Source: an optimization exercise on an open RTL-to-GDS flow (aim: small area). Production flows keep margins and buffers that such runs may drop. RTL that was checked went through simulation tests only; none was proved equivalent to the original. Some runs may be left out. An edit can pass the tests and still lose a function that they never use. Only the layout flow was run in runs 2 and 3; the RTL was not checked for function there. Power is estimated from default activity; no workload was simulated. The flow treats the clock pin as an ideal source, which a real chip does not have.

==> design/flow/config.mk <==
export PLATFORM = sky130hd
export DESIGN_NAME = CNx8
export DESIGN_NICKNAME = CNx8
export VERILOG_FILES = /design/flow/design.v
export SDC_FILE = /design/flow/constraint.sdc
export NUM_CORES = 4
export LEC_CHECK = 0
export CAP_MARGIN = 20
export CORE_MARGIN = 2
export CORE_UTILIZATION = 40
export SLEW_MARGIN = 20
==> design/flow/constraint.sdc <==
create_clock -name core_clock -period 10.0 [get_ports {clk}]
set_input_delay 2.0000 -clock core_clock [delete_from_list [all_inputs] [get_ports {clk}]]
set_output_delay 2.0000 -clock core_clock [all_outputs]
set_load 0.01 [all_outputs]
==> design/flow/design.v <==
module CNx8 # (
	parameter DATA_W = 32,
	parameter PIPE_DEPTH = 2
)(
	input wire          			clk,
	input wire          			rst,
	input wire  [7:0]         		InputValid,
	input wire  [DATA_W*8-1:0]   	InDestVid,
	input wire  [DATA_W*8-1:0]   	InUpdate,
	output wire [DATA_W*8-1:0]   	OutUpdate,
	output wire [DATA_W*8-1:0]  	OutDestVid,
	output wire [7:0]  				OutValid
);
wire [7:0]   v [0:6];
wire [255:0] d [0:6];
wire [255:0] u [0:6];
assign v[0] = InputValid;
assign d[0] = InDestVid;
assign u[0] = InUpdate;
cnx_stage #(.DIST(1)) s0 (.clk(clk), .iv(v[0]), .id(d[0]), .iu(u[0]), .ov(v[1]), .od(d[1]), .ou(u[1]));
cnx_stage #(.DIST(2)) s1 (.clk(clk), .iv(v[1]), .id(d[1]), .iu(u[1]), .ov(v[2]), .od(d[2]), .ou(u[2]));
cnx_stage #(.DIST(1)) s2 (.clk(clk), .iv(v[2]), .id(d[2]), .iu(u[2]), .ov(v[3]), .od(d[3]), .ou(u[3]));
cnx_stage #(.DIST(4)) s3 (.clk(clk), .iv(v[3]), .id(d[3]), .iu(u[3]), .ov(v[4]), .od(d[4]), .ou(u[4]));
cnx_stage #(.DIST(2)) s4 (.clk(clk), .iv(v[4]), .id(d[4]), .iu(u[4]), .ov(v[5]), .od(d[5]), .ou(u[5]));
cnx_stage #(.DIST(1)) s5 (.clk(clk), .iv(v[5]), .id(d[5]), .iu(u[5]), .ov(v[6]), .od(d[6]), .ou(u[6]));
reg [3:0] rcnt;
always @(posedge clk) begin
	if (rst)
		rcnt <= 4'd12;
	else if (rcnt != 4'd0)
		rcnt <= rcnt - 4'd1;
end
assign OutValid   = (rcnt == 4'd0) ? v[6] : 8'h00;
assign OutDestVid = d[6];
assign OutUpdate  = u[6];
endmodule
module cnx_stage #(
	parameter DIST = 1
)(
	input  wire         clk,
	input  wire [7:0]   iv,
	input  wire [255:0] id,
	input  wire [255:0] iu,
	output reg  [7:0]   ov,
	output reg  [255:0] od,
	output reg  [255:0] ou
);
reg [7:0]   cv;
reg [255:0] cd;
reg [255:0] cu;
reg [3:0]   cm;
genvar p, k;
generate
for (p = 0; p < 4; p = p + 1) begin : pr
	localparam integer A = (DIST == 1) ? 2*p :
	                       (DIST == 2) ? ((p >> 1) * 4 + (p & 1)) :
	                       p;
	localparam integer B = A + DIST;
	wire [31:0] da = id[32*A +: 32];
	wire [31:0] db = id[32*B +: 32];
	wire [31:0] ua = iu[32*A +: 32];
	wire [31:0] ub = iu[32*B +: 32];
	wire both = iv[A] & iv[B];
	wire sw = both & (db < da);
	wire mg = both & (da == db);
	always @(posedge clk) begin
		cv[A] <= iv[A];
		cv[B] <= iv[B];
		cd[32*A +: 32] <= sw ? db : da;
		cd[32*B +: 32] <= sw ? da : db;
		cu[32*A +: 32] <= sw ? ub : ua;
		cu[32*B +: 32] <= sw ? ua : ub;
		cm[p] <= mg;
	end
	wire [31:0] xa = cu[32*A +: 32];
	wire [31:0] yb = cu[32*B +: 32] & {32{cm[p]}};
	wire [32:0] c;
	wire [31:0] s;
	assign c[0] = 1'b0;
	for (k = 0; k < 32; k = k + 1) begin : rc
		assign s[k]   = xa[k] ^ yb[k] ^ c[k];
		assign c[k+1] = (xa[k] & yb[k]) | (c[k] & (xa[k] ^ yb[k]));
	end
	always @(posedge clk) begin
		ov[A] <= cv[A];
		ov[B] <= cv[B] & ~cm[p];
		od[32*A +: 32] <= cd[32*A +: 32];
		od[32*B +: 32] <= cd[32*B +: 32];
		ou[32*A +: 32] <= s;
		ou[32*B +: 32] <= cu[32*B +: 32];
	end
end
endgenerate
endmodule
==> design/flow/run.sh <==
#!/bin/bash
# synth_recipe.tcl (not shown) runs the flow's synth.tcl, then flattens the netlist and writes it again
# the make line also repeats each setting of config.mk as NAME=value (left out here)
make -C /OpenROAD-flow-scripts/flow DESIGN_CONFIG=/design/flow/config.mk WORK_HOME=/design/flow/orfs CLKGATE_MAP_FILE= SYNTH_SCRIPT=/design/flow/synth_recipe.tcl finish
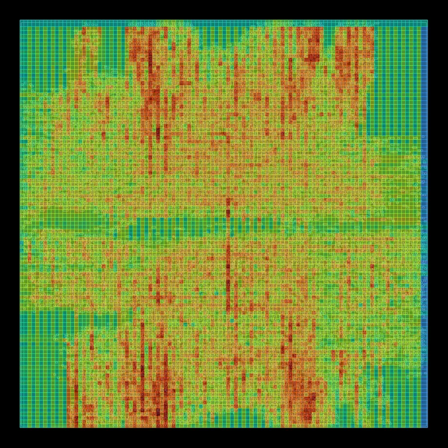
*Track usage over the die, run 1*
GRT met3 Usage: 0.0449
All-Layer GR Usage: 0.210
met2 track utilization from global routing: 0.289
busiest grt layer: met1
fin util: 0.483

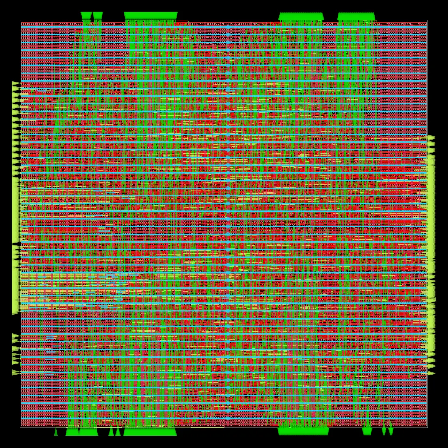
*Top view of the die, run 1*
floorplan die width: 722 um
boundary pin count: 1042
post-route non-filler standard cell count: 23.2k

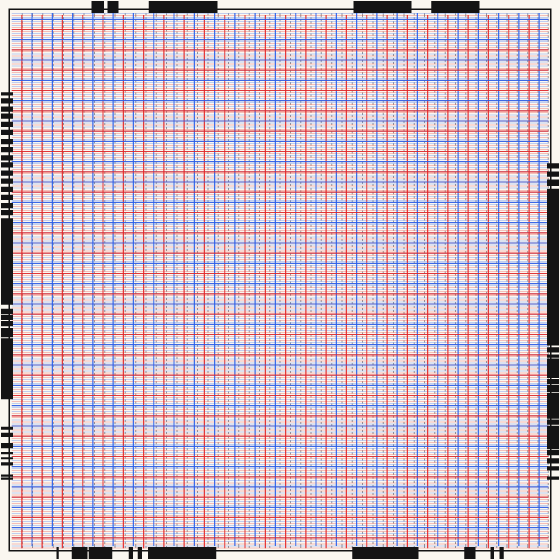
*PDN straps and rails, run 1*
Pins as bars on the die edge. Tap cells in gray.
color	net
blue	VDD
red	VSS
met4 straps	52
rows	263
signal pins	1042
met1 rails	264
tap cells	6890

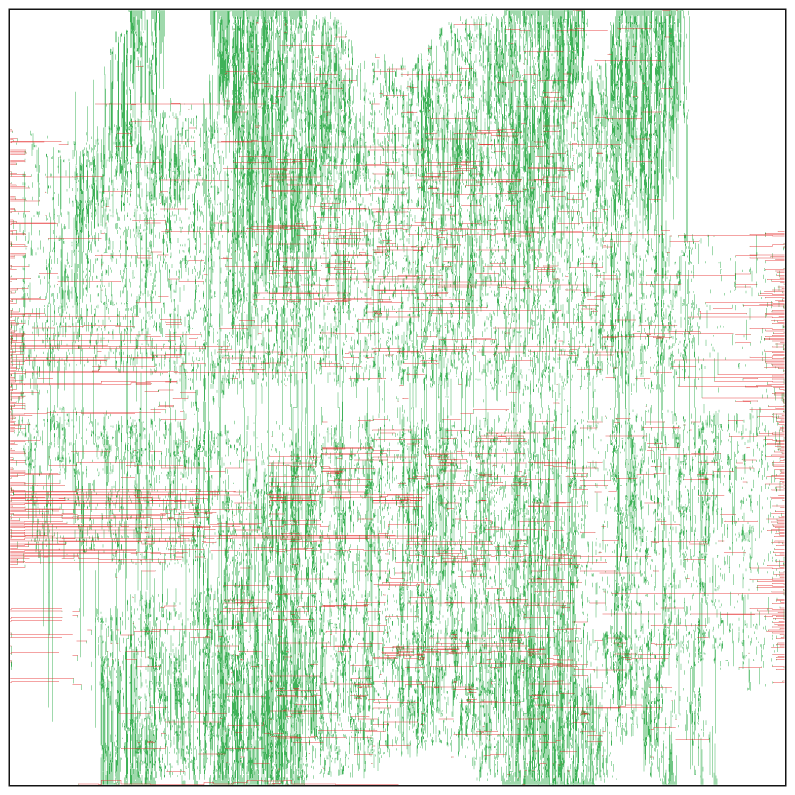
*Signal wires by layer, run 1*
Only two layers are drawn.
color	layer	wire length
green	metal 2	220 mm
red	metal 3	36.3 mm

==> impl_summary.log, run 1 <==
INFO  metric timing_hold_violations_final = 0
INFO  metric wire_per_inst = 24.3 um
INFO  metric critical_path_buf_inv_count = 2
INFO  metric clockBufferDepth = 4
INFO  metric floorplan.initialDensity = 0.402
INFO  metric met1Wirelength = 289 mm
INFO  metric layout-drive-gt1-share = 0.312
INFO  metric remaining_max_slew_budget_at_the_tightest_pin = 0.265
INFO  metric synth_seq_area_share = 0.608
INFO  metric hold_path_depth = 0
INFO  metric worst_slack = -1.62 ns
INFO  metric worstSetupStartpoint = s5.cm[3]
INFO  metric synth.area.mux_share = 0.182
INFO  metric sh_seq_area = 0.506
INFO  metric yosysTopAreaCell = dfxtp_1
INFO  metric preCtsSetupSlack = -1.68 ns
INFO  metric drt-total-wl = 563 mm
INFO  metric synth_compound_area_frac = 0.0173
INFO  metric finalSetupViolations = 122
INFO  metric hold_ws = 0.312 ns
INFO  metric power_frac_comb = 0.158
INFO  metric post_synth_edffs = 0
INFO  metric run_status = failed layout checks
INFO  metric drc_errors = 0
INFO  metric violated_checks = setup timing
INFO  metric clock_buffer_count_from_cts = 628
INFO  metric clockNetworkAreaShare = 0.0888
INFO  metric synthXorXnorAreaFrac = 0.00212
INFO  metric power.static_leakage = 0.105 uW
INFO  metric multi_input_comb_area = 76600 sq um
INFO  metric setup.reg_to_reg.worst_slack = -1.62 ns
INFO  metric dp_hpwl = 459 mm
INFO  metric synthAdderAreaFrac = 0.118
INFO  metric numPlacedInstances = 21.9k
INFO  metric startpoint_of_the_tightest_hold_check_path = s2.cu[100]
INFO  metric power_leader = sequential cells
INFO  metric synthesis.instances = 14.2k
INFO  metric antenna_diodes = 92
INFO  metric start_kind = flop
INFO  metric final_common_cell = dfxtp_1
INFO  metric comb-power = 11300 uW
INFO  metric core-area = 514000 sq um
INFO  metric timing.critical_path.arrival = 12.58 ns
INFO  metric async_reset_ff_frac = 0
INFO  metric post_cts_resized = 40
INFO  metric post_synthesis_average_cell_area = 14.5 sq um
INFO  metric ant_nets = 0
INFO  metric met2_wirelength = 220 mm
==> run 2, diff against run 1 <==
--- a/design/flow/design.v
+++ b/design/flow/design.v
@@ -19,3 +19,3 @@
 assign u[0] = InUpdate;
-cnx_stage #(.DIST(1)) s0 (.clk(clk), .iv(v[0]), .id(d[0]), .iu(u[0]), .ov(v[1]), .od(d[1]), .ou(u[1]));
+cnx_stage #(.DIST(1), .LO(14), .UNSW(1)) s0 (.clk(clk), .iv(v[0]), .id(d[0]), .iu(u[0]), .ov(v[1]), .od(d[1]), .ou(u[1]));
 cnx_stage #(.DIST(2)) s1 (.clk(clk), .iv(v[1]), .id(d[1]), .iu(u[1]), .ov(v[2]), .od(d[2]), .ou(u[2]));
@@ -37,3 +37,5 @@
 module cnx_stage #(
-	parameter DIST = 1
+	parameter DIST = 1,
+	parameter LO = 15,
+	parameter UNSW = 0
 )(
@@ -65,2 +67,14 @@
 	wire mg = both & (da == db);
+	wire [LO-1:0] xs = sw ? ub[LO-1:0] : ua[LO-1:0];
+	wire [LO-1:0] xl = UNSW ? ua[LO-1:0] : xs;
+	wire [LO-1:0] yl = UNSW ? ub[LO-1:0] : ub[LO-1:0] & {LO{mg}};
+	wire [LO:0]   cl;
+	wire [LO-1:0] al;
+	assign cl[0] = 1'b0;
+	for (k = 0; k < LO; k = k + 1) begin : rl
+		assign al[k]   = xl[k] ^ yl[k] ^ cl[k];
+		assign cl[k+1] = (xl[k] & yl[k]) | (cl[k] & (xl[k] ^ yl[k]));
+	end
+	wire [LO-1:0] sl = (UNSW && !mg) ? xs : al;
+	wire          co = UNSW ? (mg & cl[LO]) : cl[LO];
 	always @(posedge clk) begin
@@ -70,3 +84,3 @@
 		cd[32*B +: 32] <= sw ? da : db;
-		cu[32*A +: 32] <= sw ? ub : ua;
+		cu[32*A +: 32] <= {sw ? ub[31:LO] : ua[31:LO], sl};
 		cu[32*B +: 32] <= sw ? ua : ub;
@@ -74,8 +88,10 @@
 	end
-	wire [31:0] xa = cu[32*A +: 32];
-	wire [31:0] yb = cu[32*B +: 32] & {32{cm[p]}};
-	wire [32:0] c;
-	wire [31:0] s;
-	assign c[0] = 1'b0;
-	for (k = 0; k < 32; k = k + 1) begin : rc
+	reg cc;
+	always @(posedge clk) cc <= co;
+	wire [31-LO:0] xa = cu[32*A+LO +: 32-LO];
+	wire [31-LO:0] yb = cu[32*B+LO +: 32-LO] & {(32-LO){cm[p]}};
+	wire [32-LO:0] c;
+	wire [31-LO:0] s;
+	assign c[0] = cc;
+	for (k = 0; k < 32-LO; k = k + 1) begin : rc
 		assign s[k]   = xa[k] ^ yb[k] ^ c[k];
@@ -88,3 +104,3 @@
 		od[32*B +: 32] <= cd[32*B +: 32];
-		ou[32*A +: 32] <= s;
+		ou[32*A +: 32] <= {s, cu[32*A +: LO]};
 		ou[32*B +: 32] <= cu[32*B +: 32];
--- a/design/flow/config.mk
+++ b/design/flow/config.mk
@@ -9,3 +9,5 @@
 export CORE_MARGIN = 2
-export CORE_UTILIZATION = 40
+export CORE_UTILIZATION = 60
+export CTS_BUF_LIST = sky130_fd_sc_hd__clkbuf_4 sky130_fd_sc_hd__clkbuf_8
+export PLACE_DENSITY = 0.72
 export SLEW_MARGIN = 20
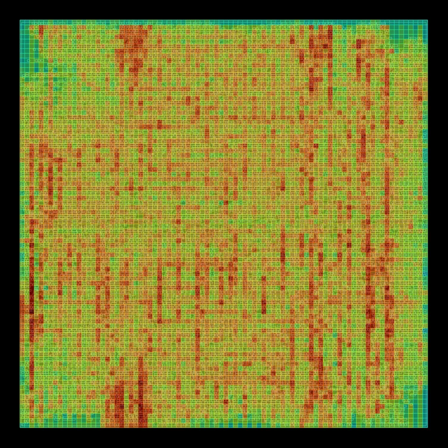
*Track usage over the die, run 2*
detailed-route wire length per cell: 23.3 um
GRT met3 Usage: 0.0572

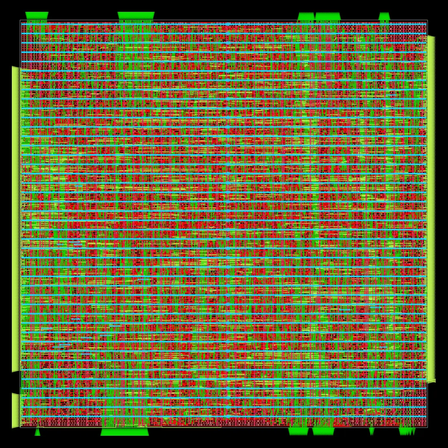
*Top view of the die, run 2*
total die area: 352000 sq um
drt total wl: 528 mm
fin util: 0.703
row count: 216

==> run 2 against run 1 <==
Effect of this change:
- the run now finishes clean
- worst hold slack worse by 0.016 ns
- synthesized cell count grew 11%
- maximum frequency grew 31%
- sequential power decreased by 2%
- wire length fell by 6.2%
- setup slack improved by 2.8 ns
- critical endpoint is now s2.cu[14]
- combinational power rose by 4%
- clock skew up 0.018 ns
==> impl_summary.log, run 2 <==
INFO  metric post_synthesis_average_cell_area = 13.2 sq um
INFO  metric setup.reg_to_reg.worst_slack = 1.16 ns
INFO  metric antenna_diodes = 78
INFO  metric largest_class = flip-flops and latches
INFO  metric power_leader = sequential cells
INFO  metric global_route.usage.met2 = 0.379
INFO  metric pg_clk = 21400 uW
INFO  metric layout-drive-gt1-share = 0.105
INFO  metric timing.critical_path.arrival = 10.02 ns
INFO  metric clock_buffer_count_from_cts = 910
INFO  metric synth.area.mux_share = 0.143
INFO  metric power.sequential.total = 34800 uW
INFO  metric run_status = no timing/DRC/antenna violations
INFO  metric fraction_of_standard_cell_area_in_multi_input_logic = 0.314
INFO  metric final-instance-count-excl-fill = 22.7k
INFO  metric met1Wirelength = 274 mm
INFO  metric synth_compound_area_frac = 0.0501
INFO  metric clockBufferDepth = 4
INFO  metric startpoint_of_the_tightest_hold_check_path = s1.cd[209]
INFO  metric floorplan.initialDensity = 0.603
INFO  metric critical_path_buf_inv_count = 6
INFO  metric worst_slack = 1.16 ns
INFO  metric globalRoute.busiestLayer = met1
INFO  metric worstSetupStartpoint = s1.od[7]
INFO  metric dp_hpwl = 419 mm
INFO  metric synth_seq_area_share = 0.604
INFO  metric met2_wirelength = 196 mm
INFO  metric synthAdderAreaFrac = 0.117
INFO  metric power_frac_comb = 0.172
INFO  metric comb-power = 11700 uW
INFO  metric synthesis.instances = 15.8k
INFO  metric antenna_found_initial = 203
INFO  metric preCtsSetupSlack = 1.04 ns
INFO  metric drc_errors = 0
INFO  metric clockNetworkAreaShare = 0.0816
INFO  metric multi_input_comb_area = 76400 sq um
INFO  metric netlist_area = 209000 sq um
INFO  metric yosysTopAreaCell = dfxtp_1
INFO  metric layout.area.seq = 126000 sq um
INFO  metric final_common_cell = dfxtp_1
INFO  metric power.static_leakage = 0.105 uW
INFO  metric sh_seq_area = 0.518
INFO  metric start_kind = flop
INFO  metric synthXorXnorAreaFrac = 0.00210
INFO  metric hold_ws = 0.296 ns
INFO  metric floorplan.io_pins = 1042
INFO  metric post_cts_resized = 0
INFO  metric async_reset_ff_frac = 0
INFO  metric drt_first_pass_iters = 6
INFO  metric timing_hold_violations_final = 0
INFO  metric worstPathMaxFanout = 63
INFO  metric post_synth_edffs = 0
INFO  metric numPlacedInstances = 21.0k
INFO  metric ant_nets = 0
INFO  metric hold_path_depth = 0
INFO  metric crit_family = adder cells
INFO  metric switching_power = 19200 uW
INFO  metric mappedNetlistNets = 17.9k
INFO  metric remaining_max_slew_budget_at_the_tightest_pin = 0.278
INFO  metric finalSetupViolations = 0
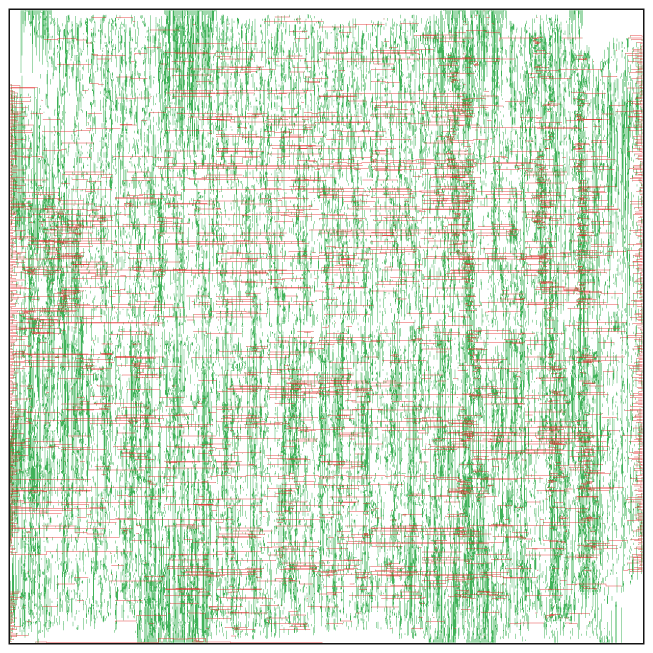
*Signal wires by layer, run 2*
Only two layers are drawn.
number of vias in the routed layout: 120k
All-Layer GR Usage: 0.294

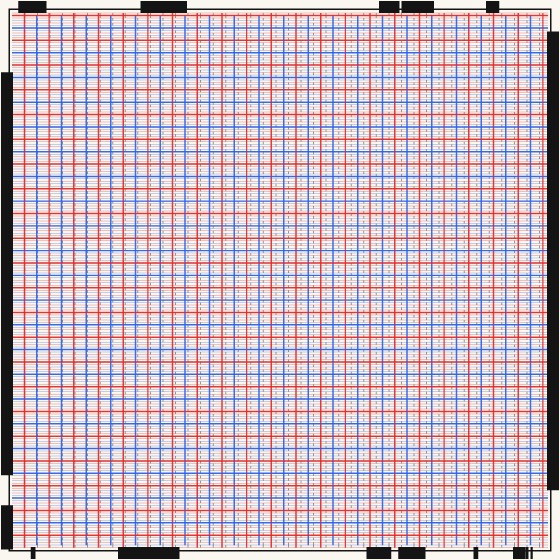
*PDN straps and rails, run 2*
Pins as bars on the die edge. Tap cells in gray.
standard cell core area: 346000 sq um
overall die height: 594 um
floorplan die width: 594 um
IR drop worst, VDD: 0.172 mV

==> run 3, diff against run 2 <==
--- a/design/flow/config.mk
+++ b/design/flow/config.mk
@@ -10,3 +10,2 @@
 export CORE_UTILIZATION = 60
-export CTS_BUF_LIST = sky130_fd_sc_hd__clkbuf_4 sky130_fd_sc_hd__clkbuf_8
 export PLACE_DENSITY = 0.72
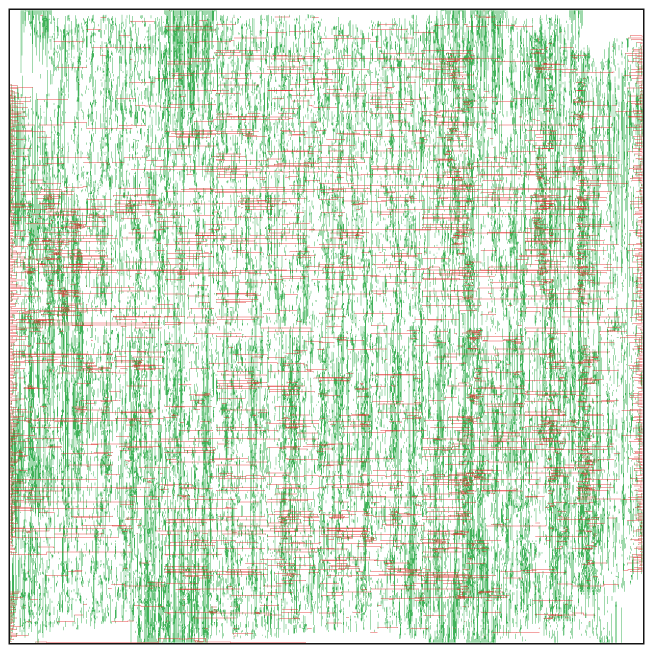
*Signal wires by layer, run 3*
Only two layers are drawn.
color	layer	wire length
green	metal 2	198 mm
red	metal 3	43.7 mm

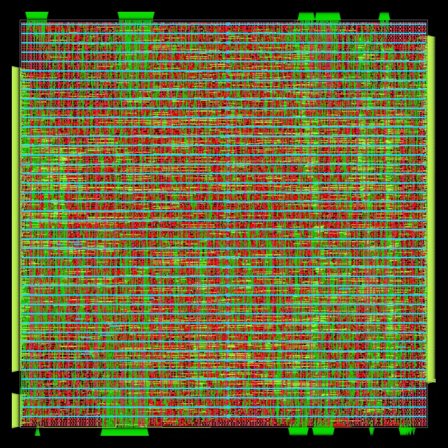
*Top view of the die, run 3*
drt total wl: 530 mm
post-route cell area: 244000 sq um
fin util: 0.704
post-route non-filler standard cell count: 22.1k

==> run 3 against run 2 <==
Effect of this change:
- now fails the layout checks on antenna rules
- first-iteration DRC count rose by 6.4%
- worst hold slack improved by 0.0054 ns
- maximum frequency fell by 0.98%
- register-to-register slack got worse by 0.09 ns
- critical path depth did not move
- wire length rose by 0.39%
- synthesized area did not move
- final area rose by 0.23%
- setup slack got worse by 0.087 ns
- non-clock buffer count did not move
==> impl_summary.log, run 3 <==
INFO  metric synthesis.instances = 15.8k
INFO  metric crit_family = adder cells
INFO  metric post_synthesis_average_cell_area = 13.2 sq um
INFO  metric met2_wirelength = 198 mm
INFO  metric timing.critical_path.arrival = 9.90 ns
INFO  metric async_reset_ff_frac = 0
INFO  metric synth_seq_area_share = 0.604
INFO  metric wire_per_inst = 24.0 um
INFO  metric run_status = failed layout checks
INFO  metric die_width = 594 um
INFO  metric hold_path_depth = 0
INFO  metric pg_clk = 23100 uW
INFO  metric worstSetupStartpoint = s1.od[7]
INFO  metric synth.area.mux_share = 0.143
INFO  metric ant_nets = 1
INFO  metric synthAdderAreaFrac = 0.117
INFO  metric drt_first_pass_iters = 8
INFO  metric final_common_cell = dfxtp_1
INFO  metric start_kind = flop
INFO  metric violated_checks = antenna rules
INFO  metric drc_errors = 0
INFO  metric post_cts_resized = 0
INFO  metric multi_input_comb_area = 76400 sq um
INFO  metric worst_slack = 1.07 ns
INFO  metric core-area = 346000 sq um
INFO  metric startpoint_of_the_tightest_hold_check_path = s2.cu[160]
INFO  metric netlist_area = 209000 sq um
INFO  metric floorplan.io_pins = 1042
INFO  metric remaining_max_slew_budget_at_the_tightest_pin = 0.255
INFO  metric ir_drop = 0.180 mV
INFO  metric layout-drive-gt1-share = 0.0699
INFO  metric setup.reg_to_reg.worst_slack = 1.07 ns
INFO  metric grt_util_met3 = 0.0517
INFO  metric design.die.area = 352000 sq um
INFO  metric synth_compound_area_frac = 0.0501
INFO  metric yosysTopAreaCell = dfxtp_1
INFO  metric clockNetworkAreaShare = 0.0838
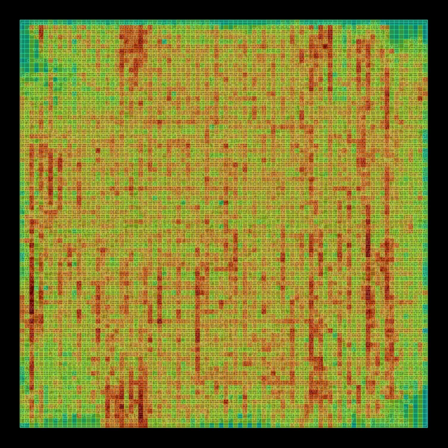
*Track usage over the die, run 3*
All-Layer GR Usage: 0.295
met2 track utilization from global routing: 0.383

==> run 4, diff against run 3 <==
--- a/design/flow/design.v
+++ b/design/flow/design.v
@@ -65,4 +65,10 @@
 	wire both = iv[A] & iv[B];
-	wire sw = both & (db < da);
-	wire mg = both & (da == db);
+	wire [31:0] dt = da ^ db;
+	wire [32:0] lc;
+	assign lc[0] = 1'b0;
+	for (k = 0; k < 32; k = k + 1) begin : cmp
+		assign lc[k+1] = dt[k] ? da[k] : lc[k];
+	end
+	wire sw = both & lc[32];
+	wire mg = both & ~|dt;
 	wire [LO-1:0] xs = sw ? ub[LO-1:0] : ua[LO-1:0];
--- a/design/flow/config.mk
+++ b/design/flow/config.mk
@@ -9,4 +9,7 @@
 export CORE_MARGIN = 2
-export CORE_UTILIZATION = 60
-export PLACE_DENSITY = 0.72
+export CORE_UTILIZATION = 55
+export CTS_BUF_LIST = sky130_fd_sc_hd__clkbuf_16
+export CTS_CLUSTER_DIAMETER = 80
+export CTS_CLUSTER_SIZE = 32
+export PLACE_DENSITY = 0.65
 export SLEW_MARGIN = 20
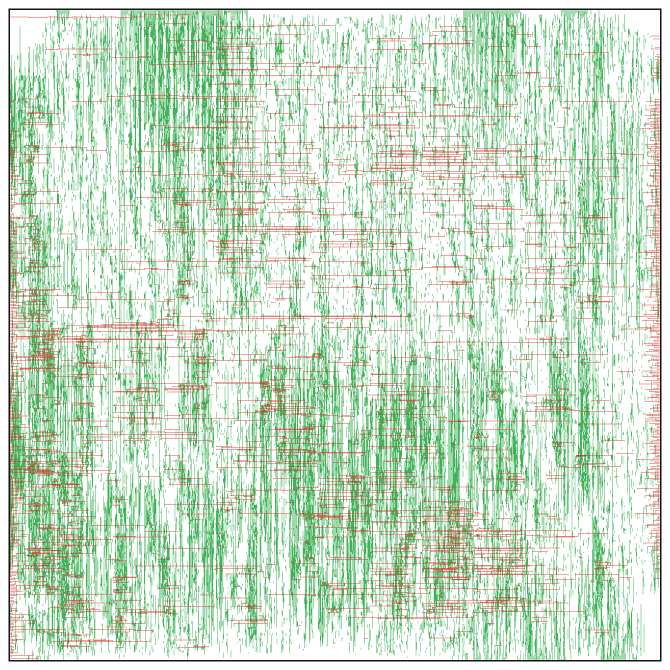
*Signal wires by layer, run 4*
Only two layers are drawn.
color	layer	wire length
green	metal 2	222 mm
red	metal 3	38.3 mm

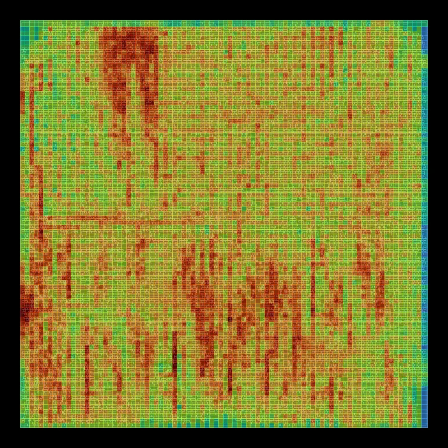
*Track usage over the die, run 4*
GRT met3 Usage: 0.0360
detailed-route wire length per cell: 27.1 um
All-Layer GR Usage: 0.300

==> run 4 against run 3 <==
Effect of this change:
- now clean on timing, DRC and antenna
- count of clock-buffer cells in the layout is 601 lower
- critical endpoint is now s2.cu[142]
- maximum frequency down 5.3%
- combinational power down 6%
- utilization fell by 9.0 points
- synthesized area decreased by 3.3%
- sequential share of layout area rose by 4.5 points
- largest cell class unchanged
- setup slack worse by 0.50 ns
- power decreased by 16%
- final cell count down 4.3%
==> impl_summary.log, run 4 <==
INFO  metric finalInstanceArea = 225000 sq um
INFO  metric met1Wirelength = 292 mm
INFO  metric drt_first_pass_iters = 7
INFO  metric synthXorXnorAreaFrac = 0.00391
INFO  metric sh_seq_area = 0.561
INFO  metric final-instance-count-excl-fill = 21.2k
INFO  metric netlist_area = 202000 sq um
INFO  metric switching_power = 17100 uW
INFO  metric power_frac_comb = 0.189
INFO  metric mappedNetlistNets = 16.6k
INFO  metric timing.critical_path.arrival = 10.37 ns
INFO  metric grt_first_pass_wirelength = 795 mm
INFO  metric remaining_max_slew_budget_at_the_tightest_pin = 0.256
INFO  metric die_width = 610 um
INFO  metric fraction_of_standard_cell_area_in_multi_input_logic = 0.310
INFO  metric timing_hold_violations_final = 0
INFO  metric power.sequential.total = 35200 uW
INFO  metric worst_slew_pin_slew = 1.09 ns
INFO  metric synth_compound_area_frac = 0.0446
INFO  metric synth.area.mux_share = 0.154
INFO  metric clockBufferDepth = 4
INFO  metric multi_input_comb_area = 69600 sq um
INFO  metric dp_hpwl = 469 mm
INFO  metric numPlacedInstances = 20.8k
INFO  metric layout.area.seq = 126000 sq um
INFO  metric clockNetworkAreaShare = 0.0309
INFO  metric globalRoute.busiestLayer = met1
INFO  metric comb-power = 11000 uW
INFO  metric pg_clk = 12200 uW
INFO  metric power.static_leakage = 0.0937 uW
INFO  metric worstSetupStartpoint = s1.od[178]
INFO  metric antenna_found_initial = 203
INFO  metric clock_buffer_count_from_cts = 234
INFO  metric worst_slack = 0.564 ns
INFO  metric crit_family = adder cells
INFO  metric yosysTopAreaCell = dfxtp_1
INFO  metric detailroute.via_count = 113k
INFO  metric final_common_cell = dfxtp_1
INFO  metric synth_seq_area_share = 0.625
INFO  metric start_kind = flop
INFO  metric drc_errors = 0
INFO  metric finalSetupViolations = 0
INFO  metric power_leader = sequential cells
INFO  metric worstPathMaxFanout = 72
INFO  metric startpoint_of_the_tightest_hold_check_path = s0.cd[1]
INFO  metric setup.reg_to_reg.worst_slack = 0.56 ns
INFO  metric layout-drive-gt1-share = 0.172
INFO  metric die_h = 610 um
INFO  metric ir_drop = 0.177 mV
INFO  metric critical_path_buf_inv_count = 7
INFO  metric antenna_diodes = 80
INFO  metric hold_ws = 0.308 ns
INFO  metric run_status = no timing/DRC/antenna violations
INFO  metric ant_nets = 0
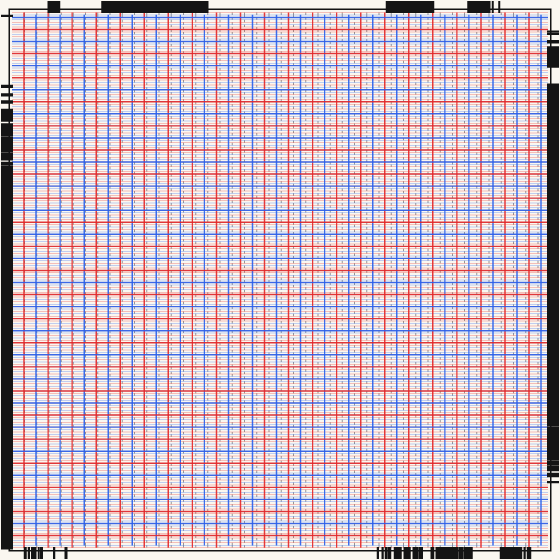
*PDN straps and rails, run 4*
Pins as bars on the die edge. Tap cells in gray.
color	net
red	VSS
blue	VDD
met4 straps	44
rows	222
met1 rails	223
met5 straps	44

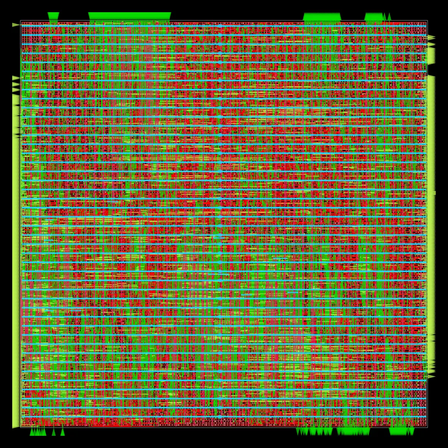
*Top view of the die, run 4*
drt total wl: 573 mm
row count: 222
total die area: 371000 sq um

==> run 5, diff against run 4 <==
==> design/flow/flow/run.sh (new file) <==
#!/bin/bash
set -euo pipefail
bash standard.sh \
  "BUFFER_PORTS_ARGS=-buffer_cell sky130_fd_sc_hd__buf_1" \
  "CTS_ARGS=-sink_clustering_enable -repair_clock_nets -dont_use_dummy_load -buf_list sky130_fd_sc_hd__clkbuf_16 -sink_clustering_size 32 -sink_clustering_max_diameter 80" \
  finish > flow_make.log 2>&1
==> design/flow/standard.sh (new file) <==
#!/bin/bash
# synth_recipe.tcl (not shown) runs the flow's synth.tcl, then flattens the netlist and writes it again
# the make line also repeats each setting of config.mk as NAME=value (left out here)
make -C /OpenROAD-flow-scripts/flow DESIGN_CONFIG=/design/flow/config.mk WORK_HOME=/design/flow/orfs CLKGATE_MAP_FILE= SYNTH_SCRIPT=/design/flow/synth_recipe.tcl "${@:-finish}"
--- a/design/flow/config.mk
+++ b/design/flow/config.mk
@@ -10,5 +10,2 @@
 export CORE_UTILIZATION = 55
-export CTS_BUF_LIST = sky130_fd_sc_hd__clkbuf_16
-export CTS_CLUSTER_DIAMETER = 80
-export CTS_CLUSTER_SIZE = 32
 export PLACE_DENSITY = 0.65
removed: design/flow/run.sh
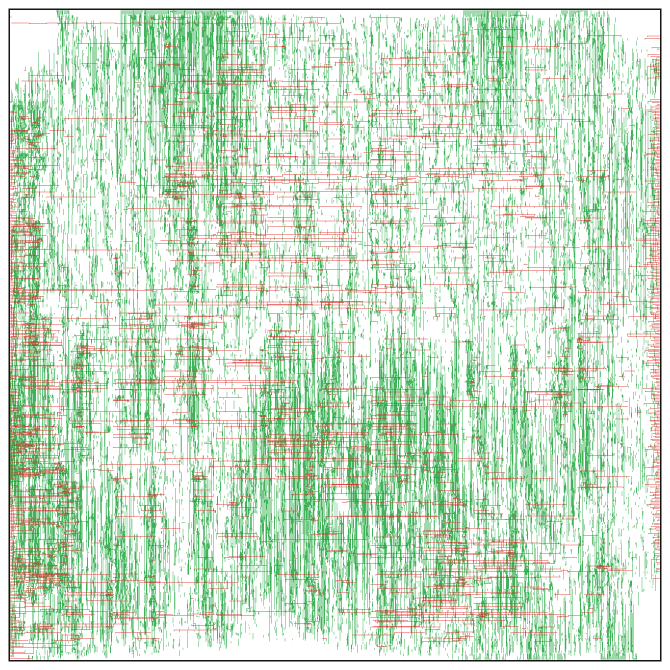
*Signal wires by layer, run 5*
Only two layers are drawn.
color	layer	wire length
red	metal 3	40.8 mm
green	metal 2	221 mm

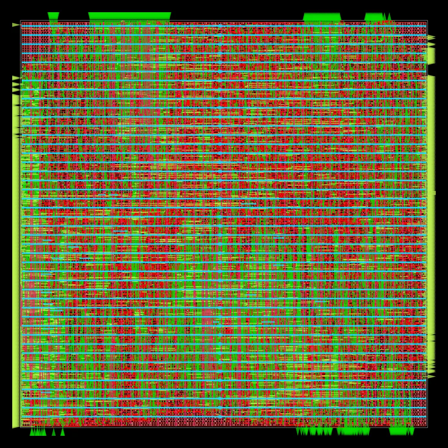
*Top view of the die, run 5*
fin util: 0.594
post-route cell area: 217000 sq um

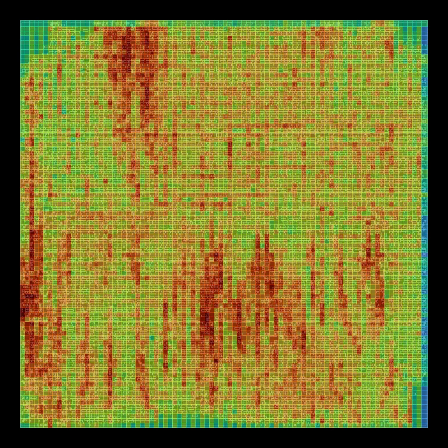
*Track usage over the die, run 5*
All-Layer GR Usage: 0.301
met1 Use GR: 0.489
GRT met3 Usage: 0.0426
detailed-route wire length per cell: 27.3 um
met2 track utilization from global routing: 0.406

==> run 5 against run 4 <==
Effect of this change:
- still clean on timing, DRC and antenna
- critical path type unchanged
- sequential share of layout area is 2.0 points higher
- worst hold slack worse by 0.051 ns
- global-route usage is 0.11 points higher
==> impl_summary.log, run 5 <==
INFO  metric antenna_found_initial = 235
INFO  metric comb-power = 9800 uW
INFO  metric preCtsSetupSlack = 0.551 ns
INFO  metric startpoint_of_the_tightest_hold_check_path = s3.cd[43]
INFO  metric ir_drop = 0.181 mV
INFO  metric layout.area.seq = 126000 sq um
INFO  metric start_kind = flop
INFO  metric synthXorXnorAreaFrac = 0.00391
INFO  metric met1Wirelength = 292 mm
INFO  metric worst_slew_pin_slew = 1.11 ns
INFO  metric grt_first_pass_wirelength = 797 mm
INFO  metric clock_buffer_count_from_cts = 233
INFO  metric drt-total-wl = 575 mm
INFO  metric hold_ws = 0.256 ns
INFO  metric crit_family = adder cells
INFO  metric hold_path_depth = 0
INFO  metric clockBufferDepth = 4
INFO  metric worstPathMaxFanout = 5
INFO  metric synth.area.mux_share = 0.154
INFO  metric ant_nets = 0
INFO  metric synthAdderAreaFrac = 0.0766
INFO  metric worstSetupStartpoint = s1.od[59]
INFO  metric fraction_of_standard_cell_area_in_multi_input_logic = 0.321
INFO  metric final-instance-count-excl-fill = 21.1k
INFO  metric die_width = 610 um
INFO  metric yosysTopAreaCell = dfxtp_1
INFO  metric synth_compound_area_frac = 0.0446
INFO  metric floorplan.io_pins = 1042
INFO  metric run_status = no timing/DRC/antenna violations
INFO  metric clockNetworkAreaShare = 0.0269
INFO  metric met2_wirelength = 221 mm
INFO  metric finalSetupViolations = 0
INFO  metric timing_hold_violations_final = 0
INFO  metric post_synth_edffs = 0
INFO  metric power_frac_comb = 0.174
INFO  metric power_leader = sequential cells
INFO  metric numPlacedInstances = 20.8k
==> run 6, diff against run 5 <==
--- a/design/flow/design.v
+++ b/design/flow/design.v
@@ -38,3 +38,3 @@
 	parameter DIST = 1,
-	parameter LO = 15,
+	parameter LO = 13,
 	parameter UNSW = 0
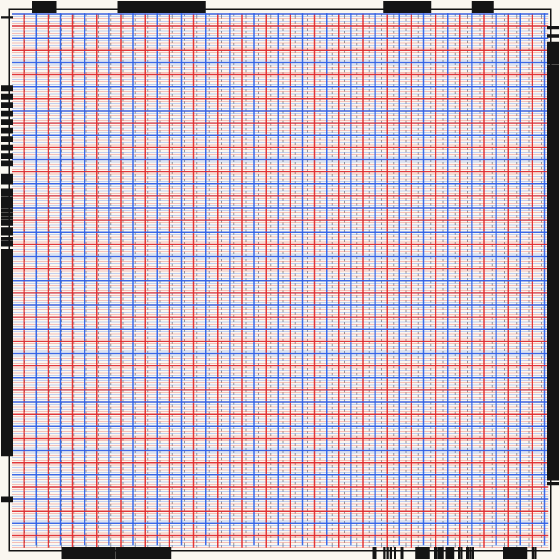
*PDN straps and rails, run 6*
Pins as bars on the die edge. Tap cells in gray.
color	net
red	VSS
blue	VDD
rows	220
tap cells	4773
met5 straps	44
met4 straps	44
signal pins	1042

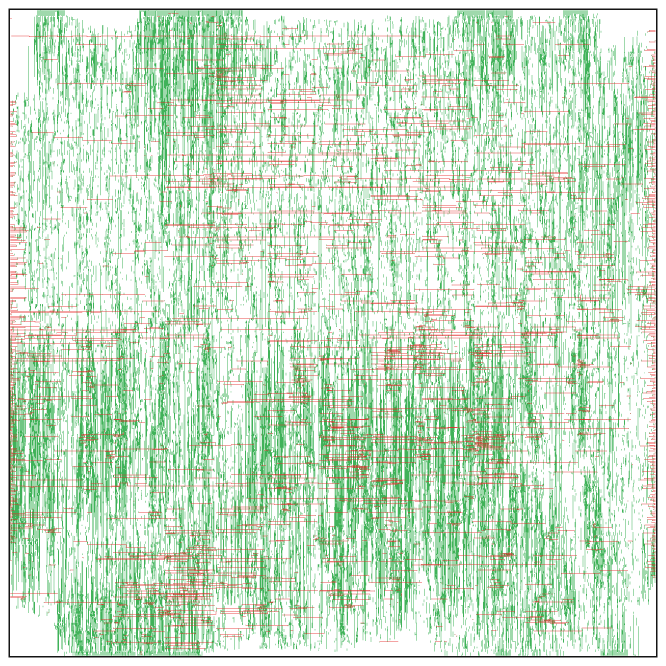
*Signal wires by layer, run 6*
Only two layers are drawn.
color	layer	wire length
red	metal 3	34.8 mm
green	metal 2	219 mm

==> run 6 against run 5 <==
Effect of this change:
- final cell count decreased by 2.4%
- die area decreased by 1.3%
- wire length is 3.5% lower
- via count decreased by 4.9%
- highest routed layer unchanged
==> impl_summary.log, run 6 <==
INFO  metric power_leader = sequential cells
INFO  metric run_status = no timing/DRC/antenna violations
INFO  metric antenna_found_initial = 194
INFO  metric startpoint_of_the_tightest_hold_check_path = s2.cd[29]
INFO  metric floorplan.initialDensity = 0.553
INFO  metric drc_errors = 0
INFO  metric hold_ws = 0.262 ns
INFO  metric ir_drop = 0.156 mV
INFO  metric timing_hold_violations_final = 0
INFO  metric synth_compound_area_frac = 0.0392
INFO  metric preCtsSetupSlack = 1.17 ns
INFO  metric worst_slack = 1.24 ns
INFO  metric worstSetupStartpoint = s4.cm[3]
INFO  metric timing.critical_path.arrival = 9.66 ns
INFO  metric comb-power = 8920 uW
INFO  metric largest_class = flip-flops and latches
INFO  metric layout-drive-gt1-share = 0.173
INFO  metric power.static_leakage = 0.0882 uW
INFO  metric fraction_of_standard_cell_area_in_multi_input_logic = 0.313
INFO  metric core-area = 360000 sq um
INFO  metric grt_util_met3 = 0.0366
INFO  metric post_synthesis_average_cell_area = 13.5 sq um
INFO  metric clockNetworkAreaShare = 0.0272
INFO  metric layout.area.seq = 126000 sq um
INFO  metric clock_buffer_count_from_cts = 233
INFO  metric remaining_max_slew_budget_at_the_tightest_pin = 0.228
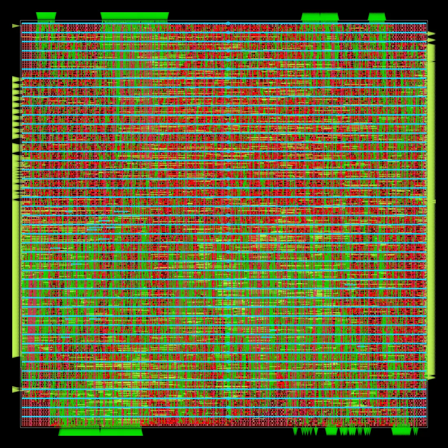
*Top view of the die, run 6*
post-route non-filler standard cell count: 20.6k
total die area: 367000 sq um
fin util: 0.595
floorplan die width: 606 um

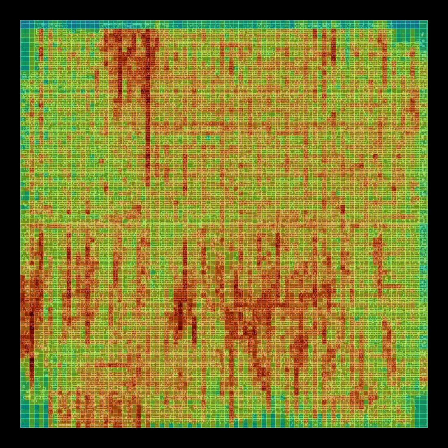
*Track usage over the die, run 6*
detailed-route wire length per cell: 27.0 um
met1 Use GR: 0.478
met2 track utilization from global routing: 0.408
All-Layer GR Usage: 0.295

==> run 7, diff against run 6 <==
==> design/flow/flow/run.sh (replaced) <==
#!/bin/bash
set -euo pipefail
bash standard.sh \
  "BUFFER_PORTS_ARGS=-buffer_cell sky130_fd_sc_hd__buf_1" \
  "CTS_ARGS=-sink_clustering_enable -repair_clock_nets -dont_use_dummy_load -buf_list sky130_fd_sc_hd__clkbuf_16 -sink_clustering_size 30 -sink_clustering_max_diameter 70" \
  finish > flow_make.log 2>&1
--- a/design/flow/config.mk
+++ b/design/flow/config.mk
@@ -9,4 +9,4 @@
 export CORE_MARGIN = 2
-export CORE_UTILIZATION = 55
-export PLACE_DENSITY = 0.65
+export CORE_UTILIZATION = 65
+export PLACE_DENSITY = 0.75
 export SLEW_MARGIN = 20
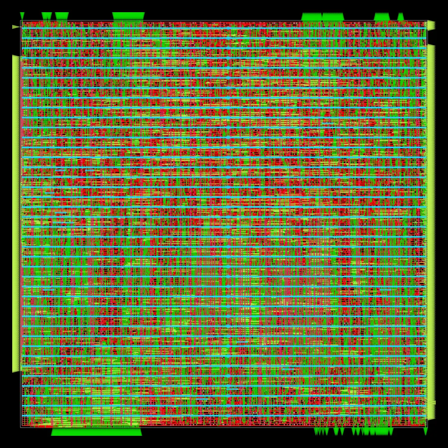
*Top view of the die, run 7*
post-route cell area: 214000 sq um
post-route non-filler standard cell count: 19.9k
overall die height: 557 um
total die area: 311000 sq um

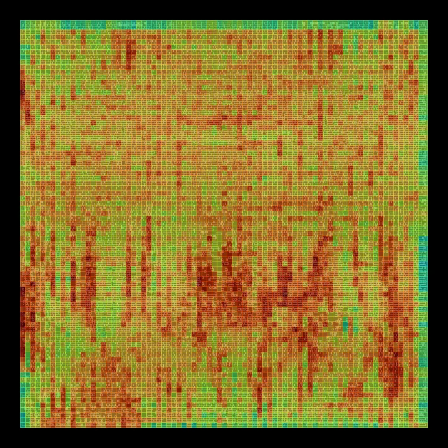
*Track usage over the die, run 7*
detailed-route wire length per cell: 27.8 um
GRT met3 Usage: 0.0589
met2 track utilization from global routing: 0.478
met1 Use GR: 0.553

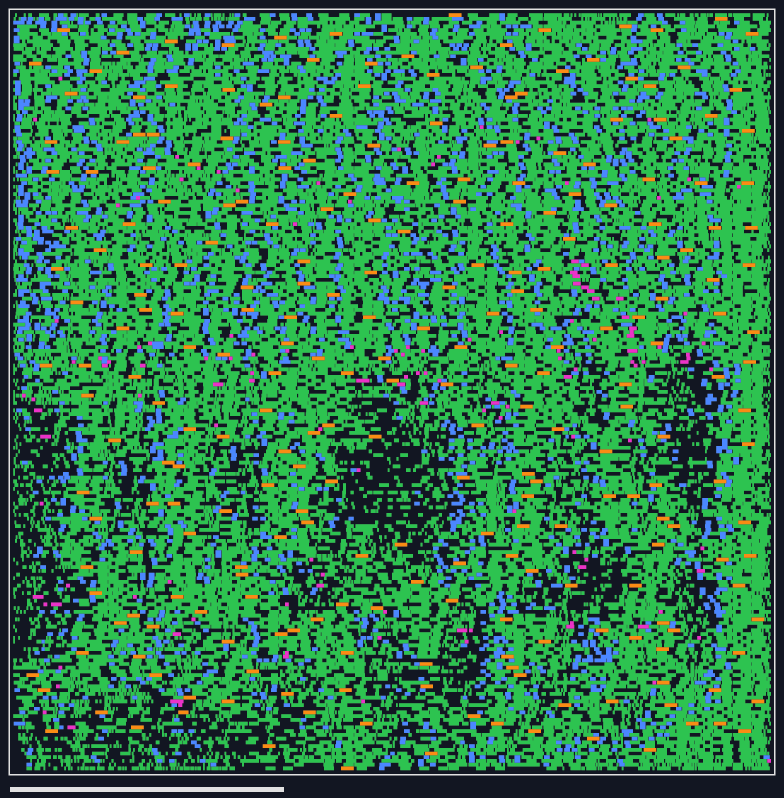
*Drive-strength map, run 7*
Scale bar: 200 um.
color	size	cells	share
magenta	_3 and _4 cells	137	0.87%
orange	_6 and larger	264	1.7%
green	_0 and _1 cells	13009	83%
blue	_2 cells	2354	15%

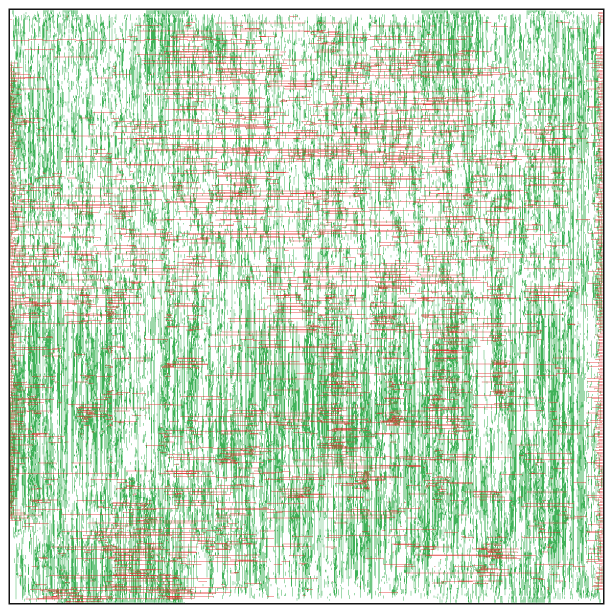
*Signal wires by layer, run 7*
Only two layers are drawn.
color	layer	wire length
green	metal 2	220 mm
red	metal 3	48.8 mm

==> run 7 against run 6 <==
Effect of this change:
- still clean
- count of clock-buffer cells in the layout increased by 30
- wire length down 0.33%
- global-route usage is 5.3 points higher
- combinational power is 0.7% higher
- synthesized cell count unchanged
- setup slack worse by 0.0060 ns
- worst hold slack gained 0.024 ns
- clock power rose by 5%
- first-iteration DRC count rose by 14%
- sequential cell count is the same
- synthesized area is the same
- critical path depth is the same
==> impl_summary.log, run 7 <==
INFO  metric clockNetworkAreaShare = 0.0308
INFO  metric synth.area.mux_share = 0.160
INFO  metric switching_power = 16100 uW
INFO  metric fp-row-count = 203
INFO  metric ant_nets = 0
INFO  metric floorplan.io_pins = 1042
INFO  metric worstSetupStartpoint = s3.cm[3]
INFO  metric drt-total-wl = 553 mm
INFO  metric grt_first_pass_wirelength = 764 mm
INFO  metric worstPathMaxFanout = 12
INFO  metric critical_path_buf_inv_count = 2
INFO  metric met2_wirelength = 220 mm
INFO  metric worst_slew_pin_slew = 1.23 ns
INFO  metric preCtsSetupSlack = 1.19 ns
INFO  metric final_common_cell = dfxtp_1
INFO  metric remaining_max_slew_budget_at_the_tightest_pin = 0.172
INFO  metric holdCritPathClass = flop to flop
INFO  metric fraction_of_standard_cell_area_in_multi_input_logic = 0.313
INFO  metric run_status = no timing/DRC/antenna violations
INFO  metric start_kind = flop
INFO  metric post_synth_edffs = 0
INFO  metric power.sequential.total = 34600 uW
INFO  metric mappedNetlistNets = 16.1k
INFO  metric async_reset_ff_frac = 0
INFO  metric power_leader = sequential cells
INFO  metric antenna_found_initial = 155
INFO  metric sh_seq_area = 0.589
INFO  metric power_frac_comb = 0.162
INFO  metric hold_ws = 0.286 ns
INFO  metric timing.critical_path.arrival = 9.61 ns
INFO  metric dp_hpwl = 452 mm
INFO  metric clock_buffer_count_from_cts = 263
INFO  metric synthAdderAreaFrac = 0.0785
INFO  metric die_width = 557 um
INFO  metric clockBufferDepth = 4
INFO  metric multi_input_comb_area = 66900 sq um
INFO  metric met1Wirelength = 264 mm
INFO  metric synth_compound_area_frac = 0.0392
INFO  metric detailroute.via_count = 111k
INFO  metric post_cts_resized = 0
INFO  metric post_synthesis_average_cell_area = 13.5 sq um
INFO  metric largest_class = flip-flops and latches
INFO  metric worst_slack = 1.24 ns
INFO  metric postSynthRegisterBits = 6292
INFO  metric core-area = 305000 sq um
INFO  metric antenna_diodes = 74
INFO  metric netlist_area = 199000 sq um
INFO  metric yosysTopAreaCell = dfxtp_1
INFO  metric timing_hold_violations_final = 0
INFO  metric finalSetupViolations = 0
INFO  metric grt_util_all_layers = 0.348
INFO  metric power.static_leakage = 0.0886 uW
INFO  metric pg_clk = 11900 uW
INFO  metric hold_path_depth = 0
INFO  metric comb-power = 8980 uW
INFO  metric globalRoute.busiestLayer = met1
INFO  metric postLayoutCoreUtil = 0.701
INFO  metric drt_first_pass_iters = 7
### PDN straps and rails, run 7

Pins as bars on the die edge. Tap cells in gray.
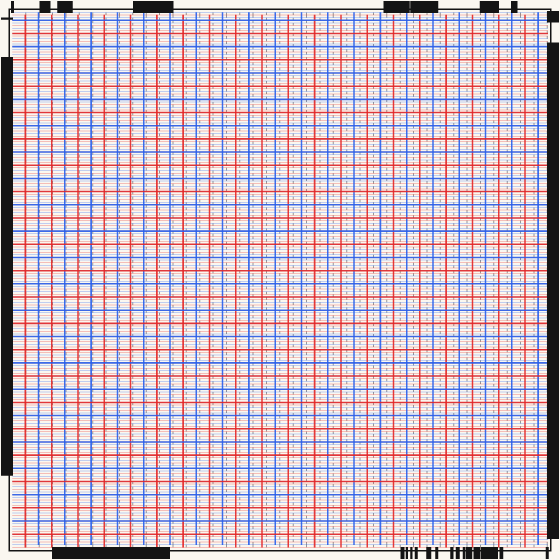

==> run 8, diff against run 7 <==
--- a/design/flow/design.v
+++ b/design/flow/design.v
@@ -52,2 +52,3 @@
 reg [255:0] cu;
+reg [3:0]   cs;
 reg [3:0]   cm;
@@ -73,5 +74,4 @@
 	wire mg = both & ~|dt;
-	wire [LO-1:0] xs = sw ? ub[LO-1:0] : ua[LO-1:0];
-	wire [LO-1:0] xl = UNSW ? ua[LO-1:0] : xs;
-	wire [LO-1:0] yl = UNSW ? ub[LO-1:0] : ub[LO-1:0] & {LO{mg}};
+	wire [LO-1:0] xl = UNSW ? ua[LO-1:0] : ua[LO-1:0] & {LO{~sw}};
+	wire [LO-1:0] yl = UNSW ? ub[LO-1:0] : ub[LO-1:0] & {LO{sw | mg}};
 	wire [LO:0]   cl;
@@ -83,4 +83,5 @@
 	end
-	wire [LO-1:0] sl = (UNSW && !mg) ? xs : al;
+	wire [LO-1:0] sl = (UNSW && !mg) ? (sw ? ub[LO-1:0] : ua[LO-1:0]) : al;
 	wire          co = UNSW ? (mg & cl[LO]) : cl[LO];
+	reg cc;
 	always @(posedge clk) begin
@@ -90,10 +91,12 @@
 		cd[32*B +: 32] <= sw ? da : db;
-		cu[32*A +: 32] <= {sw ? ub[31:LO] : ua[31:LO], sl};
-		cu[32*B +: 32] <= sw ? ua : ub;
+		cu[32*A +: 32] <= {ua[31:LO], sl};
+		cu[32*B +: 32] <= {ub[31:LO], sw ? ua[LO-1:0] : ub[LO-1:0]};
+		cs[p] <= sw;
 		cm[p] <= mg;
+		cc <= co;
 	end
-	reg cc;
-	always @(posedge clk) cc <= co;
-	wire [31-LO:0] xa = cu[32*A+LO +: 32-LO];
-	wire [31-LO:0] yb = cu[32*B+LO +: 32-LO] & {(32-LO){cm[p]}};
+	wire [31-LO:0] ha = cu[32*A+LO +: 32-LO];
+	wire [31-LO:0] hb = cu[32*B+LO +: 32-LO];
+	wire [31-LO:0] xa = ha & {(32-LO){~cs[p]}};
+	wire [31-LO:0] yb = hb & {(32-LO){cs[p] | cm[p]}};
 	wire [32-LO:0] c;
@@ -111,3 +114,3 @@
 		ou[32*A +: 32] <= {s, cu[32*A +: LO]};
-		ou[32*B +: 32] <= cu[32*B +: 32];
+		ou[32*B +: 32] <= {cs[p] ? ha : hb, cu[32*B +: LO]};
 	end
--- a/design/flow/flow/run.sh
+++ b/design/flow/flow/run.sh
@@ -1,4 +1,16 @@
 #!/bin/bash
+# The standard layout (standard.sh) with three changes:
+#  - synthesis maps the logic with flow/abc_speed.script (ABC's &nf with delay
+#    relaxation and extra area-recovery rounds) instead of ORFS's speed script;
+#    everything else in synthesis, including the registers, is unchanged;
+#  - ports are buffered with buf_1;
+#  - CTS uses larger sink clusters of clkbuf_16 and no dummy loads.
+# make's output goes to flow_make.log; ORFS keeps each step's log under orfs/logs/.
 set -euo pipefail
+W=$PWD
+rm -rf "$W/scripts_abc"
+cp -r "$FLOW_HOME/scripts" "$W/scripts_abc"
+cp "$W/flow/abc_speed.script" "$W/scripts_abc/abc_speed.script"
 bash standard.sh \
+  "SCRIPTS_DIR=$W/scripts_abc" \
   "BUFFER_PORTS_ARGS=-buffer_cell sky130_fd_sc_hd__buf_1" \
==> design/flow/flow/abc_speed.script (new file) <==
&get -n
&st
&dch
&nf -R 1000
&st
&syn2
&if -g -K 6
&synch2
&nf -R 1000
&st
&dch -f
&nf -R 1000 -F 4 -A 4
&put
buffer -c
topo
stime -c
dnsize -c
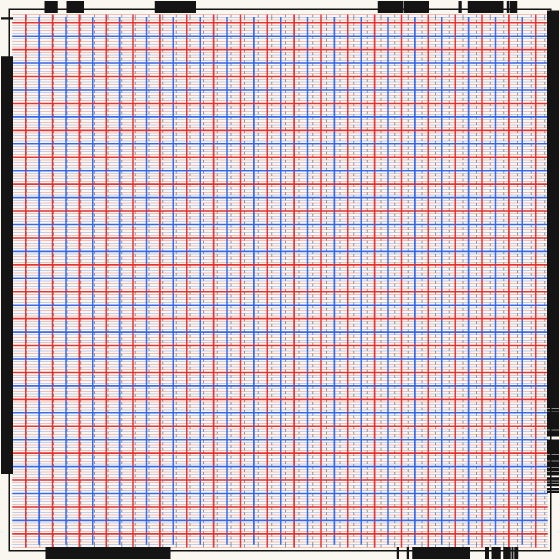
*PDN straps and rails, run 8*
Pins as bars on the die edge. Tap cells in gray.
IR drop worst, VDD: 0.282 mV
floorplan die width: 546 um
standard cell core area: 292000 sq um
overall die height: 546 um

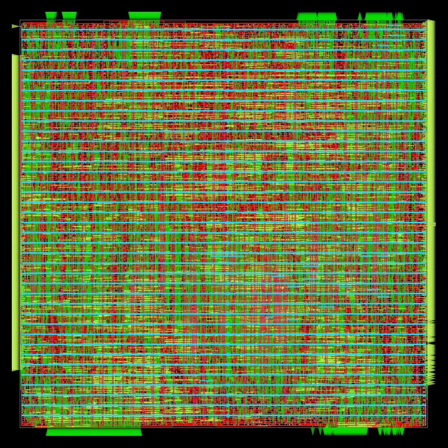
*Top view of the die, run 8*
fin util: 0.706
post-route cell area: 206000 sq um

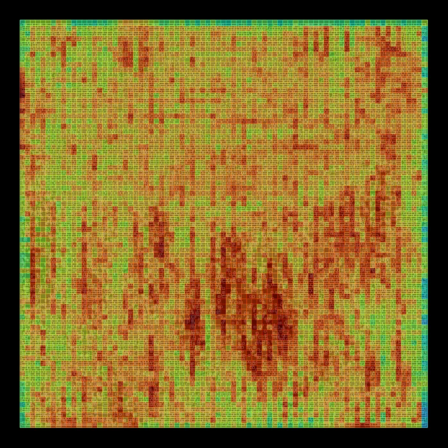
*Track usage over the die, run 8*
met2 track utilization from global routing: 0.515
detailed-route wire length per cell: 26.5 um

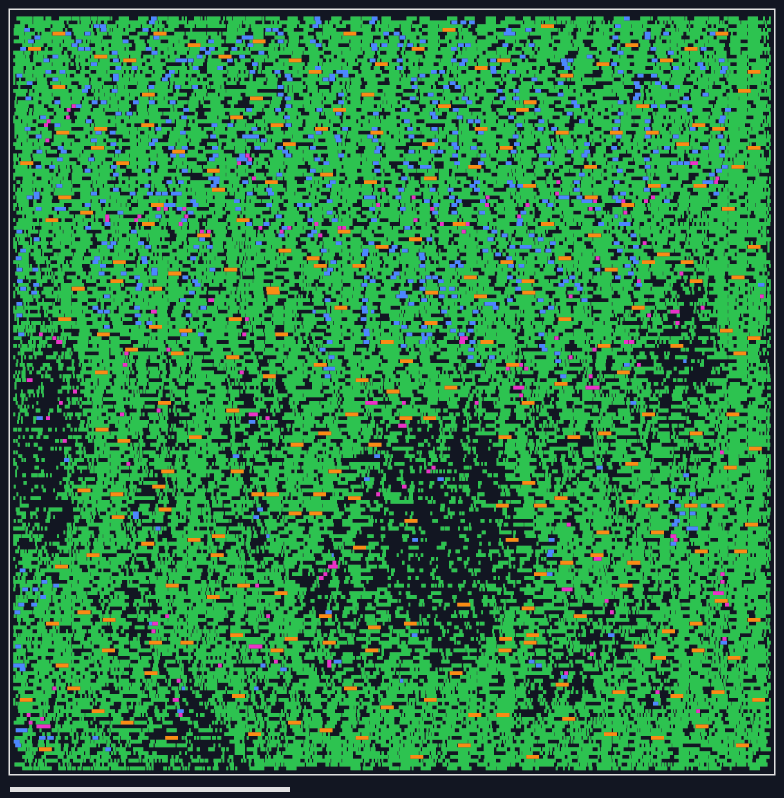
*Drive-strength map, run 8*
Scale bar: 200 um.
color	size	cells	share
magenta	_3 and _4 cells	148	0.87%
orange	_6 and larger	267	1.6%
blue	_2 cells	719	4.2%
green	_0 and _1 cells	15950	93%

==> run 8 against run 7 <==
Effect of this change:
- global-route usage grew 1.5 points
- sequential power grew about 10%
- sequential cell count grew 24
- still clean on timing, DRC and antenna
- clock power hardly changed
- critical endpoint is now s0.ou[31]
- critical path depth down 2
- highest routed layer unchanged
- largest power group unchanged
==> impl_summary.log, run 8 <==
INFO  metric run_status = no timing/DRC/antenna violations
INFO  metric met2_wirelength = 229 mm
INFO  metric preCtsSetupSlack = 0.837 ns
INFO  metric post_synthesis_average_cell_area = 11.8 sq um
INFO  metric hold_path_depth = 0
INFO  metric power_frac_comb = 0.215
INFO  metric power.sequential.total = 38100 uW
INFO  metric synth_seq_area_share = 0.662
INFO  metric layout-drive-gt1-share = 0.0664
INFO  metric fraction_of_standard_cell_area_in_multi_input_logic = 0.284
INFO  metric globalRoute.busiestLayer = met1
INFO  metric finalSetupViolations = 0
INFO  metric grt_util_all_layers = 0.363
INFO  metric timing.critical_path.arrival = 9.99 ns
INFO  metric grt_util_met3 = 0.0574
INFO  metric start_kind = flop
INFO  metric antenna_found_initial = 183
INFO  metric timing_hold_violations_final = 0
INFO  metric dp_hpwl = 458 mm
INFO  metric fp-row-count = 198
INFO  metric detailroute.via_count = 117k
INFO  metric startpoint_of_the_tightest_hold_check_path = s4.cd[49]
INFO  metric switching_power = 20900 uW
INFO  metric power.static_leakage = 0.0875 uW
INFO  metric yosysTopAreaCell = dfxtp_1
INFO  metric pg_clk = 12000 uW
INFO  metric final-instance-count-excl-fill = 21.0k
INFO  metric power_leader = sequential cells
INFO  metric grt_use_met1 = 0.564
INFO  metric clockNetworkAreaShare = 0.0325
INFO  metric synthesis.instances = 16.2k
INFO  metric multi_input_comb_area = 58300 sq um
INFO  metric synth_compound_area_frac = 0.0794
INFO  metric clock_buffer_count_from_cts = 267
INFO  metric met1Wirelength = 251 mm
### Signal wires by layer, run 8

Only two layers are drawn.
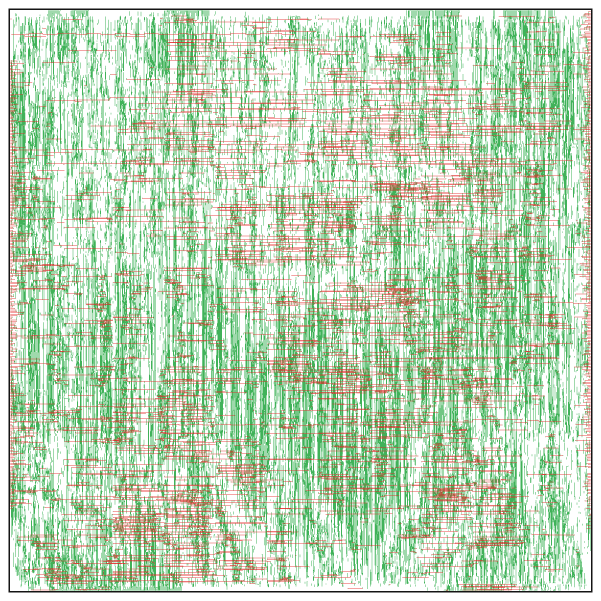

--- run 9 (changed files replaced; the others as in run 8) ---
==> design/flow/design.v <==
module CNx8 # (
	parameter DATA_W = 32,
	parameter PIPE_DEPTH = 2
)(
	input wire          			clk,
	input wire          			rst,
	input wire  [7:0]         		InputValid,
	input wire  [DATA_W*8-1:0]   	InDestVid,
	input wire  [DATA_W*8-1:0]   	InUpdate,
	output wire [DATA_W*8-1:0]   	OutUpdate,
	output wire [DATA_W*8-1:0]  	OutDestVid,
	output wire [7:0]  				OutValid
);
wire [7:0]   v [0:6];
wire [255:0] d [0:6];
wire [255:0] u [0:6];
assign v[0] = InputValid;
assign d[0] = InDestVid;
assign u[0] = InUpdate;
cnx_stage #(.DIST(1), .INV(0), .LO(14), .UNSW(1)) s0 (.clk(clk), .iv(v[0]), .id(d[0]), .iu(u[0]), .ov(v[1]), .od(d[1]), .ou(u[1]));
cnx_stage #(.DIST(2), .INV(1)) s1 (.clk(clk), .iv(v[1]), .id(d[1]), .iu(u[1]), .ov(v[2]), .od(d[2]), .ou(u[2]));
cnx_stage #(.DIST(1), .INV(0)) s2 (.clk(clk), .iv(v[2]), .id(d[2]), .iu(u[2]), .ov(v[3]), .od(d[3]), .ou(u[3]));
cnx_stage #(.DIST(4), .INV(1)) s3 (.clk(clk), .iv(v[3]), .id(d[3]), .iu(u[3]), .ov(v[4]), .od(d[4]), .ou(u[4]));
cnx_stage #(.DIST(2), .INV(0)) s4 (.clk(clk), .iv(v[4]), .id(d[4]), .iu(u[4]), .ov(v[5]), .od(d[5]), .ou(u[5]));
cnx_stage #(.DIST(1), .INV(1)) s5 (.clk(clk), .iv(v[5]), .id(d[5]), .iu(u[5]), .ov(v[6]), .od(d[6]), .ou(u[6]));
reg [3:0] rcnt;
always @(posedge clk) begin
	if (rst)
		rcnt <= 4'd12;
	else if (rcnt != 4'd0)
		rcnt <= rcnt - 4'd1;
end
assign OutValid   = (rcnt == 4'd0) ? v[6] : 8'h00;
assign OutDestVid = d[6];
assign OutUpdate  = u[6];
endmodule
module cnx_stage #(
	parameter DIST = 1,
	parameter INV = 0,
	parameter LO = 13,
	parameter UNSW = 0
)(
	input  wire         clk,
	input  wire [7:0]   iv,
	input  wire [255:0] id,
	input  wire [255:0] iu,
	output reg  [7:0]   ov,
	output reg  [255:0] od,
	output reg  [255:0] ou
);
localparam HI = 32 - LO;
reg [7:0]   cv;
reg [255:0] cd;
reg [255:0] cu;
reg [3:0]   cs;
reg [3:0]   cm;
genvar p, k;
generate
for (p = 0; p < 4; p = p + 1) begin : pr
	localparam integer A = (DIST == 1) ? 2*p :
	                       (DIST == 2) ? ((p >> 1) * 4 + (p & 1)) :
	                       p;
	localparam integer B = A + DIST;
	wire [31:0] ra = id[32*A +: 32];
	wire [31:0] rb = id[32*B +: 32];
	wire [31:0] qa = iu[32*A +: 32];
	wire [31:0] qb = iu[32*B +: 32];
	wire both = iv[A] & iv[B];
	wire [31:0] dt = ra ^ rb;
	wire [32:0] lc;
	assign lc[0] = 1'b0;
	for (k = 0; k < 32; k = k + 1) begin : cmp
		assign lc[k+1] = dt[k] ? (INV ? rb[k] : ra[k]) : lc[k];
	end
	wire sw = both & lc[32];
	wire mg = both & ~|dt;
	wire [LO-1:0] xl, yl, al;
	wire [LO:0]   cl;
	if (UNSW) begin : unsw
		assign xl = qa[LO-1:0];
		assign yl = qb[LO-1:0];
		assign cl[0] = 1'b0;
	end else if (INV) begin : tadd
		assign xl = ~(qa[LO-1:0] | {LO{sw}});
		assign yl = ~(qb[LO-1:0] | {LO{~(sw | mg)}});
		assign cl[0] = 1'b0;
	end else begin : nadd
		assign xl = ~(qa[LO-1:0] & {LO{~sw}});
		assign yl = ~(qb[LO-1:0] & {LO{sw | mg}});
		assign cl[0] = 1'b1;
	end
	assign al[0] = UNSW ? xl[0] ^ yl[0] : ~(~xl[0] ^ ~yl[0]) ^ INV;
	assign cl[1] = UNSW ? xl[0] & yl[0] : INV ? xl[0] & yl[0] : ~(~xl[0] & ~yl[0]);
	for (k = 1; k < LO; k = k + 1) begin : rl
		assign al[k]   = xl[k] ^ yl[k] ^ cl[k];
		assign cl[k+1] = (xl[k] & yl[k]) | (cl[k] & (xl[k] ^ yl[k]));
	end
	wire [LO-1:0] sl = UNSW ? ~(mg ? al : (sw ? qb[LO-1:0] : qa[LO-1:0])) : al;
	wire          co = UNSW ? ~(mg & cl[LO]) : cl[LO];
	reg cc;
	always @(posedge clk) begin
		cv[A] <= iv[A];
		cv[B] <= iv[B];
		cd[32*A +: 32] <= ~(sw ? rb : ra);
		cd[32*B +: 32] <= ~(sw ? ra : rb);
		cu[32*A +: 32] <= {qa[31:LO], sl};
		cu[32*B +: 32] <= {qb[31:LO], ~(sw ? qa[LO-1:0] : qb[LO-1:0])};
		cs[p] <= sw;
		cm[p] <= mg;
		cc <= co;
	end
	wire [HI-1:0] ha = cu[32*A+LO +: HI];
	wire [HI-1:0] hb = cu[32*B+LO +: HI];
	wire [HI-1:0] xa = INV ? ~(ha | {HI{cs[p]}}) : ~(ha & {HI{~cs[p]}});
	wire [HI-1:0] yb = INV ? ~(hb | {HI{~(cs[p] | cm[p])}}) : ~(hb & {HI{cs[p] | cm[p]}});
	wire [HI:0] c;
	wire [HI-1:0] s;
	assign c[0] = cc;
	for (k = 0; k < HI; k = k + 1) begin : rc
		assign s[k]   = xa[k] ^ yb[k] ^ c[k];
		assign c[k+1] = (xa[k] & yb[k]) | (c[k] & (xa[k] ^ yb[k]));
	end
	always @(posedge clk) begin
		ov[A] <= cv[A];
		ov[B] <= cv[B] & ~cm[p];
		od[32*A +: 32] <= cd[32*A +: 32];
		od[32*B +: 32] <= cd[32*B +: 32];
		ou[32*A +: 32] <= {s, cu[32*A +: LO]};
		ou[32*B +: 32] <= {~(cs[p] ? ha : hb), cu[32*B +: LO]};
	end
end
endgenerate
endmodule
==> design/flow/config.mk <==
export PLATFORM = sky130hd
export DESIGN_NAME = CNx8
export DESIGN_NICKNAME = CNx8
export VERILOG_FILES = /design/flow/design.v
export SDC_FILE = /design/flow/constraint.sdc
export NUM_CORES = 4
export LEC_CHECK = 0
export CAP_MARGIN = 30
export CORE_MARGIN = 2
export CORE_UTILIZATION = 65
export PLACE_DENSITY = 0.75
export SLEW_MARGIN = 30
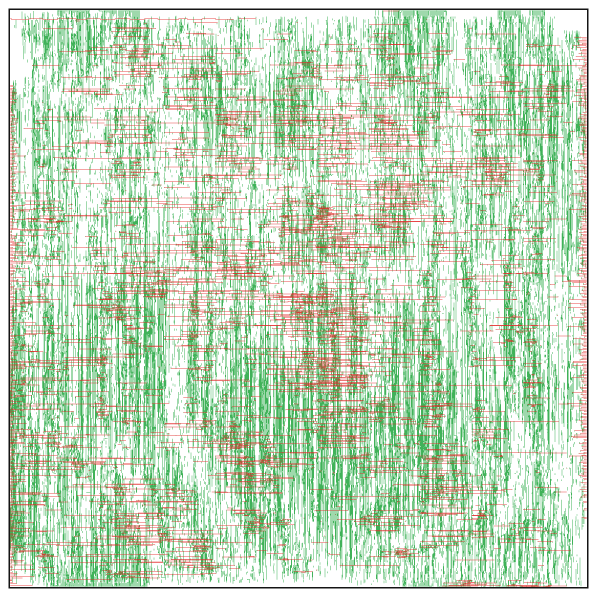
*Signal wires by layer, run 9*
Only two layers are drawn.
detailed-route wire length per cell: 26.5 um
All-Layer GR Usage: 0.346
number of vias in the routed layout: 109k
drt total wl: 524 mm

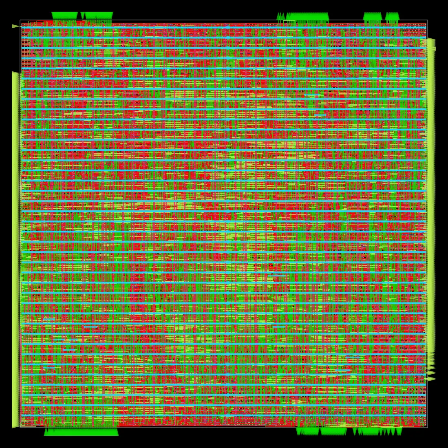
*Top view of the die, run 9*
post-route cell area: 204000 sq um
floorplan die width: 543 um
row count: 197
post-route non-filler standard cell count: 19.8k

==> run 9 against run 8 <==
Effect of this change:
- combinational power down 15%
- wire length down 5.9%
- first-iteration DRC count down 16%
- die area down 1.0%
- sequential share of layout area up 0.52 points
- utilization up 0.13 points
- synthesized cell count down 7.8%
- non-clock buffer count down 14
- register-to-register slack better by 0.49 ns
- count of clock-buffer cells in the layout up 2
- clock skew down 0.0058 ns
- largest cell class unchanged
- largest power group unchanged
==> impl_summary.log, run 9 <==
INFO  metric design.die.area = 295000 sq um
INFO  metric synthAdderAreaFrac = 0.0798
INFO  metric largest_class = flip-flops and latches
INFO  metric post_synthesis_average_cell_area = 12.7 sq um
INFO  metric run_status = no timing/DRC/antenna violations
INFO  metric start_kind = flop
INFO  metric worst_slack = 1.31 ns
INFO  metric post_cts_resized = 0
INFO  metric pg_clk = 12000 uW
INFO  metric postSynthRegisterBits = 6316
INFO  metric grt_util_met3 = 0.0546
INFO  metric floorplan.io_pins = 1042
INFO  metric clockNetworkAreaShare = 0.0330
INFO  metric worst_slew_pin_slew = 1.01 ns
INFO  metric dp_hpwl = 431 mm
INFO  metric final_common_cell = dfxtp_1
INFO  metric met2_wirelength = 208 mm
INFO  metric power_leader = sequential cells
INFO  metric synth_compound_area_frac = 0.0578
INFO  metric met1Wirelength = 250 mm
INFO  metric preCtsSetupSlack = 1.35 ns
INFO  metric ant_nets = 0
INFO  metric layout-drive-gt1-share = 0.0334
INFO  metric finalSetupViolations = 0
INFO  metric async_reset_ff_frac = 0
INFO  metric synth_seq_area_share = 0.669
INFO  metric netlist_area = 189000 sq um
INFO  metric synth.area.mux_share = 0.0934
INFO  metric numPlacedInstances = 19.5k
INFO  metric remaining_max_slew_budget_at_the_tightest_pin = 0.320
INFO  metric yosysTopAreaCell = dfxtp_1
INFO  metric startpoint_of_the_tightest_hold_check_path = s3.cd[142]
INFO  metric clockBufferDepth = 4
INFO  metric multi_input_comb_area = 56400 sq um
INFO  metric antenna_found_initial = 126
INFO  metric grt_first_pass_wirelength = 722 mm
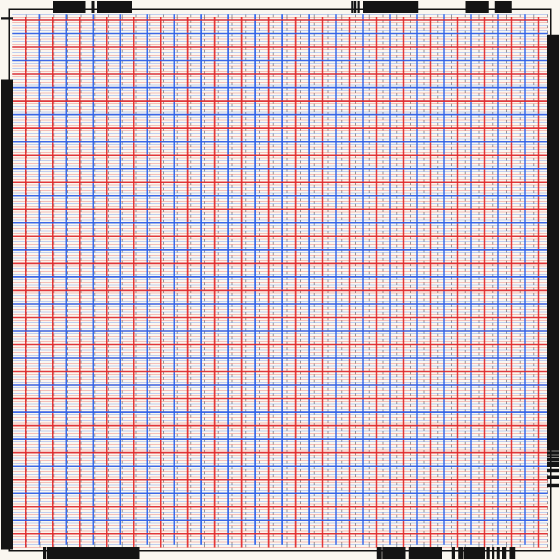
*PDN straps and rails, run 9*
Pins as bars on the die edge. Tap cells in gray.
IR drop worst, VDD: 0.261 mV
overall die height: 543 um
standard cell core area: 289000 sq um

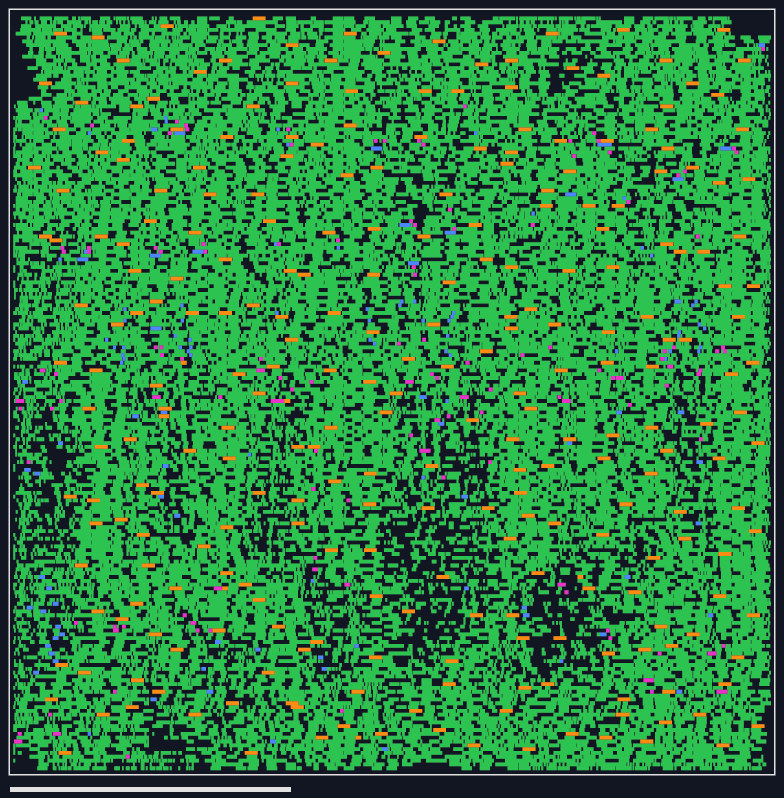
*Drive-strength map, run 9*
Scale bar: 200 um.
color	size	cells	share
green	_0 and _1 cells	15366	97%
orange	_6 and larger	276	1.7%
blue	_2 cells	128	0.81%
magenta	_3 and _4 cells	127	0.80%

separate check: timing with driven ports:
How much do the figures lean on ideal ports? The routed layouts below were timed once more, with nothing changed but the port constraints.
Step 1 (the two cells are an assumption about what drives the block):
set clk [get_ports {clk}]
set_driving_cell -lib_cell sky130_fd_sc_hd__clkbuf_16 $clk
set_driving_cell -lib_cell sky130_fd_sc_hd__buf_2 [delete_from_list [all_inputs] $clk]
Step 2 adds t to the input delays and takes it off the output delays; t is the mean of the earliest and latest rising clock arrival at the registers after step 1. Input paths then give back, and output paths get back, about the clock's delay inside the block.
Three values: ideal, step 1, step 2; two values: the first two.
| run | t (ns) | setup WS [ns] | worst setup path after step 2 | latest minus earliest clock arrival (ns) | pins driven straight from the clock port |
|---|---|---|---|---|---|
| run 1 | 1.177 | -1.624 / -1.624 / -1.624 | register to register | 0.055 / 0.054 | 1 |
| run 2 | 1.361 | 1.156 / 1.156 / 1.070 | input to register | 0.079 / 0.079 | 1 |
| run 3 | 1.126 | 1.069 / 1.069 / 1.064 | input to register | 0.038 / 0.038 | 1 |
| run 4 | 1.099 | 0.564 / 0.564 / 0.564 | register to register | 0.068 / 0.069 | 1 |
| run 5 | 1.054 | 0.435 / 0.435 / 0.435 | register to register | 0.122 / 0.121 | 1 |
| run 6 | 1.073 | 1.242 / 1.242 / 1.242 | register to register | 0.117 / 0.117 | 1 |
| run 7 | 1.008 | 1.236 / 1.236 / 1.236 | register to register | 0.092 / 0.092 | 1 |
| run 8 | 1.015 | 0.822 / 0.822 / 0.822 | register to register | 0.105 / 0.104 | 1 |
| run 9 | 1.006 | 1.308 / 1.308 / 1.308 | register to register | 0.098 / 0.098 | 1 |
The setup slack of run 2, which loses most, moves by 0.000 ns with the drivers and by -0.086 ns with both steps.
